This design comes from an exercise in tuning for small area, a short achievable clock period and few clock cycles per item on the open sky130 flow, not from production work. Some runs may be left out. An edit can pass the tests and still lose a function that they never use. Function was not checked in any run shown here: the RTL went through the layout flow alone.

$ cat config.mk
export PLATFORM = sky130hd
export DESIGN_NAME = Mult
export DESIGN_NICKNAME = Mult
export VERILOG_FILES = /design/flow/design.v
export SDC_FILE = /design/flow/constraint.sdc
export NUM_CORES = 4
export LEC_CHECK = 0
export CAP_MARGIN = 20
export CORE_MARGIN = 2
export CORE_UTILIZATION = 40
export SLEW_MARGIN = 20
$ cat constraint.sdc
create_clock -name core_clock -period 6.5 [get_ports {clk}]
set_input_delay 1.3000 -clock core_clock [delete_from_list [all_inputs] [get_ports {clk}]]
set_output_delay 1.3000 -clock core_clock [all_outputs]
set_load 0.01 [all_outputs]
$ cat design.v
module Mult (MultStart, out_A, out_B, rst, clk, HI, LOW, EndMult);
	input wire MultStart;
	input wire [31:0] out_A;
	input wire [31:0] out_B;
	output reg [31:0] HI;
	output reg [31:0] LOW;
	input wire rst;
	input wire clk;
	output reg EndMult;
	wire signed [63:0] p = $signed(out_A) * $signed(out_B);
	always @(posedge clk) begin
		{HI, LOW} <= p;
		EndMult <= ~rst & MultStart;
	end
endmodule
$ cat run.sh
#!/bin/bash
# synth_recipe.tcl (not shown) runs the flow's synth.tcl, then flattens the netlist and writes it again
# the make line also repeats each setting of config.mk as NAME=value (left out here)
make -C /OpenROAD-flow-scripts/flow DESIGN_CONFIG=/design/flow/config.mk WORK_HOME=/design/flow/orfs CLKGATE_MAP_FILE= SYNTH_SCRIPT=/design/flow/synth_recipe.tcl finish
==> run_1/layer_met2.png <==
Drawn at 1 px/µm.
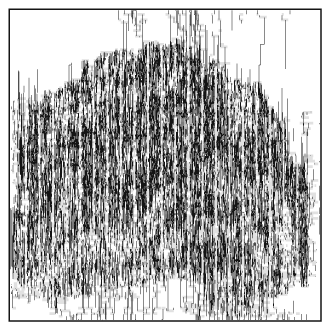
nets with wire on the layer = 5344
main direction = vertical
longest straight run = 77.9 µm
vias: 29112
Total Wirelength: 121000 µm
met2 GRT Util: 0.462

==> run_1/wires.png <==
Drawn at 2 px/µm. Only two layers are drawn.
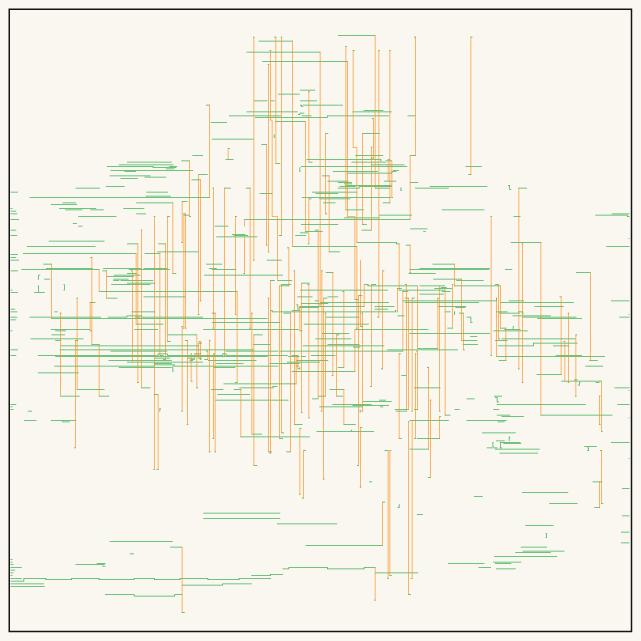
green -> metal 3  # wire length 6480 µm
orange -> metal 4  # wire length 7100 µm

==> run_1/logic_types.png <==
Drawn at 1.5 px/µm.
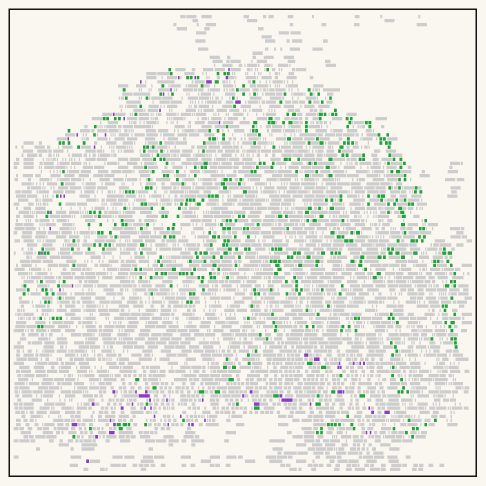
green -> and/or cells  # cells 535
purple -> nor cells  # cells 69, where all over the die

==> impl_metrics.json, run 1 <==
{
  "clock.fmax_ghz": 0.124,
  "antenna_left": 0,
  "grt_pass1_wl_um": 186000,
  "holdCritStartpoint": "rst",
  "drive_above_1_share": 0.284,
  "nets": 5899,
  "io_pins": 132,
  "crit_type": "primary input to flop",
  "synth_common_cells": "fa_1, inv_1, nand2_1, and2_1, clkbuf_1",
  "yosysTopAreaCell": "fa_1",
  "yosys-top-cells-area": "fa_1, inv_1, and2_1",
  "wl_per_cell_um": 20.7,
  "grt_max_degree": 28,
  "critPathLaunchType": "primary input",
  "synth_area_mm2": 0.0375,
  "drt_first_pass_iters": 6,
  "hpwl_um": 90800,
  "synthArstFlopShare": 0,
  "final-hold-violation-count": 0,
  "postLayoutCellArea_mm2": 0.0499,
  "drtIter0Drc": 1605,
  "worstPathMaxFanout": 7,
  "cts_root_buf": "clkbuf_16",
  "post_dp_cell_area_mm2": 0.0446,
  "io_buffers": 131,
  "setup-violations-final": 51,
  "syn2layout_area_growth_pct": 33.0,
  "postSynthAreaPerCell_um2": 9.54,
  "rsz0062_at_grt": "true",
  "fin_util": 0.536,
  "numCtsBuffers": 9,
  "synth.most_common_cell": "fa_1",
  "antenna_found_initial": 6,
  "cts_hold_buffers": 0,
  "setup_tns_ps": -51060,
  "timing.hold.ws_ps": 1480,
  "die_w_um": 310,
  "synth-edff-count": 0,
  "crit_required_ps": 6770,
  "cts_tree": "yes",
  "post-place-ws_ps": -2510,
  "cts_buffer_depth": 2,
  "check.faults": "setup timing",
  "syn-instance-count": 3935,
  "vias_per_cell": 5.00,
  "drv_slew": 0,
  "yosysWarningCount": 1,
  "drv_cap": 0,
  "rows": 112,
  "hold_path_class": "primary input to flop",
  "netlist-cell-type-count": 70,
  "grt_pass1_vias": 32421,
  "grt_overflow_total": 0,
  "fin_crit_sh": 1.25,
  "die_y_um": 310,
  "route.detailed.drc": 0,
  "synth-seq-cells": 65,
  "outcome": "complete, but fails checks",
  "gp_routability_congestion": 0.873,
  "setup_ws_ps": -1590,
  "grt_use_total": 0.257,
  "tightest_slew_ps": 429,
  "path_clk_slew_ps": 60,
  "yosysSeqAreaShare": 0.0347,
  "synth_flop_cell": "dfxtp_1",
  "cp.arrival_ps": 8370,
  "cp-end-kind": "flop",
  "finalCriticalPeriod_ps": 8090,
  "slew_headroom": 0.707,
  "nFillCells": 8212,
  "h-tree-depth": 3,
  "start_util": 0.403,
  "yosys.area.top_type_share": 0.577,
  "dieArea_mm2": 0.0963,
  "cts_num_sinks": 65,
  "startpoint": "out_B[11]",
  "worstHoldPathCells": 2,
  "placedCellCount": 5598,
  "core_mm2": 0.0932,
  "post_layout_nonfiller_instances": 5826
}
-- run 1: kinds of logic (layout without fill, tap and decap cells) --
group / Yosys count / in the layout / synth area share
AO/OA/AOI/OAI: 209 / 209 / 0.0379
buffers and inverters: 1161 / 1797 / 0.117
XOR/XNOR: 72 / 72 / 0.0168
AND/OR/NAND/NOR: 1162 / 1162 / 0.156
other: 0 / 1 / 0
flip-flops: 65 / 65 / 0.0347
adder cells (fa/ha/maj): 1266 / 1266 / 0.638
-- run 1: cell usage in the layout (no fill, tap or decap), types with 26 or more instances in the layout --
master,n
a21o_1,26
a21oi_2,27
and2_1,435
and2_4,80
buf_12,93
buf_16,27
buf_4,474
buf_6,86
clkdlybuf4s50_1,67
dfxtp_1,65
fa_1,934
fa_2,148
ha_1,142
ha_4,39
inv_1,879
inv_2,70
nand2_1,477
nand2_2,37
nor2_1,41
xnor2_1,30
-- run 1: routing by layer --
| layer | wire length [µm] | track usage | share of wire |
|---|---|---|---|
| met3 | 6480 | 0.0313 | 0.054 |
| met1 | 44200 | 0.308 | 0.37 |
| met2 | 62800 | 0.462 | 0.52 |
| met5 | 47 | 0 | 0.00039 |
| met4 | 7100 | 0.117 | 0.059 |
-- run 1: worst paths after layout --
check | endpoint
setup / recovery | HI[26]
hold / removal | EndMult
-- run 1: state kept, by name, summed over array words and instances, names as in the netlist --
signal   count
LOW         32
EndMult      1
HI          32
-- run 1: final cells by class --
| class | instances | area, µm² | area share |
|---|---|---|---|
| Inverter | 952 | 3580 | 0.0718 |
| Tap cell | 1254 | 1570 | 0.0314 |
| Antenna cell | 1 | 2.50 | 0.0000501 |
| Clock buffer | 9 | 225 | 0.00451 |
| Clock inverter | 7 | 108 | 0.00216 |
| Sequential cell | 65 | 1300 | 0.0261 |
| Multi-Input combinational cell | 2709 | 34000 | 0.680 |
| Timing Repair Buffer | 829 | 9180 | 0.184 |
-- run 1: critical path: stages --
cell      delay [ps]
buf_8            100
buf_12           140
buf_4            150
and2_4           150
fa_1             500
inv_2             40
fa_1             530
fa_2             450
fa_1             550
inv_1             60
fa_1             510
fa_2             450
fa_2             570
inv_2             50
fa_2             530
inv_2             50
ha_4             320
nand4_1          150
or2_1            260
o22ai_2          150
a211oi_4          80
a311oi_2         260
buf_4            200
nor4_4            60
o41ai_4          270
nand3_2          150
o21ai_2          160
xor2_1           150
-- run 1: repair_timing --
item	CTS	global route
resized for setup	639	355
buffers inserted	128	42
pin swaps	239	216
endpoints found under the setup margin	55	54
endpoints found under the hold margin	0	0
cloned	54	3
==> run_1/detail.png <==
Window x 143 to 168, y 143 to 168 µm. Cells in grey, sequential cells in the stronger grey; small squares are vias.
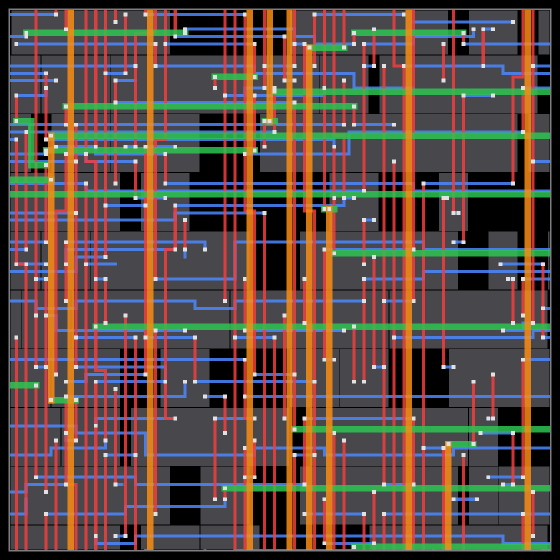

==> run 2, diff against run 1 <==
==> design.v (replaced) <==
module Mult (MultStart, out_A, out_B, rst, clk, HI, LOW, EndMult);
	input wire MultStart;
	input wire [31:0] out_A;
	input wire [31:0] out_B;
	output reg [31:0] HI;			 
	output reg [31:0] LOW;			 
	input wire rst;
	input wire clk;
	reg sinal;
	reg [65:0] A;
	reg [65:0] B;
	reg [65:0] negaA;
	reg [6:0] cont;
	output reg EndMult;
	always @(posedge clk) begin
		EndMult = 1'b0;
		if (rst) begin
			sinal = 0; A = 0; B = 0; negaA = 0; cont = 0;
		end else if (MultStart == 1'd1) begin
			if (cont == 7'd0) begin		 
				A = {out_A[31], out_A, 33'd0};			 
				negaA = {(~{out_A[31], out_A}) + 33'd1, 33'd0};	 
				B = {33'd0, out_B, 1'b0};	 
			end
			if (cont == 7'd32) begin		 
				HI = B [64:33];
				LOW = B [32:1];		 
				EndMult = 1'b1;
			end
			case (B[1:0])
				2'b01: begin
					B = B + A;		 
					sinal = B[65];		 
					B = (B >> 1);
				end
				2'b10: begin
					B = B + negaA;	 
					sinal = B[65];
					B = (B >> 1);
				end
				2'b00: begin			 
					sinal = B[65];		 
					B = (B >> 1);		 
				end
				2'b11: begin
					sinal = B[65];
					B = (B >> 1);
				end
			endcase
			B [65] = sinal;
			if (cont == 32) cont = 0;
			else cont = cont + 1;
		end  
	end		 
endmodule
==> run_2/detail.png <==
Window x 102 to 127, y 102 to 127 µm. Cells in grey, sequential cells in the stronger grey; small squares are vias.
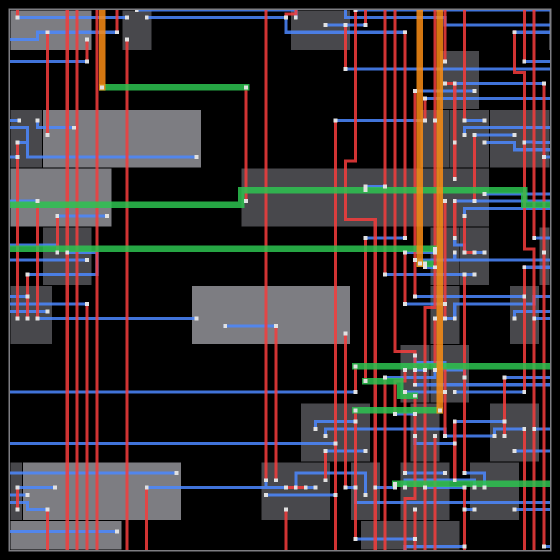
red -> metal 2
green -> metal 3
blue -> metal 1
orange -> metal 4
cells with their middle in the window = 31
most frequent = dfxtp_1 (6), nor2_1 (5), nand2_1 (3)
netlist names of flops here include = negaA (5), B (1)
sequential cells in the window = 6

==> impl_metrics.json, run 2 <==
{
  "holdCritStartpoint": "A[33]",
  "worstPathCellList": "inv_1 > ha_1 > nor2b_1 > and2_4 > mux2i_1 > inv_1 > fa_1 > a21o_1 > a221o_1 > a21oi_1 > o21ai_0 > a21oi_1 > o21bai_1 > a21boi_0 > buf_4 > o31ai_1 > xnor2_1 > a2111oi_0",
  "outcome": "timing/DRC/antenna clean",
  "synthArstFlopShare": 0,
  "numCtsBuffers": 35,
  "hold_path_class": "flop to flop",
  "layout_commonest_cell": "nand2_1",
  "core_mm2": 0.0500,
  "critPathLaunchType": "flop",
  "crit_required_ps": 6920,
  "antenna_found_initial": 0,
  "grt_pass1_vias": 19048,
  "postSynthAreaPerCell_um2": 7.72,
  "io_buffers": 131,
  "post_cts_buffers": 0,
  "yosysWarningCount": 1,
  "final_cell_mix": "nand2_1, a21oi_1, dfxtp_1",
  "clock_latency_ps": 570,
  "drive_above_1_share": 0.0545,
  "path_clk_slew_ps": 60,
  "grt_overflow_total": 0,
  "antenna_left": 0,
  "grt_max_degree": 65,
  "cts_num_sinks": 269,
  "setup-violations-final": 0,
  "rsz0062_at_grt": "false",
  "vias": 19857,
  "drt_first_pass_iters": 6,
  "yosysTopAreaCell": "dfxtp_1",
  "synth.most_common_cell": "nand2_1",
  "vias_per_cell": 5.92,
  "grt_use_total": 0.276,
  "post-place-ws_ps": 470,
  "final-hold-violation-count": 0,
  "io_pins": 132,
  "syn-instance-count": 2617,
  "worstHoldPathCells": 2,
  "yosysSeqAreaShare": 0.298,
  "muxShareOfSynthArea": 0.0227,
  "critPathMaxStageDelay_ps": 610,
  "cts_buffer_depth": 3,
  "setup_tns_ps": 0,
  "tightest_slew_ps": 1140,
  "gp_routability_congestion": 0.951,
  "synth-seq-cells": 269,
  "nets": 2855,
  "slew_headroom": 0.237,
  "placedCellCount": 3288,
  "nFillCells": 5012,
  "yosys.area.top_type_share": 0.203,
  "post_cts_resize_count": 0,
  "synthSimpleGateAreaFrac": 0.253,
  "die_y_um": 229,
  "synth_flop_cell": "dfxtp_1",
  "syn2layout_area_growth_pct": 14.1,
  "start_util": 0.404,
  "drtIter0Drc": 1831,
  "synth-edff-count": 64,
  "cp.arrival_ps": 6260,
  "synth-adder-area-share": 0.0843,
  "crit_buf_inv": 3,
  "reg2reg_from": "cont[0]",
  "synth_top_family_by_area": "simple AND/OR/NAND/NOR gates",
  "wl_um": 74500,
  "clock_skew_ps": 32.1,
  "grt_pass1_wl_um": 114000,
  "dieArea_mm2": 0.0523,
  "cp_top_family": "compound AO/OA/AOI/OAI gates",
  "fin_crit_sh": 0.899,
  "post_layout_nonfiller_instances": 3352,
  "worstPathMaxFanout": 14,
  "cp-end-kind": "flop",
  "yosys-top-cells-area": "dfxtp_1, edfxtp_1, nand2_1",
  "netlist-cell-type-count": 91,
  "wl_per_cell_um": 22.2,
  "reg2reg_slack_ps": 660,
  "drv_cap": 0,
  "worstHoldEndpoint": "A[33]",
  "crit_type": "flop to flop",
  "cts_hold_buffers": 0,
  "synthXorXnorAreaFrac": 0.0602,
  "route.detailed.drc": 0,
  "rows": 82,
  "hpwl_um": 55200,
  "ff2ff_path_depth": 18,
  "antennaDiodeCount": 0,
  "die_w_um": 229,
  "cts_tree": "yes",
  "synth_area_mm2": 0.0202,
  "clock.fmax_ghz": 0.171,
  "setup_ws_ps": 660,
  "drv_slew": 0,
  "critical_path.slowest_cell": "a21oi_1",
  "finalCriticalPeriod_ps": 5840,
  "synth_common_cells": "nand2_1, a21oi_1, dfxtp_1, nor2_1, ha_1",
  "fin_util": 0.462,
  "rr_endpoint": "B[49]",
  "synth_compound_area_frac": 0.235
}
==> run_2/clock_tree.png <==
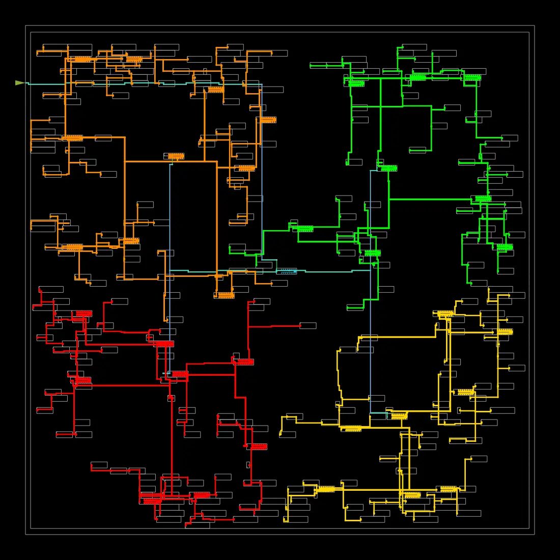
clk root buf: clkbuf_16
H-tree depth: 2

[run 2: area by class of cell]
type	instances	area, µm²	area share
Clock buffer	46	937	0.0406
Tap cell	672	841	0.0365
Clock inverter	18	193	0.00836
Inverter	51	191	0.00830
Timing Repair Buffer	167	1590	0.0689
Sequential cell	269	6030	0.261
Multi-Input combinational cell	2129	13300	0.576
[run 2: cell families (layout without fill, tap and decap cells)]
logic type | after synthesis | after routing
DFF | 269 | 269
and+or+nand+nor | 1089 | 1089
xor gates and xnor gates | 139 | 139
AOI/OAI and AO/OA | 721 | 721
muxes | 45 | 45
buffers and inverters | 219 | 282
adders and majority gates | 135 | 135
[run 2: routing by layer]
metal | vias up | GRT usage | wire length [µm]
li1 | 9474 | - | -
met2 | 730 | 0.461 | 34800
met3 | 112 | 0.0306 | 4590
met1 | 9541 | 0.369 | 32700
met4 | 0 | 0.0917 | 2340
met5 | - | 0 | 0
[run 2: worst max path at each step]
stage / startpoint / slack, ps / cells past startpoint / end
after CTS: cont[0] / 760 / 18 / B[49]
after detailed placement: out_A[4] / 470 / 17 / B[62]
after global placement: out_A[5] / 530 / 17 / B[62]
final: cont[0] / 660 / 18 / B[49]
after global routing: cont[0] / 520 / 18 / B[49]
after floorplan: MultStart / 1430 / 4 / HI[0]
[run 2: worst min-delay path, delay by kind of cell, from the launching register on]
family	cells	cell delay (ps)
and+or+nand+nor	1	50
DFF	1	310
AOI/OAI and AO/OA	1	50
[run 2: per-stage QoR]
step           instance area (µm²)  hold WS [ps]
6_report                     23100           454
5_1_grt                      23100           470
4_1_cts                      23100           457
3_5_place_dp                 21900           448
3_3_place_gp                 21900           442
2_1_floorplan                20200           437
==> run_2/flops_by_reg.png <==
Drawn at 1.5 px/µm.
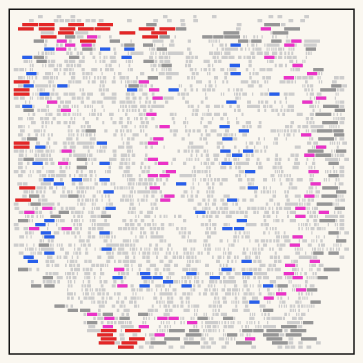

--- run 3 (changed files replaced; the others as in run 2) ---
==> design.v <==
module Mult (MultStart, out_A, out_B, rst, clk, HI, LOW, EndMult);
	input wire MultStart;
	input wire [31:0] out_A;
	input wire [31:0] out_B;
	output wire [31:0] HI;
	output reg [31:0] LOW;
	input wire rst;
	input wire clk;
	output reg EndMult;
	reg [0:0] cnt;
	wire first = (cnt == 1'd0);
	always @(posedge clk) begin
		if (rst) begin
			cnt <= 1'd0;
			EndMult <= 1'b0;
		end else begin
			EndMult <= (cnt == 1'd1);
			if (!first || MultStart) cnt <= cnt + 1'd1;
		end
	end
	wire [16:0] bs;
	reg [16:0] bsr;
	always @(*) begin
		case (cnt)
		1'd0: bsr = {out_B[15:0], 1'b0};
		default: bsr = out_B[31:15];
		endcase
	end
	assign bs = bsr;
	wire [32:0] ax = {out_A[31], out_A};
	wire [32:0] ax1 = {out_A, 1'b0};
	wire neg0 = bs[2];
	wire one0 = bs[1] ^ bs[0];
	wire two0 = (bs[2] & ~bs[1] & ~bs[0]) | (~bs[2] & bs[1] & bs[0]);
	wire [32:0] pp0 = (({33{one0}} & ax) | ({33{two0}} & ax1)) ^ {33{neg0}};
	wire neg1 = bs[4];
	wire one1 = bs[3] ^ bs[2];
	wire two1 = (bs[4] & ~bs[3] & ~bs[2]) | (~bs[4] & bs[3] & bs[2]);
	wire [32:0] pp1 = (({33{one1}} & ax) | ({33{two1}} & ax1)) ^ {33{neg1}};
	wire neg2 = bs[6];
	wire one2 = bs[5] ^ bs[4];
	wire two2 = (bs[6] & ~bs[5] & ~bs[4]) | (~bs[6] & bs[5] & bs[4]);
	wire [32:0] pp2 = (({33{one2}} & ax) | ({33{two2}} & ax1)) ^ {33{neg2}};
	wire neg3 = bs[8];
	wire one3 = bs[7] ^ bs[6];
	wire two3 = (bs[8] & ~bs[7] & ~bs[6]) | (~bs[8] & bs[7] & bs[6]);
	wire [32:0] pp3 = (({33{one3}} & ax) | ({33{two3}} & ax1)) ^ {33{neg3}};
	wire neg4 = bs[10];
	wire one4 = bs[9] ^ bs[8];
	wire two4 = (bs[10] & ~bs[9] & ~bs[8]) | (~bs[10] & bs[9] & bs[8]);
	wire [32:0] pp4 = (({33{one4}} & ax) | ({33{two4}} & ax1)) ^ {33{neg4}};
	wire neg5 = bs[12];
	wire one5 = bs[11] ^ bs[10];
	wire two5 = (bs[12] & ~bs[11] & ~bs[10]) | (~bs[12] & bs[11] & bs[10]);
	wire [32:0] pp5 = (({33{one5}} & ax) | ({33{two5}} & ax1)) ^ {33{neg5}};
	wire neg6 = bs[14];
	wire one6 = bs[13] ^ bs[12];
	wire two6 = (bs[14] & ~bs[13] & ~bs[12]) | (~bs[14] & bs[13] & bs[12]);
	wire [32:0] pp6 = (({33{one6}} & ax) | ({33{two6}} & ax1)) ^ {33{neg6}};
	wire neg7 = bs[16];
	wire one7 = bs[15] ^ bs[14];
	wire two7 = (bs[16] & ~bs[15] & ~bs[14]) | (~bs[16] & bs[15] & bs[14]);
	wire [32:0] pp7 = (({33{one7}} & ax) | ({33{two7}} & ax1)) ^ {33{neg7}};
	reg [32:0] accS;
	reg [32:0] accC;
	wire [32:0] gS = accS & {33{~first}};
	wire [32:0] gC = accC & {33{~first}};
	wire s1 = gS[12] ^ gC[12];
	wire c2 = gS[12] & gC[12];
	wire s3 = gS[13] ^ gC[13] ^ pp0[13];
	wire c4 = (gS[13] & gC[13]) | (gS[13] & pp0[13]) | (gC[13] & pp0[13]);
	wire s5 = gS[14] ^ gC[14] ^ neg7;
	wire c6 = (gS[14] & gC[14]) | (gS[14] & neg7) | (gC[14] & neg7);
	wire s7 = pp0[14] ^ pp1[12] ^ pp2[10];
	wire c8 = (pp0[14] & pp1[12]) | (pp0[14] & pp2[10]) | (pp1[12] & pp2[10]);
	wire s9 = gS[15] ^ gC[15] ^ pp0[15];
	wire c10 = (gS[15] & gC[15]) | (gS[15] & pp0[15]) | (gC[15] & pp0[15]);
	wire s11 = pp1[13] ^ pp2[11] ^ pp3[9];
	wire c12 = (pp1[13] & pp2[11]) | (pp1[13] & pp3[9]) | (pp2[11] & pp3[9]);
	wire s13 = pp4[7] ^ pp5[5];
	wire c14 = pp4[7] & pp5[5];
	wire s15 = gS[16] ^ gC[16] ^ pp0[16];
	wire c16 = (gS[16] & gC[16]) | (gS[16] & pp0[16]) | (gC[16] & pp0[16]);
	wire s17 = pp1[14] ^ pp2[12] ^ pp3[10];
	wire c18 = (pp1[14] & pp2[12]) | (pp1[14] & pp3[10]) | (pp2[12] & pp3[10]);
	wire s19 = pp4[8] ^ pp5[6] ^ pp6[4];
	wire c20 = (pp4[8] & pp5[6]) | (pp4[8] & pp6[4]) | (pp5[6] & pp6[4]);
	wire s21 = gS[17] ^ gC[17] ^ pp0[17];
	wire c22 = (gS[17] & gC[17]) | (gS[17] & pp0[17]) | (gC[17] & pp0[17]);
	wire s23 = pp1[15] ^ pp2[13] ^ pp3[11];
	wire c24 = (pp1[15] & pp2[13]) | (pp1[15] & pp3[11]) | (pp2[13] & pp3[11]);
	wire s25 = pp4[9] ^ pp5[7] ^ pp6[5];
	wire c26 = (pp4[9] & pp5[7]) | (pp4[9] & pp6[5]) | (pp5[7] & pp6[5]);
	wire s27 = gS[18] ^ gC[18] ^ pp0[18];
	wire c28 = (gS[18] & gC[18]) | (gS[18] & pp0[18]) | (gC[18] & pp0[18]);
	wire s29 = pp1[16] ^ pp2[14] ^ pp3[12];
	wire c30 = (pp1[16] & pp2[14]) | (pp1[16] & pp3[12]) | (pp2[14] & pp3[12]);
	wire s31 = pp4[10] ^ pp5[8] ^ pp6[6];
	wire c32 = (pp4[10] & pp5[8]) | (pp4[10] & pp6[6]) | (pp5[8] & pp6[6]);
	wire s33 = gS[19] ^ gC[19] ^ pp0[19];
	wire c34 = (gS[19] & gC[19]) | (gS[19] & pp0[19]) | (gC[19] & pp0[19]);
	wire s35 = pp1[17] ^ pp2[15] ^ pp3[13];
	wire c36 = (pp1[17] & pp2[15]) | (pp1[17] & pp3[13]) | (pp2[15] & pp3[13]);
	wire s37 = pp4[11] ^ pp5[9] ^ pp6[7];
	wire c38 = (pp4[11] & pp5[9]) | (pp4[11] & pp6[7]) | (pp5[9] & pp6[7]);
	wire s39 = gS[20] ^ gC[20] ^ pp0[20];
	wire c40 = (gS[20] & gC[20]) | (gS[20] & pp0[20]) | (gC[20] & pp0[20]);
	wire s41 = pp1[18] ^ pp2[16] ^ pp3[14];
	wire c42 = (pp1[18] & pp2[16]) | (pp1[18] & pp3[14]) | (pp2[16] & pp3[14]);
	wire s43 = pp4[12] ^ pp5[10] ^ pp6[8];
	wire c44 = (pp4[12] & pp5[10]) | (pp4[12] & pp6[8]) | (pp5[10] & pp6[8]);
	wire s45 = gS[21] ^ gC[21] ^ pp0[21];
	wire c46 = (gS[21] & gC[21]) | (gS[21] & pp0[21]) | (gC[21] & pp0[21]);
	wire s47 = pp1[19] ^ pp2[17] ^ pp3[15];
	wire c48 = (pp1[19] & pp2[17]) | (pp1[19] & pp3[15]) | (pp2[17] & pp3[15]);
	wire s49 = pp4[13] ^ pp5[11] ^ pp6[9];
	wire c50 = (pp4[13] & pp5[11]) | (pp4[13] & pp6[9]) | (pp5[11] & pp6[9]);
	wire s51 = gS[22] ^ gC[22] ^ pp0[22];
	wire c52 = (gS[22] & gC[22]) | (gS[22] & pp0[22]) | (gC[22] & pp0[22]);
	wire s53 = pp1[20] ^ pp2[18] ^ pp3[16];
	wire c54 = (pp1[20] & pp2[18]) | (pp1[20] & pp3[16]) | (pp2[18] & pp3[16]);
	wire s55 = pp4[14] ^ pp5[12] ^ pp6[10];
	wire c56 = (pp4[14] & pp5[12]) | (pp4[14] & pp6[10]) | (pp5[12] & pp6[10]);
	wire s57 = gS[23] ^ gC[23] ^ pp0[23];
	wire c58 = (gS[23] & gC[23]) | (gS[23] & pp0[23]) | (gC[23] & pp0[23]);
	wire s59 = pp1[21] ^ pp2[19] ^ pp3[17];
	wire c60 = (pp1[21] & pp2[19]) | (pp1[21] & pp3[17]) | (pp2[19] & pp3[17]);
	wire s61 = pp4[15] ^ pp5[13] ^ pp6[11];
	wire c62 = (pp4[15] & pp5[13]) | (pp4[15] & pp6[11]) | (pp5[13] & pp6[11]);
	wire s63 = gS[24] ^ gC[24] ^ pp0[24];
	wire c64 = (gS[24] & gC[24]) | (gS[24] & pp0[24]) | (gC[24] & pp0[24]);
	wire s65 = pp1[22] ^ pp2[20] ^ pp3[18];
	wire c66 = (pp1[22] & pp2[20]) | (pp1[22] & pp3[18]) | (pp2[20] & pp3[18]);
	wire s67 = pp4[16] ^ pp5[14] ^ pp6[12];
	wire c68 = (pp4[16] & pp5[14]) | (pp4[16] & pp6[12]) | (pp5[14] & pp6[12]);
	wire s69 = gS[25] ^ gC[25] ^ pp0[25];
	wire c70 = (gS[25] & gC[25]) | (gS[25] & pp0[25]) | (gC[25] & pp0[25]);
	wire s71 = pp1[23] ^ pp2[21] ^ pp3[19];
	wire c72 = (pp1[23] & pp2[21]) | (pp1[23] & pp3[19]) | (pp2[21] & pp3[19]);
	wire s73 = pp4[17] ^ pp5[15] ^ pp6[13];
	wire c74 = (pp4[17] & pp5[15]) | (pp4[17] & pp6[13]) | (pp5[15] & pp6[13]);
	wire s75 = gS[26] ^ gC[26] ^ pp0[26];
	wire c76 = (gS[26] & gC[26]) | (gS[26] & pp0[26]) | (gC[26] & pp0[26]);
	wire s77 = pp1[24] ^ pp2[22] ^ pp3[20];
	wire c78 = (pp1[24] & pp2[22]) | (pp1[24] & pp3[20]) | (pp2[22] & pp3[20]);
	wire s79 = pp4[18] ^ pp5[16] ^ pp6[14];
	wire c80 = (pp4[18] & pp5[16]) | (pp4[18] & pp6[14]) | (pp5[16] & pp6[14]);
	wire s81 = gS[27] ^ gC[27] ^ pp0[27];
	wire c82 = (gS[27] & gC[27]) | (gS[27] & pp0[27]) | (gC[27] & pp0[27]);
	wire s83 = pp1[25] ^ pp2[23] ^ pp3[21];
	wire c84 = (pp1[25] & pp2[23]) | (pp1[25] & pp3[21]) | (pp2[23] & pp3[21]);
	wire s85 = pp4[19] ^ pp5[17] ^ pp6[15];
	wire c86 = (pp4[19] & pp5[17]) | (pp4[19] & pp6[15]) | (pp5[17] & pp6[15]);
	wire s87 = gS[28] ^ gC[28] ^ pp0[28];
	wire c88 = (gS[28] & gC[28]) | (gS[28] & pp0[28]) | (gC[28] & pp0[28]);
	wire s89 = pp1[26] ^ pp2[24] ^ pp3[22];
	wire c90 = (pp1[26] & pp2[24]) | (pp1[26] & pp3[22]) | (pp2[24] & pp3[22]);
	wire s91 = pp4[20] ^ pp5[18] ^ pp6[16];
	wire c92 = (pp4[20] & pp5[18]) | (pp4[20] & pp6[16]) | (pp5[18] & pp6[16]);
	wire s93 = gS[29] ^ gC[29] ^ pp0[29];
	wire c94 = (gS[29] & gC[29]) | (gS[29] & pp0[29]) | (gC[29] & pp0[29]);
	wire s95 = pp1[27] ^ pp2[25] ^ pp3[23];
	wire c96 = (pp1[27] & pp2[25]) | (pp1[27] & pp3[23]) | (pp2[25] & pp3[23]);
	wire s97 = pp4[21] ^ pp5[19] ^ pp6[17];
	wire c98 = (pp4[21] & pp5[19]) | (pp4[21] & pp6[17]) | (pp5[19] & pp6[17]);
	wire s99 = gS[30] ^ gC[30] ^ pp0[30];
	wire c100 = (gS[30] & gC[30]) | (gS[30] & pp0[30]) | (gC[30] & pp0[30]);
	wire s101 = pp1[28] ^ pp2[26] ^ pp3[24];
	wire c102 = (pp1[28] & pp2[26]) | (pp1[28] & pp3[24]) | (pp2[26] & pp3[24]);
	wire s103 = pp4[22] ^ pp5[20] ^ pp6[18];
	wire c104 = (pp4[22] & pp5[20]) | (pp4[22] & pp6[18]) | (pp5[20] & pp6[18]);
	wire s105 = gS[31] ^ gC[31] ^ pp0[31];
	wire c106 = (gS[31] & gC[31]) | (gS[31] & pp0[31]) | (gC[31] & pp0[31]);
	wire s107 = pp1[29] ^ pp2[27] ^ pp3[25];
	wire c108 = (pp1[29] & pp2[27]) | (pp1[29] & pp3[25]) | (pp2[27] & pp3[25]);
	wire s109 = pp4[23] ^ pp5[21] ^ pp6[19];
	wire c110 = (pp4[23] & pp5[21]) | (pp4[23] & pp6[19]) | (pp5[21] & pp6[19]);
	wire s111 = first ^ gS[32] ^ gC[32];
	wire c112 = (first & gS[32]) | (first & gC[32]) | (gS[32] & gC[32]);
	wire s113 = ~pp0[32] ^ pp1[30] ^ pp2[28];
	wire c114 = (~pp0[32] & pp1[30]) | (~pp0[32] & pp2[28]) | (pp1[30] & pp2[28]);
	wire s115 = pp3[26] ^ pp4[24] ^ pp5[22];
	wire c116 = (pp3[26] & pp4[24]) | (pp3[26] & pp5[22]) | (pp4[24] & pp5[22]);
	wire s117 = pp6[20] ^ pp7[18];
	wire c118 = pp6[20] & pp7[18];
	wire s119 = 1'b1 ^ pp1[31] ^ pp2[29];
	wire c120 = (1'b1 & pp1[31]) | (1'b1 & pp2[29]) | (pp1[31] & pp2[29]);
	wire s121 = pp3[27] ^ pp4[25] ^ pp5[23];
	wire c122 = (pp3[27] & pp4[25]) | (pp3[27] & pp5[23]) | (pp4[25] & pp5[23]);
	wire s123 = pp6[21] ^ pp7[19];
	wire c124 = pp6[21] & pp7[19];
	wire s125 = ~pp1[32] ^ pp2[30] ^ pp3[28];
	wire c126 = (~pp1[32] & pp2[30]) | (~pp1[32] & pp3[28]) | (pp2[30] & pp3[28]);
	wire s127 = pp4[26] ^ pp5[24] ^ pp6[22];
	wire c128 = (pp4[26] & pp5[24]) | (pp4[26] & pp6[22]) | (pp5[24] & pp6[22]);
	wire s129 = 1'b1 ^ pp2[31] ^ pp3[29];
	wire c130 = (1'b1 & pp2[31]) | (1'b1 & pp3[29]) | (pp2[31] & pp3[29]);
	wire s131 = gS[6] ^ gC[6];
	wire c132 = gS[6] & gC[6];
	wire s133 = gS[7] ^ gC[7] ^ pp0[7];
	wire c134 = (gS[7] & gC[7]) | (gS[7] & pp0[7]) | (gC[7] & pp0[7]);
	wire s135 = gS[8] ^ gC[8] ^ neg4;
	wire c136 = (gS[8] & gC[8]) | (gS[8] & neg4) | (gC[8] & neg4);
	wire s137 = pp0[8] ^ pp1[6] ^ pp2[4];
	wire c138 = (pp0[8] & pp1[6]) | (pp0[8] & pp2[4]) | (pp1[6] & pp2[4]);
	wire s139 = gS[9] ^ gC[9] ^ pp0[9];
	wire c140 = (gS[9] & gC[9]) | (gS[9] & pp0[9]) | (gC[9] & pp0[9]);
	wire s141 = pp1[7] ^ pp2[5] ^ pp3[3];
	wire c142 = (pp1[7] & pp2[5]) | (pp1[7] & pp3[3]) | (pp2[5] & pp3[3]);
	wire s143 = gS[10] ^ gC[10] ^ neg5;
	wire c144 = (gS[10] & gC[10]) | (gS[10] & neg5) | (gC[10] & neg5);
	wire s145 = pp0[10] ^ pp1[8] ^ pp2[6];
	wire c146 = (pp0[10] & pp1[8]) | (pp0[10] & pp2[6]) | (pp1[8] & pp2[6]);
	wire s147 = pp3[4] ^ pp4[2] ^ pp5[0];
	wire c148 = (pp3[4] & pp4[2]) | (pp3[4] & pp5[0]) | (pp4[2] & pp5[0]);
	wire s149 = gS[11] ^ gC[11] ^ pp0[11];
	wire c150 = (gS[11] & gC[11]) | (gS[11] & pp0[11]) | (gC[11] & pp0[11]);
	wire s151 = pp1[9] ^ pp2[7] ^ pp3[5];
	wire c152 = (pp1[9] & pp2[7]) | (pp1[9] & pp3[5]) | (pp2[7] & pp3[5]);
	wire s153 = pp4[3] ^ pp5[1];
	wire c154 = pp4[3] & pp5[1];
	wire s155 = s1 ^ neg6 ^ pp0[12];
	wire c156 = (s1 & neg6) | (s1 & pp0[12]) | (neg6 & pp0[12]);
	wire s157 = pp1[10] ^ pp2[8] ^ pp3[6];
	wire c158 = (pp1[10] & pp2[8]) | (pp1[10] & pp3[6]) | (pp2[8] & pp3[6]);
	wire s159 = pp4[4] ^ pp5[2] ^ pp6[0];
	wire c160 = (pp4[4] & pp5[2]) | (pp4[4] & pp6[0]) | (pp5[2] & pp6[0]);
	wire s161 = c2 ^ pp1[11] ^ pp2[9];
	wire c162 = (c2 & pp1[11]) | (c2 & pp2[9]) | (pp1[11] & pp2[9]);
	wire s163 = pp3[7] ^ pp4[5] ^ pp5[3];
	wire c164 = (pp3[7] & pp4[5]) | (pp3[7] & pp5[3]) | (pp4[5] & pp5[3]);
	wire s165 = pp6[1] ^ s3;
	wire c166 = pp6[1] & s3;
	wire s167 = pp3[8] ^ pp4[6] ^ pp5[4];
	wire c168 = (pp3[8] & pp4[6]) | (pp3[8] & pp5[4]) | (pp4[6] & pp5[4]);
	wire s169 = pp6[2] ^ pp7[0] ^ s5;
	wire c170 = (pp6[2] & pp7[0]) | (pp6[2] & s5) | (pp7[0] & s5);
	wire s171 = c4 ^ s7;
	wire c172 = c4 & s7;
	wire s173 = pp6[3] ^ pp7[1] ^ c6;
	wire c174 = (pp6[3] & pp7[1]) | (pp6[3] & c6) | (pp7[1] & c6);
	wire s175 = s13 ^ c8 ^ s9;
	wire c176 = (s13 & c8) | (s13 & s9) | (c8 & s9);
	wire s177 = pp7[2] ^ c14 ^ c10;
	wire c178 = (pp7[2] & c14) | (pp7[2] & c10) | (c14 & c10);
	wire s179 = c12 ^ s15 ^ s17;
	wire c180 = (c12 & s15) | (c12 & s17) | (s15 & s17);
	wire s181 = pp7[3] ^ c16 ^ c18;
	wire c182 = (pp7[3] & c16) | (pp7[3] & c18) | (c16 & c18);
	wire s183 = c20 ^ s21 ^ s23;
	wire c184 = (c20 & s21) | (c20 & s23) | (s21 & s23);
	wire s185 = pp7[4] ^ c22 ^ c24;
	wire c186 = (pp7[4] & c22) | (pp7[4] & c24) | (c22 & c24);
	wire s187 = c26 ^ s27 ^ s29;
	wire c188 = (c26 & s27) | (c26 & s29) | (s27 & s29);
	wire s189 = pp7[5] ^ c28 ^ c30;
	wire c190 = (pp7[5] & c28) | (pp7[5] & c30) | (c28 & c30);
	wire s191 = c32 ^ s33 ^ s35;
	wire c192 = (c32 & s33) | (c32 & s35) | (s33 & s35);
	wire s193 = pp7[6] ^ c34 ^ c36;
	wire c194 = (pp7[6] & c34) | (pp7[6] & c36) | (c34 & c36);
	wire s195 = c38 ^ s39 ^ s41;
	wire c196 = (c38 & s39) | (c38 & s41) | (s39 & s41);
	wire s197 = pp7[7] ^ c40 ^ c42;
	wire c198 = (pp7[7] & c40) | (pp7[7] & c42) | (c40 & c42);
	wire s199 = c44 ^ s45 ^ s47;
	wire c200 = (c44 & s45) | (c44 & s47) | (s45 & s47);
	wire s201 = pp7[8] ^ c46 ^ c48;
	wire c202 = (pp7[8] & c46) | (pp7[8] & c48) | (c46 & c48);
	wire s203 = c50 ^ s51 ^ s53;
	wire c204 = (c50 & s51) | (c50 & s53) | (s51 & s53);
	wire s205 = pp7[9] ^ c52 ^ c54;
	wire c206 = (pp7[9] & c52) | (pp7[9] & c54) | (c52 & c54);
	wire s207 = c56 ^ s57 ^ s59;
	wire c208 = (c56 & s57) | (c56 & s59) | (s57 & s59);
	wire s209 = pp7[10] ^ c58 ^ c60;
	wire c210 = (pp7[10] & c58) | (pp7[10] & c60) | (c58 & c60);
	wire s211 = c62 ^ s63 ^ s65;
	wire c212 = (c62 & s63) | (c62 & s65) | (s63 & s65);
	wire s213 = pp7[11] ^ c64 ^ c66;
	wire c214 = (pp7[11] & c64) | (pp7[11] & c66) | (c64 & c66);
	wire s215 = c68 ^ s69 ^ s71;
	wire c216 = (c68 & s69) | (c68 & s71) | (s69 & s71);
	wire s217 = pp7[12] ^ c70 ^ c72;
	wire c218 = (pp7[12] & c70) | (pp7[12] & c72) | (c70 & c72);
	wire s219 = c74 ^ s75 ^ s77;
	wire c220 = (c74 & s75) | (c74 & s77) | (s75 & s77);
	wire s221 = pp7[13] ^ c76 ^ c78;
	wire c222 = (pp7[13] & c76) | (pp7[13] & c78) | (c76 & c78);
	wire s223 = c80 ^ s81 ^ s83;
	wire c224 = (c80 & s81) | (c80 & s83) | (s81 & s83);
	wire s225 = pp7[14] ^ c82 ^ c84;
	wire c226 = (pp7[14] & c82) | (pp7[14] & c84) | (c82 & c84);
	wire s227 = c86 ^ s87 ^ s89;
	wire c228 = (c86 & s87) | (c86 & s89) | (s87 & s89);
	wire s229 = pp7[15] ^ c88 ^ c90;
	wire c230 = (pp7[15] & c88) | (pp7[15] & c90) | (c88 & c90);
	wire s231 = c92 ^ s93 ^ s95;
	wire c232 = (c92 & s93) | (c92 & s95) | (s93 & s95);
	wire s233 = pp7[16] ^ c94 ^ c96;
	wire c234 = (pp7[16] & c94) | (pp7[16] & c96) | (c94 & c96);
	wire s235 = c98 ^ s99 ^ s101;
	wire c236 = (c98 & s99) | (c98 & s101) | (s99 & s101);
	wire s237 = pp7[17] ^ c100 ^ c102;
	wire c238 = (pp7[17] & c100) | (pp7[17] & c102) | (c100 & c102);
	wire s239 = c104 ^ s105 ^ s107;
	wire c240 = (c104 & s105) | (c104 & s107) | (s105 & s107);
	wire s241 = s111 ^ s117 ^ c106;
	wire c242 = (s111 & s117) | (s111 & c106) | (s117 & c106);
	wire s243 = c108 ^ c110 ^ s113;
	wire c244 = (c108 & c110) | (c108 & s113) | (c110 & s113);
	wire s245 = c112 ^ c118 ^ s123;
	wire c246 = (c112 & c118) | (c112 & s123) | (c118 & s123);
	wire s247 = c114 ^ c116 ^ s119;
	wire c248 = (c114 & c116) | (c114 & s119) | (c116 & s119);
	wire s249 = pp7[20] ^ c124 ^ c120;
	wire c250 = (pp7[20] & c124) | (pp7[20] & c120) | (c124 & c120);
	wire s251 = c122 ^ s125 ^ s127;
	wire c252 = (c122 & s125) | (c122 & s127) | (s125 & s127);
	wire s253 = pp4[27] ^ pp5[25] ^ pp6[23];
	wire c254 = (pp4[27] & pp5[25]) | (pp4[27] & pp6[23]) | (pp5[25] & pp6[23]);
	wire s255 = pp7[21] ^ c126 ^ c128;
	wire c256 = (pp7[21] & c126) | (pp7[21] & c128) | (c126 & c128);
	wire s257 = ~pp2[32] ^ pp3[30] ^ pp4[28];
	wire c258 = (~pp2[32] & pp3[30]) | (~pp2[32] & pp4[28]) | (pp3[30] & pp4[28]);
	wire s259 = pp5[26] ^ pp6[24] ^ pp7[22];
	wire c260 = (pp5[26] & pp6[24]) | (pp5[26] & pp7[22]) | (pp6[24] & pp7[22]);
	wire s261 = 1'b1 ^ pp3[31] ^ pp4[29];
	wire c262 = (1'b1 & pp3[31]) | (1'b1 & pp4[29]) | (pp3[31] & pp4[29]);
	wire s263 = pp5[27] ^ pp6[25] ^ pp7[23];
	wire c264 = (pp5[27] & pp6[25]) | (pp5[27] & pp7[23]) | (pp6[25] & pp7[23]);
	wire s265 = ~pp3[32] ^ pp4[30] ^ pp5[28];
	wire c266 = (~pp3[32] & pp4[30]) | (~pp3[32] & pp5[28]) | (pp4[30] & pp5[28]);
	wire s267 = pp6[26] ^ pp7[24];
	wire c268 = pp6[26] & pp7[24];
	wire s269 = 1'b1 ^ pp4[31] ^ pp5[29];
	wire c270 = (1'b1 & pp4[31]) | (1'b1 & pp5[29]) | (pp4[31] & pp5[29]);
	wire s271 = pp6[27] ^ pp7[25];
	wire c272 = pp6[27] & pp7[25];
	wire s273 = ~pp4[32] ^ pp5[30] ^ pp6[28];
	wire c274 = (~pp4[32] & pp5[30]) | (~pp4[32] & pp6[28]) | (pp5[30] & pp6[28]);
	wire s275 = gS[2] ^ gC[2];
	wire c276 = gS[2] & gC[2];
	wire s277 = gS[3] ^ gC[3] ^ pp0[3];
	wire c278 = (gS[3] & gC[3]) | (gS[3] & pp0[3]) | (gC[3] & pp0[3]);
	wire s279 = gS[4] ^ gC[4] ^ neg2;
	wire c280 = (gS[4] & gC[4]) | (gS[4] & neg2) | (gC[4] & neg2);
	wire s281 = pp0[4] ^ pp1[2] ^ pp2[0];
	wire c282 = (pp0[4] & pp1[2]) | (pp0[4] & pp2[0]) | (pp1[2] & pp2[0]);
	wire s283 = gS[5] ^ gC[5] ^ pp0[5];
	wire c284 = (gS[5] & gC[5]) | (gS[5] & pp0[5]) | (gC[5] & pp0[5]);
	wire s285 = pp1[3] ^ pp2[1];
	wire c286 = pp1[3] & pp2[1];
	wire s287 = s131 ^ neg3 ^ pp0[6];
	wire c288 = (s131 & neg3) | (s131 & pp0[6]) | (neg3 & pp0[6]);
	wire s289 = pp1[4] ^ pp2[2] ^ pp3[0];
	wire c290 = (pp1[4] & pp2[2]) | (pp1[4] & pp3[0]) | (pp2[2] & pp3[0]);
	wire s291 = c132 ^ pp1[5] ^ pp2[3];
	wire c292 = (c132 & pp1[5]) | (c132 & pp2[3]) | (pp1[5] & pp2[3]);
	wire s293 = pp3[1] ^ s133;
	wire c294 = pp3[1] & s133;
	wire s295 = pp3[2] ^ pp4[0] ^ s135;
	wire c296 = (pp3[2] & pp4[0]) | (pp3[2] & s135) | (pp4[0] & s135);
	wire s297 = c134 ^ s137;
	wire c298 = c134 & s137;
	wire s299 = pp4[1] ^ c136 ^ c138;
	wire c300 = (pp4[1] & c136) | (pp4[1] & c138) | (c136 & c138);
	wire s301 = s139 ^ s141;
	wire c302 = s139 & s141;
	wire s303 = s143 ^ c140 ^ c142;
	wire c304 = (s143 & c140) | (s143 & c142) | (c140 & c142);
	wire s305 = s145 ^ s147;
	wire c306 = s145 & s147;
	wire s307 = c144 ^ s153 ^ c146;
	wire c308 = (c144 & s153) | (c144 & c146) | (s153 & c146);
	wire s309 = c148 ^ s149 ^ s151;
	wire c310 = (c148 & s149) | (c148 & s151) | (s149 & s151);
	wire s311 = c154 ^ c150 ^ c152;
	wire c312 = (c154 & c150) | (c154 & c152) | (c150 & c152);
	wire s313 = s155 ^ s157 ^ s159;
	wire c314 = (s155 & s157) | (s155 & s159) | (s157 & s159);
	wire s315 = c156 ^ c158 ^ c160;
	wire c316 = (c156 & c158) | (c156 & c160) | (c158 & c160);
	wire s317 = s161 ^ s163 ^ s165;
	wire c318 = (s161 & s163) | (s161 & s165) | (s163 & s165);
	wire s319 = c162 ^ c164 ^ s167;
	wire c320 = (c162 & c164) | (c162 & s167) | (c164 & s167);
	wire s321 = s169 ^ c166 ^ s171;
	wire c322 = (s169 & c166) | (s169 & s171) | (c166 & s171);
	wire s323 = c168 ^ s11 ^ c170;
	wire c324 = (c168 & s11) | (c168 & c170) | (s11 & c170);
	wire s325 = s173 ^ c172 ^ s175;
	wire c326 = (s173 & c172) | (s173 & s175) | (c172 & s175);
	wire s327 = s19 ^ c174 ^ c176;
	wire c328 = (s19 & c174) | (s19 & c176) | (c174 & c176);
	wire s329 = s177 ^ s179;
	wire c330 = s177 & s179;
	wire s331 = s25 ^ c178 ^ c180;
	wire c332 = (s25 & c178) | (s25 & c180) | (c178 & c180);
	wire s333 = s181 ^ s183;
	wire c334 = s181 & s183;
	wire s335 = s31 ^ c182 ^ c184;
	wire c336 = (s31 & c182) | (s31 & c184) | (c182 & c184);
	wire s337 = s185 ^ s187;
	wire c338 = s185 & s187;
	wire s339 = s37 ^ c186 ^ c188;
	wire c340 = (s37 & c186) | (s37 & c188) | (c186 & c188);
	wire s341 = s189 ^ s191;
	wire c342 = s189 & s191;
	wire s343 = s43 ^ c190 ^ c192;
	wire c344 = (s43 & c190) | (s43 & c192) | (c190 & c192);
	wire s345 = s193 ^ s195;
	wire c346 = s193 & s195;
	wire s347 = s49 ^ c194 ^ c196;
	wire c348 = (s49 & c194) | (s49 & c196) | (c194 & c196);
	wire s349 = s197 ^ s199;
	wire c350 = s197 & s199;
	wire s351 = s55 ^ c198 ^ c200;
	wire c352 = (s55 & c198) | (s55 & c200) | (c198 & c200);
	wire s353 = s201 ^ s203;
	wire c354 = s201 & s203;
	wire s355 = s61 ^ c202 ^ c204;
	wire c356 = (s61 & c202) | (s61 & c204) | (c202 & c204);
	wire s357 = s205 ^ s207;
	wire c358 = s205 & s207;
	wire s359 = s67 ^ c206 ^ c208;
	wire c360 = (s67 & c206) | (s67 & c208) | (c206 & c208);
	wire s361 = s209 ^ s211;
	wire c362 = s209 & s211;
	wire s363 = s73 ^ c210 ^ c212;
	wire c364 = (s73 & c210) | (s73 & c212) | (c210 & c212);
	wire s365 = s213 ^ s215;
	wire c366 = s213 & s215;
	wire s367 = s79 ^ c214 ^ c216;
	wire c368 = (s79 & c214) | (s79 & c216) | (c214 & c216);
	wire s369 = s217 ^ s219;
	wire c370 = s217 & s219;
	wire s371 = s85 ^ c218 ^ c220;
	wire c372 = (s85 & c218) | (s85 & c220) | (c218 & c220);
	wire s373 = s221 ^ s223;
	wire c374 = s221 & s223;
	wire s375 = s91 ^ c222 ^ c224;
	wire c376 = (s91 & c222) | (s91 & c224) | (c222 & c224);
	wire s377 = s225 ^ s227;
	wire c378 = s225 & s227;
	wire s379 = s97 ^ c226 ^ c228;
	wire c380 = (s97 & c226) | (s97 & c228) | (c226 & c228);
	wire s381 = s229 ^ s231;
	wire c382 = s229 & s231;
	wire s383 = s103 ^ c230 ^ c232;
	wire c384 = (s103 & c230) | (s103 & c232) | (c230 & c232);
	wire s385 = s233 ^ s235;
	wire c386 = s233 & s235;
	wire s387 = s109 ^ c234 ^ c236;
	wire c388 = (s109 & c234) | (s109 & c236) | (c234 & c236);
	wire s389 = s237 ^ s239;
	wire c390 = s237 & s239;
	wire s391 = s115 ^ c238 ^ c240;
	wire c392 = (s115 & c238) | (s115 & c240) | (c238 & c240);
	wire s393 = s241 ^ s243;
	wire c394 = s241 & s243;
	wire s395 = s121 ^ s245 ^ c242;
	wire c396 = (s121 & s245) | (s121 & c242) | (s245 & c242);
	wire s397 = c244 ^ s247;
	wire c398 = c244 & s247;
	wire s399 = c246 ^ c248 ^ s249;
	wire c400 = (c246 & c248) | (c246 & s249) | (c248 & s249);
	wire s401 = s253 ^ s129 ^ c250;
	wire c402 = (s253 & s129) | (s253 & c250) | (s129 & c250);
	wire s403 = c252 ^ s255;
	wire c404 = c252 & s255;
	wire s405 = c254 ^ s257 ^ s259;
	wire c406 = (c254 & s257) | (c254 & s259) | (s257 & s259);
	wire s407 = c130 ^ c256;
	wire c408 = c130 & c256;
	wire s409 = c258 ^ c260 ^ s261;
	wire c410 = (c258 & c260) | (c258 & s261) | (c260 & s261);
	wire s411 = s267 ^ c262 ^ c264;
	wire c412 = (s267 & c262) | (s267 & c264) | (c262 & c264);
	wire s413 = c268 ^ s271 ^ c266;
	wire c414 = (c268 & s271) | (c268 & c266) | (s271 & c266);
	wire s415 = pp7[26] ^ c272 ^ c270;
	wire c416 = (pp7[26] & c272) | (pp7[26] & c270) | (c272 & c270);
	wire s417 = 1'b1 ^ pp5[31] ^ pp6[29];
	wire c418 = (1'b1 & pp5[31]) | (1'b1 & pp6[29]) | (pp5[31] & pp6[29]);
	wire s419 = pp7[27] ^ c274;
	wire c420 = pp7[27] & c274;
	wire s421 = ~pp5[32] ^ pp6[30] ^ pp7[28];
	wire c422 = (~pp5[32] & pp6[30]) | (~pp5[32] & pp7[28]) | (pp6[30] & pp7[28]);
	wire s423 = 1'b1 ^ pp6[31];
	wire c424 = 1'b1 & pp6[31];
	wire s425 = gS[0] ^ gC[0];
	wire c426 = gS[0] & gC[0];
	wire s427 = gS[1] ^ gC[1] ^ pp0[1];
	wire c428 = (gS[1] & gC[1]) | (gS[1] & pp0[1]) | (gC[1] & pp0[1]);
	wire s429 = s275 ^ neg1 ^ pp0[2];
	wire c430 = (s275 & neg1) | (s275 & pp0[2]) | (neg1 & pp0[2]);
	wire s431 = c276 ^ pp1[1] ^ s277;
	wire c432 = (c276 & pp1[1]) | (c276 & s277) | (pp1[1] & s277);
	wire s433 = s279 ^ c278 ^ s281;
	wire c434 = (s279 & c278) | (s279 & s281) | (c278 & s281);
	wire s435 = c280 ^ s285 ^ c282;
	wire c436 = (c280 & s285) | (c280 & c282) | (s285 & c282);
	wire s437 = c286 ^ c284 ^ s287;
	wire c438 = (c286 & c284) | (c286 & s287) | (c284 & s287);
	wire s439 = c288 ^ c290 ^ s291;
	wire c440 = (c288 & c290) | (c288 & s291) | (c290 & s291);
	wire s441 = c292 ^ s295 ^ c294;
	wire c442 = (c292 & s295) | (c292 & c294) | (s295 & c294);
	wire s443 = c296 ^ c298 ^ s301;
	wire c444 = (c296 & c298) | (c296 & s301) | (c298 & s301);
	wire s445 = c302 ^ s305 ^ c300;
	wire c446 = (c302 & s305) | (c302 & c300) | (s305 & c300);
	wire s447 = c306 ^ c304 ^ s307;
	wire c448 = (c306 & c304) | (c306 & s307) | (c304 & s307);
	wire s449 = c308 ^ c310 ^ s311;
	wire c450 = (c308 & c310) | (c308 & s311) | (c310 & s311);
	wire s451 = c312 ^ c314 ^ s315;
	wire c452 = (c312 & c314) | (c312 & s315) | (c314 & s315);
	wire s453 = c316 ^ s319 ^ c318;
	wire c454 = (c316 & s319) | (c316 & c318) | (s319 & c318);
	wire s455 = c320 ^ s323 ^ c322;
	wire c456 = (c320 & s323) | (c320 & c322) | (s323 & c322);
	wire s457 = c324 ^ s329 ^ c326;
	wire c458 = (c324 & s329) | (c324 & c326) | (s329 & c326);
	wire s459 = c330 ^ s333 ^ c328;
	wire c460 = (c330 & s333) | (c330 & c328) | (s333 & c328);
	wire s461 = c334 ^ s337 ^ c332;
	wire c462 = (c334 & s337) | (c334 & c332) | (s337 & c332);
	wire s463 = c338 ^ s341 ^ c336;
	wire c464 = (c338 & s341) | (c338 & c336) | (s341 & c336);
	wire s465 = c342 ^ s345 ^ c340;
	wire c466 = (c342 & s345) | (c342 & c340) | (s345 & c340);
	wire s467 = c346 ^ s349 ^ c344;
	wire c468 = (c346 & s349) | (c346 & c344) | (s349 & c344);
	wire s469 = c350 ^ s353 ^ c348;
	wire c470 = (c350 & s353) | (c350 & c348) | (s353 & c348);
	wire s471 = c354 ^ s357 ^ c352;
	wire c472 = (c354 & s357) | (c354 & c352) | (s357 & c352);
	wire s473 = c358 ^ s361 ^ c356;
	wire c474 = (c358 & s361) | (c358 & c356) | (s361 & c356);
	wire s475 = c362 ^ s365 ^ c360;
	wire c476 = (c362 & s365) | (c362 & c360) | (s365 & c360);
	wire s477 = c366 ^ s369 ^ c364;
	wire c478 = (c366 & s369) | (c366 & c364) | (s369 & c364);
	wire s479 = c370 ^ s373 ^ c368;
	wire c480 = (c370 & s373) | (c370 & c368) | (s373 & c368);
	wire s481 = c374 ^ s377 ^ c372;
	wire c482 = (c374 & s377) | (c374 & c372) | (s377 & c372);
	wire s483 = c378 ^ s381 ^ c376;
	wire c484 = (c378 & s381) | (c378 & c376) | (s381 & c376);
	wire s485 = c382 ^ s385 ^ c380;
	wire c486 = (c382 & s385) | (c382 & c380) | (s385 & c380);
	wire s487 = c386 ^ s389 ^ c384;
	wire c488 = (c386 & s389) | (c386 & c384) | (s389 & c384);
	wire s489 = c390 ^ s393 ^ c388;
	wire c490 = (c390 & s393) | (c390 & c388) | (s393 & c388);
	wire s491 = c394 ^ s397 ^ c392;
	wire c492 = (c394 & s397) | (c394 & c392) | (s397 & c392);
	wire s493 = s251 ^ c398 ^ c396;
	wire c494 = (s251 & c398) | (s251 & c396) | (c398 & c396);
	wire s495 = s403 ^ c400 ^ s401;
	wire c496 = (s403 & c400) | (s403 & s401) | (c400 & s401);
	wire s497 = s405 ^ c404 ^ s407;
	wire c498 = (s405 & c404) | (s405 & s407) | (c404 & s407);
	wire s499 = s263 ^ c406 ^ s409;
	wire c500 = (s263 & c406) | (s263 & s409) | (c406 & s409);
	wire s501 = s265 ^ c410 ^ s411;
	wire c502 = (s265 & c410) | (s265 & s411) | (c410 & s411);
	wire s503 = s269 ^ c412 ^ s413;
	wire c504 = (s269 & c412) | (s269 & s413) | (c412 & s413);
	wire s505 = s273 ^ c414 ^ s415;
	wire c506 = (s273 & c414) | (s273 & s415) | (c414 & s415);
	wire s507 = s417 ^ s419 ^ c416;
	wire c508 = (s417 & s419) | (s417 & c416) | (s419 & c416);
	wire s509 = c418 ^ s421 ^ c420;
	wire c510 = (c418 & s421) | (c418 & c420) | (s421 & c420);
	wire s511 = pp7[29] ^ s423 ^ c422;
	wire c512 = (pp7[29] & s423) | (pp7[29] & c422) | (s423 & c422);
	wire s513 = ~pp6[32] ^ pp7[30] ^ c424;
	wire c514 = (~pp6[32] & pp7[30]) | (~pp6[32] & c424) | (pp7[30] & c424);
	wire s515 = 1'b1 ^ pp7[31];
	wire c516 = 1'b1 & pp7[31];
	wire s517 = s425 ^ neg0;
	wire c518 = s425 & neg0;
	wire s519 = c426 ^ s427;
	wire c520 = c426 & s427;
	wire s521 = pp1[0] ^ c428 ^ s429;
	wire c522 = (pp1[0] & c428) | (pp1[0] & s429) | (c428 & s429);
	wire s523 = c430 ^ s431;
	wire c524 = c430 & s431;
	wire s525 = c432 ^ s433;
	wire c526 = c432 & s433;
	wire s527 = s283 ^ c434 ^ s435;
	wire c528 = (s283 & c434) | (s283 & s435) | (c434 & s435);
	wire s529 = s289 ^ c436 ^ s437;
	wire c530 = (s289 & c436) | (s289 & s437) | (c436 & s437);
	wire s531 = s293 ^ c438 ^ s439;
	wire c532 = (s293 & c438) | (s293 & s439) | (c438 & s439);
	wire s533 = s297 ^ c440 ^ s441;
	wire c534 = (s297 & c440) | (s297 & s441) | (c440 & s441);
	wire s535 = s299 ^ c442 ^ s443;
	wire c536 = (s299 & c442) | (s299 & s443) | (c442 & s443);
	wire s537 = s303 ^ c444 ^ s445;
	wire c538 = (s303 & c444) | (s303 & s445) | (c444 & s445);
	wire s539 = s309 ^ c446 ^ s447;
	wire c540 = (s309 & c446) | (s309 & s447) | (c446 & s447);
	wire s541 = s313 ^ c448 ^ s449;
	wire c542 = (s313 & c448) | (s313 & s449) | (c448 & s449);
	wire s543 = s317 ^ c450 ^ s451;
	wire c544 = (s317 & c450) | (s317 & s451) | (c450 & s451);
	wire s545 = s321 ^ c452 ^ s453;
	wire c546 = (s321 & c452) | (s321 & s453) | (c452 & s453);
	wire s547 = s325 ^ c454 ^ s455;
	wire c548 = (s325 & c454) | (s325 & s455) | (c454 & s455);
	wire s549 = s327 ^ c456 ^ s457;
	wire c550 = (s327 & c456) | (s327 & s457) | (c456 & s457);
	wire s551 = s331 ^ c458 ^ s459;
	wire c552 = (s331 & c458) | (s331 & s459) | (c458 & s459);
	wire s553 = s335 ^ c460 ^ s461;
	wire c554 = (s335 & c460) | (s335 & s461) | (c460 & s461);
	wire s555 = s339 ^ c462 ^ s463;
	wire c556 = (s339 & c462) | (s339 & s463) | (c462 & s463);
	wire s557 = s343 ^ c464 ^ s465;
	wire c558 = (s343 & c464) | (s343 & s465) | (c464 & s465);
	wire s559 = s347 ^ c466 ^ s467;
	wire c560 = (s347 & c466) | (s347 & s467) | (c466 & s467);
	wire s561 = s351 ^ c468 ^ s469;
	wire c562 = (s351 & c468) | (s351 & s469) | (c468 & s469);
	wire s563 = s355 ^ c470 ^ s471;
	wire c564 = (s355 & c470) | (s355 & s471) | (c470 & s471);
	wire s565 = s359 ^ c472 ^ s473;
	wire c566 = (s359 & c472) | (s359 & s473) | (c472 & s473);
	wire s567 = s363 ^ c474 ^ s475;
	wire c568 = (s363 & c474) | (s363 & s475) | (c474 & s475);
	wire s569 = s367 ^ c476 ^ s477;
	wire c570 = (s367 & c476) | (s367 & s477) | (c476 & s477);
	wire s571 = s371 ^ c478 ^ s479;
	wire c572 = (s371 & c478) | (s371 & s479) | (c478 & s479);
	wire s573 = s375 ^ c480 ^ s481;
	wire c574 = (s375 & c480) | (s375 & s481) | (c480 & s481);
	wire s575 = s379 ^ c482 ^ s483;
	wire c576 = (s379 & c482) | (s379 & s483) | (c482 & s483);
	wire s577 = s383 ^ c484 ^ s485;
	wire c578 = (s383 & c484) | (s383 & s485) | (c484 & s485);
	wire s579 = s387 ^ c486 ^ s487;
	wire c580 = (s387 & c486) | (s387 & s487) | (c486 & s487);
	wire s581 = s391 ^ c488 ^ s489;
	wire c582 = (s391 & c488) | (s391 & s489) | (c488 & s489);
	wire s583 = s395 ^ c490 ^ s491;
	wire c584 = (s395 & c490) | (s395 & s491) | (c490 & s491);
	wire s585 = s399 ^ c492 ^ s493;
	wire c586 = (s399 & c492) | (s399 & s493) | (c492 & s493);
	wire s587 = c494 ^ s495;
	wire c588 = c494 & s495;
	wire s589 = c402 ^ s497 ^ c496;
	wire c590 = (c402 & s497) | (c402 & c496) | (s497 & c496);
	wire s591 = c408 ^ s499 ^ c498;
	wire c592 = (c408 & s499) | (c408 & c498) | (s499 & c498);
	wire s593 = c500 ^ s501;
	wire c594 = c500 & s501;
	wire s595 = c502 ^ s503;
	wire c596 = c502 & s503;
	wire s597 = c504 ^ s505;
	wire c598 = c504 & s505;
	wire s599 = c506 ^ s507;
	wire c600 = c506 & s507;
	wire s601 = s509 ^ c508;
	wire c602 = s509 & c508;
	wire s603 = s511 ^ c510;
	wire c604 = s511 & c510;
	wire s605 = s513 ^ c512;
	wire c606 = s513 & c512;
	wire s607 = s515 ^ c514;
	wire c608 = s515 & c514;
	wire s609 = ~pp7[32] ^ c516;
	wire c610 = ~pp7[32] & c516;
	reg cf;
	wire [15:0] lo_s = {c546, c544, c542, c540, c538, c536, c534, c532, c530, c528, c526, c524, c522, c520, c518, s517};
	wire [15:0] lo_c = {s547, s545, s543, s541, s539, s537, s535, s533, s531, s529, s527, s525, s523, s521, s519, pp0[0]};
	wire [17:0] lo_sum = {1'b0, lo_s, 1'b1} + {1'b0, lo_c, cf & ~first};
	always @(posedge clk) begin
		cf <= lo_sum[17];
		LOW <= {lo_sum[16:1], LOW[31:16]};
		accS[0] <= c548;
		accC[0] <= s549;
		accS[1] <= c550;
		accC[1] <= s551;
		accS[2] <= c552;
		accC[2] <= s553;
		accS[3] <= c554;
		accC[3] <= s555;
		accS[4] <= c556;
		accC[4] <= s557;
		accS[5] <= c558;
		accC[5] <= s559;
		accS[6] <= c560;
		accC[6] <= s561;
		accS[7] <= c562;
		accC[7] <= s563;
		accS[8] <= c564;
		accC[8] <= s565;
		accS[9] <= c566;
		accC[9] <= s567;
		accS[10] <= c568;
		accC[10] <= s569;
		accS[11] <= c570;
		accC[11] <= s571;
		accS[12] <= c572;
		accC[12] <= s573;
		accS[13] <= c574;
		accC[13] <= s575;
		accS[14] <= c576;
		accC[14] <= s577;
		accS[15] <= c578;
		accC[15] <= s579;
		accS[16] <= c580;
		accC[16] <= s581;
		accS[17] <= c582;
		accC[17] <= s583;
		accS[18] <= c584;
		accC[18] <= s585;
		accS[19] <= c586;
		accC[19] <= s587;
		accS[20] <= c588;
		accC[20] <= s589;
		accS[21] <= c590;
		accC[21] <= s591;
		accS[22] <= c592;
		accC[22] <= s593;
		accS[23] <= c594;
		accC[23] <= s595;
		accS[24] <= c596;
		accC[24] <= s597;
		accS[25] <= c598;
		accC[25] <= s599;
		accS[26] <= c600;
		accC[26] <= s601;
		accS[27] <= c602;
		accC[27] <= s603;
		accS[28] <= c604;
		accC[28] <= s605;
		accS[29] <= c606;
		accC[29] <= s607;
		accS[30] <= c608;
		accC[30] <= s609;
		accS[31] <= c610;
		accC[31] <= 1'b1;
		accS[32] <= 1'b0;
		accC[32] <= 1'b0;
	end
	wire [32:0] hi_sum = {accS[31:0], 1'b1} + {accC[31:0], cf};
	assign HI = hi_sum[32:1];
endmodule
==> run_3/flops_by_reg.png <==
Drawn at 1.5 px/µm.
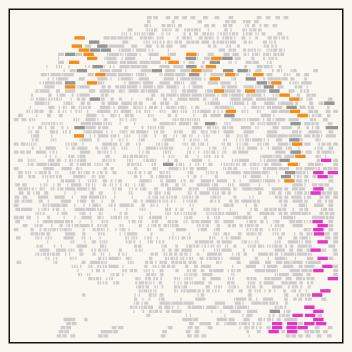
magenta -> LOW  # placed flops 32, where lower right
orange -> accC  # placed flops 31
not coloured = 35
register area: 0.00197 mm²
final core occ: 0.459
sequential cell area share: 0.0921

==> impl_metrics.json, run 3 <==
{
  "vias_per_cell": 5.91,
  "drv_cap": 0,
  "rsz0062_at_grt": "false",
  "drt_first_pass_iters": 6,
  "io_pins": 132,
  "h-tree-depth": 3,
  "cts_buffer_depth": 2,
  "wl_per_cell_um": 22.4,
  "antennaDiodeCount": 0,
  "use_met2": 0.451,
  "dieArea_mm2": 0.0490,
  "synth_area_mm2": 0.0189,
  "cts_num_sinks": 98,
  "crit_required_ps": 6750,
  "cp_top_family": "adder cells",
  "worst-path-stages": 19,
  "yosys-top-cells-area": "fa_1, nor2_1, dfxtp_1",
  "cp.arrival_ps": 6440,
  "critPathMaxStageDelay_ps": 530,
  "die_y_um": 221,
  "synth-seq-cells": 98,
  "fin_crit_sh": 0.952,
  "drv_slew": 0,
  "postSynthAreaPerCell_um2": 7.41,
  "grt.met1_usage": 0.388,
  "holdCritStartpoint": "LOW[23]",
  "placedCellCount": 3157,
  "numCtsBuffers": 9,
  "wl_um": 71000,
  "clock_latency_ps": 390,
  "antenna_left": 0,
  "grt_use_total": 0.289,
  "yosys.area.top_type_share": 0.259,
  "grt_overflow_total": 0,
  "worstPathCellList": "clkdlybuf4s50_1 > mux2i_2 > xnor2_1 > nor2_2 > a22oi_1 > o21ai_0 > buf_4 > fa_1 > inv_1 > ha_1 > fa_1 > fa_1 > ha_1 > a21oi_1 > o21ai_0 > o41ai_2 > o221ai_1 > a21oi_1 > o21ai_0",
  "startpoint": "out_B[5]",
  "post_cts_buffers": 0,
  "crit_type": "primary input to flop",
  "yosysWarningCount": 1,
  "cp-end-kind": "flop",
  "hpwl_um": 55300,
  "post_layout_nonfiller_instances": 3173,
  "clock.fmax_ghz": 0.162,
  "nets": 2978,
  "reg2reg_from": "cnt",
  "grt_max_degree": 73,
  "rows": 79,
  "antenna_found_initial": 1,
  "start_util": 0.406,
  "rr_endpoint": "cf",
  "setup_tns_ps": 0,
  "grt_pass1_wl_um": 110000,
  "synth-edff-count": 0,
  "die_w_um": 221,
  "grt_util_met3": 0.0430,
  "outcome": "timing/DRC/antenna clean",
  "crit_buf_inv": 3,
  "synth_flop_cell": "dfxtp_1",
  "cts_hold_buffers": 0,
  "vias": 18753,
  "post_cts_resize_count": 0,
  "syn2layout_area_growth_pct": 13.0,
  "reg2reg_slack_ps": 930,
  "route.detailed.drc": 0,
  "hold_path_class": "flop to flop",
  "netlist-cell-type-count": 66,
  "final-hold-violation-count": 0,
  "synth.most_common_cell": "nor2_1",
  "busiest_layer": "met2",
  "yosysSeqAreaShare": 0.104,
  "gp_routability_congestion": 0.957,
  "synthArstFlopShare": 0,
  "slew_headroom": 0.449,
  "grt_pass1_vias": 18270,
  "final_cell_mix": "nor2_1, fa_1, inv_1",
  "path_clk_slew_ps": 70,
  "endpoint": "cf",
  "cts_root_buf": "clkbuf_16",
  "worstPathMaxFanout": 5,
  "tightest_slew_ps": 820,
  "core_mm2": 0.0466,
  "critical_path.slowest_cell": "fa_1",
  "drtIter0Drc": 2208,
  "syn-instance-count": 2549,
  "finalCriticalPeriod_ps": 6190,
  "clock_skew_ps": 11.7,
  "ff2ff_path_depth": 18,
  "setup-violations-final": 0,
  "critPathLaunchType": "primary input",
  "yosysTopAreaCell": "fa_1",
  "cts_tree": "yes",
  "drive_above_1_share": 0.0733,
  "synth_common_cells": "nor2_1, fa_1, inv_1, clkbuf_1, nor3_1",
  "io_buffers": 131
}
==> run_3/logic_types.png <==
Drawn at 2 px/µm.
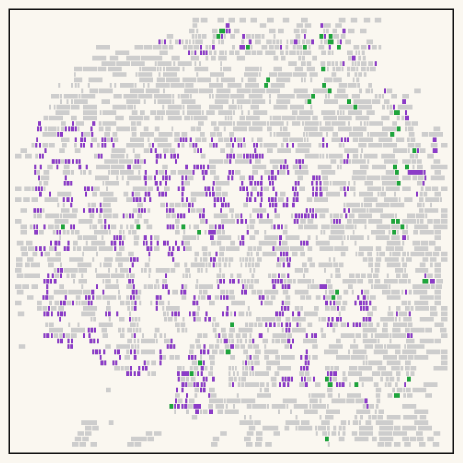
multi-input combinational area share: 0.709
commonest non-fill, non-tap cell in the layout: nor2_1

run 3: changes by cell type after synthesis, sizes merged, moves of 64 or more:
cell    delta
nor2     +358
nand2    -329
fa       +242
inv      +172
a21oi    -162
nor3     +124
dfxtp    -107
a221oi   +101
a22oi     +98
and3      -84
and2      -77
clkbuf    +66
edfxtp    -64
run 3: how the worst min path moves through the flow:
| stage | end | cells after the start |
|---|---|---|
| after floorplan | LOW[0] | 0 |
| after global placement | LOW[0] | 0 |
| after detailed placement | LOW[7] | 0 |
| after CTS | LOW[7] | 0 |
| after global routing | LOW[4] | 0 |
| final | LOW[7] | 0 |
run 3: kinds of logic (layout without fill, tap and decap cells):
group                      count (synthesis)  after routing  share of synthesized area
AOI/OAI and AO/OA                        553            553                      0.202
xor gates and xnor gates                  85             85                     0.0394
adders and majority gates                350            350                      0.329
buffers and inverters                    485            502                      0.101
DFF                                       98             98                      0.104
muxes                                     19             19                     0.0108
and+or+nand+nor                          959            959                      0.214
run 3: layer usage:
metal / wire (µm) / vias up
met2: 31600 / 956
met1: 29600 / 9080
li1: - / 8554
met4: 4000 / 2
met5: 10 / -
met3: 5810 / 161
run 3: per-stage QoR:
stage	util	worst slack [ps]	hold WS, ps	instance area (µm²)
floorplan	-	433	382	18900
global placement	0.451	-37.6	336	21000
detailed placement	0.451	-179	338	21000
CTS	0.458	208	352	21300
global route	0.459	32.2	358	21300
finish	0.459	311	350	21300
run 3: final cells by class:
type / count / area (µm²)
inverters: 223 / 837
repair buffers: 263 / 2330
multi-input cells: 1966 / 15100
fillers: 4666 / 25200
well taps: 607 / 759
clock buffers: 10 / 250
flip-flops and latches: 98 / 1970
clock inverters: 6 / 76.3
run 3: worst reg2reg max path, stage by stage (launching register included):
cell and delay (ps):
dfxtp_4 610, mux2i_2 600, xnor2_1 240, nor2_2 60, a22oi_1 130, o21ai_0 140, buf_4 170, fa_1 530
inv_1 50, ha_1 300, fa_1 510, fa_1 490, ha_1 340, a21oi_1 140, o21ai_0 160, o41ai_2 410
o221ai_1 160, a21oi_1 230, o21ai_0 150
==> run_3/layer_met2.png <==
Drawn at 1.5 px/µm.
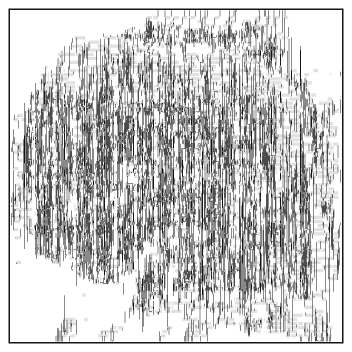

==> run 4, diff against run 3 <==
--- a/config.mk
+++ b/config.mk
@@ -10,2 +10,3 @@
 export CORE_UTILIZATION = 40
+export SETUP_SLACK_MARGIN = 1.0
 export SLEW_MARGIN = 20
==> run_4/layer_met2.png <==
Drawn at 1.5 px/µm.
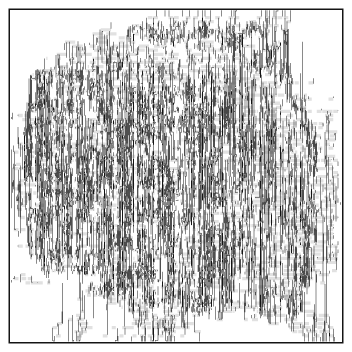
longest straight run = 122 µm
nets with wire on the layer = 2367
met2 GRT Util: 0.455
vias: 19178
Total Wirelength: 73900 µm

==> impl_metrics.json, run 4 <==
{
  "outcome": "timing/DRC/antenna clean",
  "post-place-ws_ps": 194,
  "grt_overflow_total": 0,
  "finalCriticalPeriod_ps": 5490,
  "worstHoldPathCells": 0,
  "syn-instance-count": 2549,
  "antenna_found_initial": 6,
  "rsz0062_at_grt": "true",
  "cts_tree": "yes",
  "tightest_slew_ps": 871,
  "clock_latency_ps": 380,
  "clock_skew_ps": 10.9,
  "numCtsBuffers": 9,
  "final-hold-violation-count": 0,
  "drv_cap": 0,
  "crit_required_ps": 6800,
  "die_w_um": 221,
  "yosysTopAreaCell": "fa_1",
  "layout_commonest_cell": "nor2_1",
  "antenna_left": 0,
  "drive_above_1_share": 0.124,
  "setup_ws_ps": 1010,
  "grt_use_total": 0.296,
  "hpwl_um": 56900,
  "synthArstFlopShare": 0,
  "yosysSeqAreaShare": 0.104,
  "cp.arrival_ps": 5790,
  "dieArea_mm2": 0.0490,
  "clock.fmax_ghz": 0.182,
  "core_mm2": 0.0466,
  "netlist-cell-type-count": 66,
  "io_buffers": 131,
  "drtIter0Drc": 2271,
  "h-tree-depth": 3,
  "route.detailed.drc": 0,
  "synth_area_mm2": 0.0189,
  "rr_endpoint": "LOW[31]",
  "synth_common_cells": "nor2_1, fa_1, inv_1, clkbuf_1, nor3_1",
  "critPathLaunchType": "primary input",
  "synth_flop_cell": "dfxtp_1",
  "cp-end-kind": "flop",
  "rows": 79,
  "slew_headroom": 0.418,
  "gp_routability_congestion": 0.971,
  "die_y_um": 221,
  "hold_path_class": "flop to flop",
  "path_clk_slew_ps": 70,
  "crit_type": "primary input to flop",
  "grt_max_degree": 72,
  "startpoint": "out_B[11]",
  "worstPathMaxFanout": 11,
  "cts_root_buf": "clkbuf_16",
  "synth.most_common_cell": "nor2_1",
  "reg2reg_slack_ps": 1350,
  "wl_per_cell_um": 22.9,
  "yosysWarningCount": 1,
  "ff2ff_path_depth": 20,
  "postSynthAreaPerCell_um2": 7.41,
  "vias_per_cell": 5.95,
  "endpoint": "LOW[31]",
  "setup_tns_ps": 0,
  "reg2reg_from": "cnt",
  "synth-seq-cells": 98,
  "grt_pass1_wl_um": 112000,
  "setup-violations-final": 0,
  "drt_first_pass_iters": 6,
  "yosys.area.top_type_share": 0.259,
  "final_cell_mix": "nor2_1, fa_1, inv_1",
  "synth-edff-count": 0,
  "cts_num_sinks": 98,
  "nets": 3027,
  "io_pins": 132,
  "fin_crit_sh": 0.844,
  "grt_pass1_vias": 18224,
  "yosys-top-cells-area": "fa_1, nor2_1, dfxtp_1",
  "start_util": 0.406,
  "cts_buffer_depth": 2,
  "drv_slew": 0,
  "syn2layout_area_growth_pct": 19.0
}
==> run_4/flops_by_reg.png <==
Drawn at 1.5 px/µm.
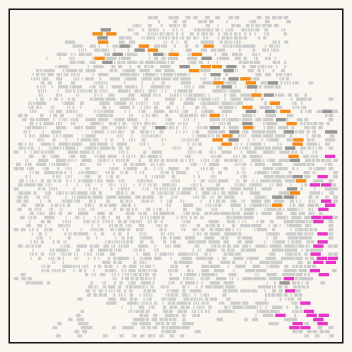
orange -> accC  # placed flops 31
magenta -> LOW  # placed flops 32
not coloured = 35

run 4: cell count changes in the layout (fill, tap and decap cells not counted), moves of 13 or more:
cell / delta
o21ai_0: -15
ha_1: -13
a221oi_1: -21
dlygate4sd2_1: +18
buf_4: +22
buf_6: +13
a221oi_2: +19
clkdlybuf4s50_1: -24
run 4: per-layer routing:
| metal | vias to the layer above | part of all wire | track usage | routed length (µm) |
|---|---|---|---|---|
| met1 | 9238 | 0.41 | 0.409 | 30600 |
| met2 | 1114 | 0.44 | 0.455 | 32500 |
| li1 | 8663 | - | - | - |
| met3 | 163 | 0.10 | 0.0527 | 7530 |
| met5 | - | 0 | 0 | 0 |
| met4 | 0 | 0.045 | 0.123 | 3320 |
run 4: cells by family after synthesis:
kind of cell    share of synthesized area
simple gates                        0.214
compound gates                      0.202
buf+inv                             0.101
fa+ha+maj                           0.329
flops                               0.104
xor+xnor                           0.0394
mux                                0.0108
run 4: worst min path at each step:
stage | from | slack [ps] | end
floorplan | LOW[16] | 380 | LOW[0]
detailed placement | LOW[20] | 340 | LOW[4]
global route | LOW[23] | 360 | LOW[7]
global placement | LOW[23] | 330 | LOW[7]
finish | LOW[20] | 350 | LOW[4]
CTS | LOW[20] | 350 | LOW[4]
run 4: per-stage QoR:
stage / cells / instance area (µm²) / hold slack [ps] / util
2_1_floorplan: 2549 / 19000 / 382 / -
3_3_place_gp: 3155 / 21200 / 334 / 0.455
3_5_place_dp: 3155 / 21200 / 339 / 0.455
4_1_cts: 3206 / 21900 / 353 / 0.471
5_1_grt: 3222 / 22500 / 358 / 0.483
6_report: 3223 / 22500 / 352 / 0.483
run 4: cell type report:
cell class / count / area [µm²]
diodes: 1 / 2.50
clock buffers: 11 / 243
clock inverters: 5 / 38.8
fillers: 4523 / 24100
inverters: 223 / 848
multi-input cells: 1966 / 15700
flip-flops and latches: 98 / 1970
well taps: 607 / 759
repair buffers: 312 / 2880
run 4: critical path, cell delays in order:
cell and delay (ps):
clkdlybuf4s50_1 440, mux2i_4 170, buf_12 150, buf_4 100, buf_4 200, nand2_1 140, nor2_1 130, nor3_1 50
o21ai_1 420, ha_4 290, fa_2 390, fa_1 570, inv_1 70, fa_1 530, inv_1 70, ha_4 260
nand3_1 70, nand2_1 70, a211oi_2 220, xnor2_1 140
run 4: repair_timing:
item | CTS | global route
pin swaps | 25 | 50
gates cloned | 0 | 1
hold buffers | 0 | 0
setup endpoints to repair | 31 | 39
setup buffers | 35 | 15
gates resized for setup | 86 | 85
==> run_4/logic_types.png <==
Drawn at 2 px/µm.
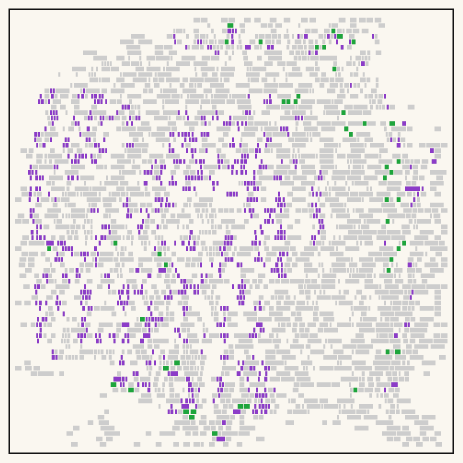

==> run 5: too many edits to list; what changed since run 4 <==
design.v: 754 -> 800 lines; modules unchanged: 0
  Mult: edited, 754 -> 778 lines
  BoothSel: new, 5 lines
  BoothSelN: new, 5 lines
  FA: new, 6 lines
  HA: new, 6 lines
==> module HA as of run 5 <==
module HA (a, b, s, co);
	input wire a, b;
	output wire s, co;
	assign s = a ^ b;
	assign co = a & b;
endmodule
==> module FA as of run 5 <==
module FA (a, b, c, s, co);
	input wire a, b, c;
	output wire s, co;
	assign s = a ^ b ^ c;
	assign co = (a & b) | (a & c) | (b & c);
endmodule
==> module BoothSel as of run 5 <==
module BoothSel (one, two, neg, a, a1, p);
	input wire one, two, neg, a, a1;
	output wire p;
	assign p = ((one & a) | (two & a1)) ^ neg;
endmodule
==> module BoothSelN as of run 5 <==
module BoothSelN (one, two, neg, a, a1, pn);
	input wire one, two, neg, a, a1;
	output wire pn;
	assign pn = ~(((one & a) | (two & a1)) ^ neg);
endmodule
--- a/config.mk
+++ b/config.mk
@@ -11,2 +11,4 @@
 export SETUP_SLACK_MARGIN = 1.0
 export SLEW_MARGIN = 20
+export SYNTH_HIERARCHICAL = 1
+export SYNTH_MINIMUM_KEEP_SIZE = 0
==> run_5/logic_types.png <==
Drawn at 2 px/µm.
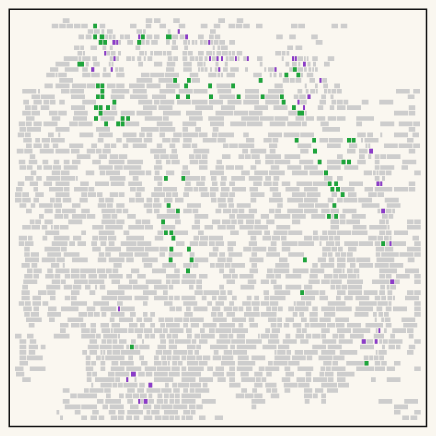
commonest non-fill, non-tap cell in the layout: xnor2_1
Non-Filler Instances: 2271
multi-input combinational area share: 0.724

==> impl_metrics.json, run 5 <==
{
  "cts_num_sinks": 98,
  "yosysWarningCount": 7,
  "rows": 74,
  "cts_tree": "yes",
  "antenna_found_initial": 0,
  "yosys.area.top_type_share": 0.304,
  "start_util": 0.406,
  "regArea_mm2": 0.00196,
  "crit_type": "primary input to flop",
  "antennaDiodeCount": 0,
  "antenna_left": 0,
  "netlist-cell-type-count": 59,
  "setup-violations-final": 0,
  "cts_root_buf": "clkbuf_16",
  "fin_crit_sh": 0.853,
  "drv_slew": 0,
  "yosys-top-cells-area": "fa_1, a22oi_2, xnor2_1",
  "numCtsBuffers": 9,
  "timing.hold.ws_ps": 349,
  "synthArstFlopShare": 0,
  "path_clk_slew_ps": 80,
  "grt_pass1_vias": 14044,
  "rsz0062_at_grt": "true",
  "die_y_um": 208,
  "reg2reg_from": "cnt",
  "drv_cap": 0,
  "grt_max_degree": 66,
  "multiInputGateArea_mm2": 0.0157,
  "synth_flop_cell": "dfxtp_1",
  "outcome": "timing/DRC/antenna clean",
  "clock_latency_ps": 370,
  "gp_routability_congestion": 0.901,
  "h-tree-depth": 3,
  "finalCriticalPeriod_ps": 5550,
  "core_mm2": 0.0409,
  "synth.most_common_cell": "xnor2_1",
  "drt_first_pass_iters": 5,
  "slew_headroom": 0.388,
  "tightest_slew_ps": 916,
  "clock.fmax_ghz": 0.180,
  "io_pins": 132,
  "holdCritStartpoint": "LOW[24]",
  "crit_required_ps": 6770,
  "grt_pass1_wl_um": 85200,
  "synth-seq-cells": 98,
  "post_dp_cell_area_mm2": 0.0201,
  "hold_path_class": "flop to flop",
  "dieArea_mm2": 0.0432,
  "yosysSeqAreaShare": 0.118,
  "nets": 2155,
  "yosysTopAreaCell": "fa_1",
  "grt_overflow_total": 0,
  "synth_area_mm2": 0.0166,
  "syn-instance-count": 1421,
  "drtIter0Drc": 800,
  "route.detailed.drc": 0,
  "wl_per_cell_um": 24.3,
  "worstPathMaxFanout": 5,
  "clock_skew_ps": 6.96,
  "startpoint": "out_B[5]",
  "critPathLaunchType": "primary input",
  "final-hold-violation-count": 0,
  "syn2layout_area_growth_pct": 30.0,
  "final_cell_mix": "xnor2_1, a22oi_2, fa_1",
  "cts_hold_buffers": 0,
  "hpwl_um": 42000,
  "vias": 12927,
  "cts_buffer_depth": 2,
  "die_w_um": 208,
  "synth-edff-count": 0,
  "postSynthAreaPerCell_um2": 11.7,
  "postLayoutCellArea_mm2": 0.0216,
  "drive_above_1_share": 0.374,
  "grt_use_total": 0.257,
  "placedCellCount": 2175,
  "cp-end-kind": "flop",
  "vias_per_cell": 5.69,
  "nFillCells": 3561,
  "synth_common_cells": "xnor2_1, a22oi_2, fa_1, ha_1, dfxtp_1",
  "cp.arrival_ps": 5820,
  "io_buffers": 131,
  "fin_util": 0.529
}
==> run_5/layer_met2.png <==
Drawn at 2 px/µm.
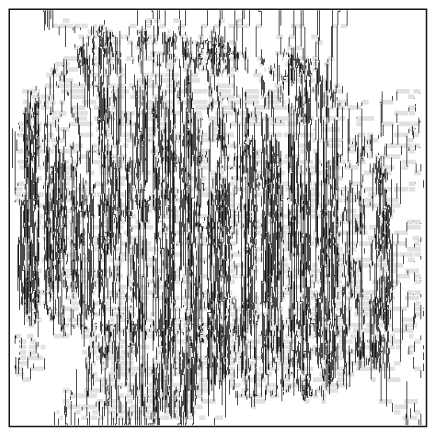
Total Wirelength: 55100 µm
met2 GRT Util: 0.464

[run 5: through the flow]
stage          setup TNS, ps  setup WS [ps]
2_1_floorplan           -300           -155
4_1_cts                    0           1010
3_3_place_gp               0            262
6_report                   0            953
3_5_place_dp               0            170
5_1_grt                    0            841
[run 5: what timing repair did]
| action | CTS | global route |
|---|---|---|
| buffers inserted | 54 | 22 |
| setup endpoints to repair | 16 | 12 |
| resized for setup | 60 | 51 |
| cloned | 3 | 1 |
| pin swaps | 48 | 40 |
[run 5: routing by layer]
layer | up-vias | wire, µm | GRT usage
met4 | 0 | 2430 | 0.105
met3 | 107 | 2640 | 0.0340
met2 | 387 | 28100 | 0.464
li1 | 5788 | - | -
met5 | - | 0 | 0
met1 | 6645 | 21900 | 0.308
[run 5: worst paths after layout]
kind                            slack [ps]     end  cells after the start
worst max-delay path                   950      cf                     16
worst min-delay path                   350  LOW[8]                      0
worst max register to register        1220      cf                     16
worst min register to register         350  LOW[8]                      0
[run 5: critical path, cell delays in order]
cell           delay, ps
dlygate4sd2_1        250
mux2i_4              240
clkinvlp_4           270
xnor2_4              200
buf_6                140
buf_16               130
a22oi_2              200
xnor2_2              150
fa_1                 460
fa_1                 540
fa_1                 440
fa_2                 600
ha_4                 230
and3_1               150
a221o_1              320
a21o_1               180
[run 5: kinds of logic (layout without fill, tap and decap cells)]
family	Yosys count	after routing	synth area share
AOI/OAI and AO/OA	423	424	0.262
xor gates and xnor gates	309	309	0.163
adders and majority gates	354	354	0.380
buffers and inverters	43	345	0.0103
DFF	98	98	0.118
muxes	15	15	0.00910
other	2	17	0.000451
and+or+nand+nor	177	177	0.0569
[run 5: layout make-up]
class                   instances  share of cell area
clock inverters                 7             0.00324
multi-input cells            1296               0.724
repair buffers                306               0.136
well taps                     532              0.0308
inverters                      23             0.00486
flip-flops and latches         98              0.0908
clock buffers                   9              0.0104
[run 5: per-module statistics from Yosys (local to each module, per instance)]
module	cell area [µm²]	cells inside
HA	12.5	1
BoothSel	21.3	2
FA	20.0	1
BoothSelN	21.3	2
Mult	5320	588
==> run_5/detail.png <==
Window x 91 to 116, y 91 to 116 µm. Cells in grey, sequential cells in the stronger grey; small squares are vias.
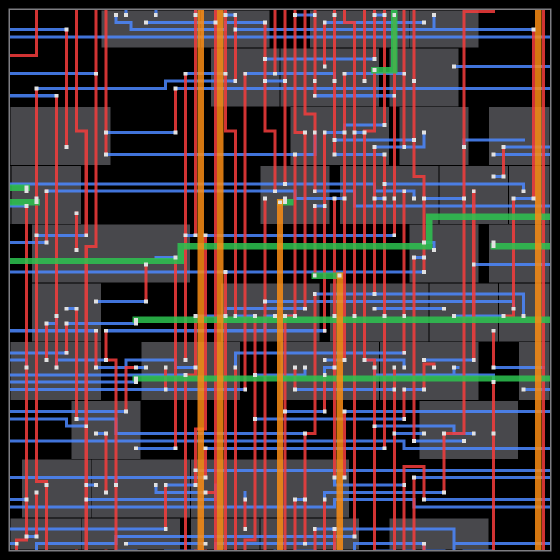

## Run 6: large edit since run 5, in outline
design.v: 800 -> 1242 lines; modules unchanged: 0
  Mult: edited, 778 -> 1242 lines
  removed: BoothSel, BoothSelN, FA, HA
--- a/config.mk
+++ b/config.mk
@@ -9,6 +9,3 @@
 export CORE_MARGIN = 2
 export CORE_UTILIZATION = 40
-export SETUP_SLACK_MARGIN = 1.0
 export SLEW_MARGIN = 20
-export SYNTH_HIERARCHICAL = 1
-export SYNTH_MINIMUM_KEEP_SIZE = 0
==> run_6/detail.png <==
Window x 139 to 164, y 139 to 164 µm. Cells in grey, sequential cells in the stronger grey; small squares are vias.
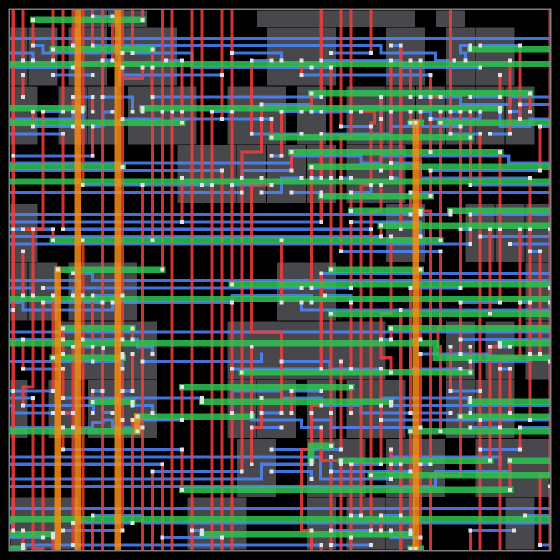

==> run_6/layer_met2.png <==
Drawn at 1 px/µm.
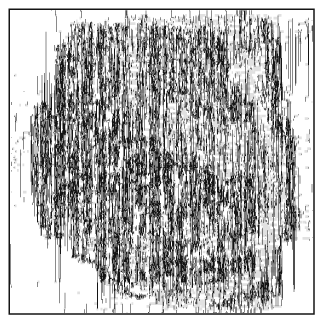
main direction = vertical
share of all routed wire = 41%
wire length on this layer = 59.0 mm
nets with wire on the layer = 4129
longest straight run = 93.5 µm
met2 GRT Util: 0.441
Total Wirelength: 144000 µm
vias: 36961

==> impl_metrics.json, run 6 <==
{
  "hold_path_class": "primary input to flop",
  "setup_ws_ps": 443,
  "grt_overflow_total": 0,
  "post_cts_buffers": 0,
  "wl_per_cell_um": 24.0,
  "synth_flop_cell": "dfxtp_1",
  "fin_util": 0.441,
  "drt_first_pass_iters": 7,
  "rsz0062_at_grt": "false",
  "layout_commonest_cell": "nand2_1",
  "route.detailed.drc": 0,
  "wl_met1_um": 62400,
  "dieArea_mm2": 0.0919,
  "postSynthAreaPerCell_um2": 7.13,
  "cts_buffer_depth": 2,
  "yosysWarningCount": 1,
  "grt_use_total": 0.310,
  "post-place-ws_ps": 258,
  "fin_crit_sh": 0.932,
  "dr_wl_met3_um": 19100,
  "regArea_mm2": 0.00254,
  "syn-instance-count": 5024,
  "finalCriticalPeriod_ps": 6060,
  "antenna_left": 0,
  "grt_max_degree": 84,
  "met2RoutedLength_um": 59000,
  "start_util": 0.405,
  "nFillCells": 8986,
  "drv_slew": 0,
  "synthArstFlopShare": 0,
  "setup-violations-final": 0,
  "drtIter0Drc": 5596,
  "path_clk_slew_ps": 60,
  "final-hold-violation-count": 0,
  "nets": 5477,
  "outcome": "timing/DRC/antenna clean",
  "setup_tns_ps": 0,
  "synth-seq-cells": 127,
  "grt_pass1_vias": 33559,
  "placedCellCount": 5980,
  "largest_reg_flops": 64,
  "synth_common_cells": "nand2_1, clkbuf_1, a21oi_1, inv_1, fa_1",
  "antenna_found_initial": 5,
  "rows": 109,
  "top_register": "S",
  "grt_pass1_wl_um": 217000,
  "tightest_slew_ps": 1010,
  "routed.top_layer": "met5",
  "cts_tree": "yes",
  "critPathLaunchType": "flop",
  "gp_routability_congestion": 0.975,
  "post_cts_resize_count": 0,
  "crit_required_ps": 5200,
  "cts_root_buf": "clkbuf_16",
  "crit_type": "flop to output port",
  "die_w_um": 303,
  "synth.most_common_cell": "nand2_1",
  "yosysSeqAreaShare": 0.0710,
  "cts_num_sinks": 127,
  "cts_hold_buffers": 0,
  "yosysTopAreaCell": "fa_1",
  "vias_per_cell": 6.14,
  "die_y_um": 303,
  "synth-edff-count": 0,
  "netlist-cell-type-count": 69,
  "io_pins": 132,
  "h-tree-depth": 4,
  "core_mm2": 0.0885,
  "cp-end-kind": "output port",
  "slew_headroom": 0.327,
  "syn2layout_area_growth_pct": 8.93,
  "final_cell_mix": "nand2_1, a21oi_1, inv_1",
  "clock.fmax_ghz": 0.165,
  "multiInputGateArea_mm2": 0.0291,
  "drv_cap": 0,
  "yosys.area.top_type_share": 0.235,
  "drive_above_1_share": 0.0801,
  "hpwl_um": 113000,
  "cp.arrival_ps": 4760,
  "synth_area_mm2": 0.0358,
  "numCtsBuffers": 17,
  "worstPathMaxFanout": 8,
  "yosys-top-cells-area": "fa_1, nand2_1, dfxtp_1",
  "io_buffers": 131,
  "post_layout_nonfiller_instances": 6015
}
-- run 6: cell types whose count changed after synthesis, sizes merged, moves of 241 or more --
cell / change
o21ai: +297
a21oi: +457
inv: +454
xnor2: -241
nand2: +822
clkbuf: +496
-- run 6: worst paths after layout --
check                 startpoint       to  slack (ps)  cells after the start
worst min-delay path         rst  EndMult        1400                      2
worst max-delay path       C[12]   HI[31]         440                     11
-- run 6: final cells by class --
type	instances	area share
well taps	1165	0.0374
flip-flops and latches	127	0.0652
diodes	4	0.000257
multi-input cells	3785	0.747
repair buffers	422	0.0890
clock buffers	20	0.0120
inverters	481	0.0463
clock inverters	11	0.00279
-- run 6: cell families (layout without fill, tap and decap cells) --
family,count (synthesis),after routing,share of synthesized area
AO/OA/AOI/OAI,1654,1654,0.296
AND/OR/NAND/NOR,1238,1238,0.142
buffers and inverters,1112,934,0.117
adder cells (fa/ha/maj),757,757,0.340
flip-flops,127,127,0.0710
XOR/XNOR,90,90,0.0220
multiplexers,46,46,0.0129
other,0,4,0
-- run 6: metrics by stage --
stage	area (µm²)	hold slack (ps)
floorplan	35800	1330
global placement	38400	1870
detailed placement	38400	1870
CTS	39000	1380
global route	39000	1420
finish	39000	1400
-- run 6: routing by layer --
layer  vias up  track usage
li1      16841            -
met1     17817        0.455
met2      2103        0.441
met3       194       0.0914
met4         6       0.0755
met5         -            0
-- run 6: critical path: stages (launching register included) --
cell and delay (ps):
dfxtp_1 310, ha_1 400, a21oi_1 160, o22ai_1 150, o21ai_0 720, a31oi_1 350
o211ai_1 440, nand4b_1 260, a31oi_1 460, nor4_1 130, nor3_1 290, clkdlybuf4s50_1 600

==> layout pictures side by side <==
Clock tree after CTS.
image #1
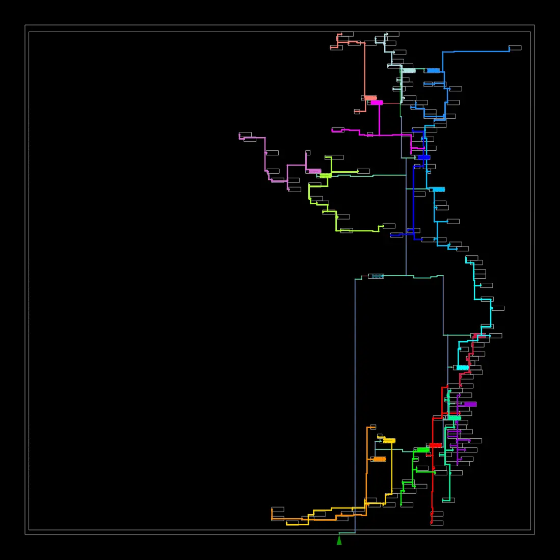
image #2
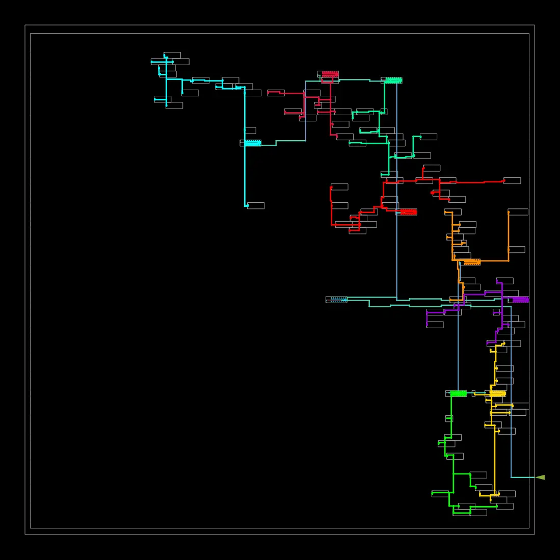
image #3
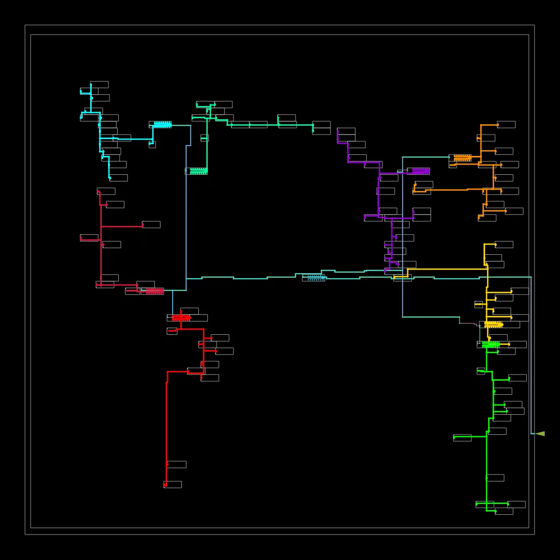
image #4
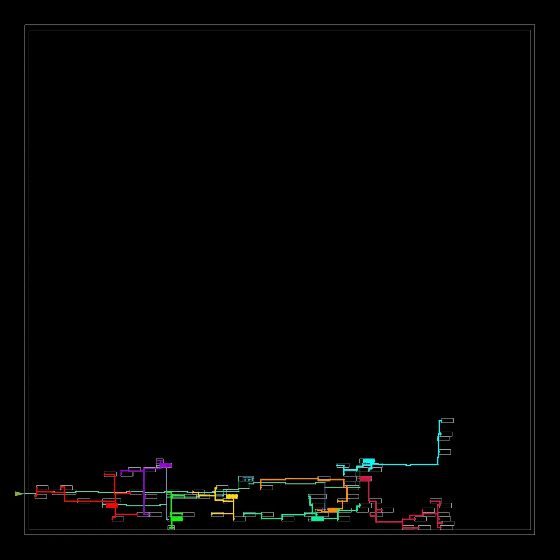
image #5
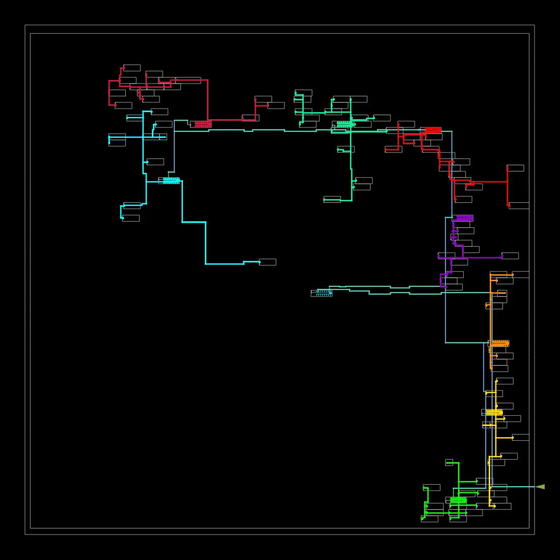
Run 4 is image #2.
Run 5 is image #3.
Run 6 is image #1.
Run 3 is image #5.
Run 1 is image #4.
The one with the most sequential cells is image #1.
The one with the fewest sequential cells is image #4.

-- port drivers added, routing unchanged --
The results above use ideal ports. As a check the final layouts listed here were re-extracted and re-timed, cells and wires unchanged. Step 1 sets driving cells, clkbuf_16 on the clock port and buf_2 on the other inputs (assumed; they add their load-dependent delay and slew). Step 2 times the ports against the registers' clock, not the clock port: input delays grow and output delays shrink by t, the midpoint of the rising clock arrivals with the driver on. Three values: ideal, step 1, step 2; two values: the first two.
run	t (ns)	setup WS [ns]	cell pins on the clock port's net
run 1	0.385	-1.594 / -1.596 / -1.981	1
run 2	0.611	0.660 / 0.660 / 0.345	1
run 3	0.436	0.311 / 0.335 / -0.101	1
run 4	0.423	1.012 / 1.043 / 0.620	1
run 5	0.419	0.953 / 0.985 / 0.566	1
run 6	0.498	0.443 / 0.388 / 0.189	1
Met with ideal ports but missed after step 2: setup timing in run 3. For run 3, which loses most, drivers alone change the setup slack by +0.024 ns; drivers and shift together by -0.412 ns.
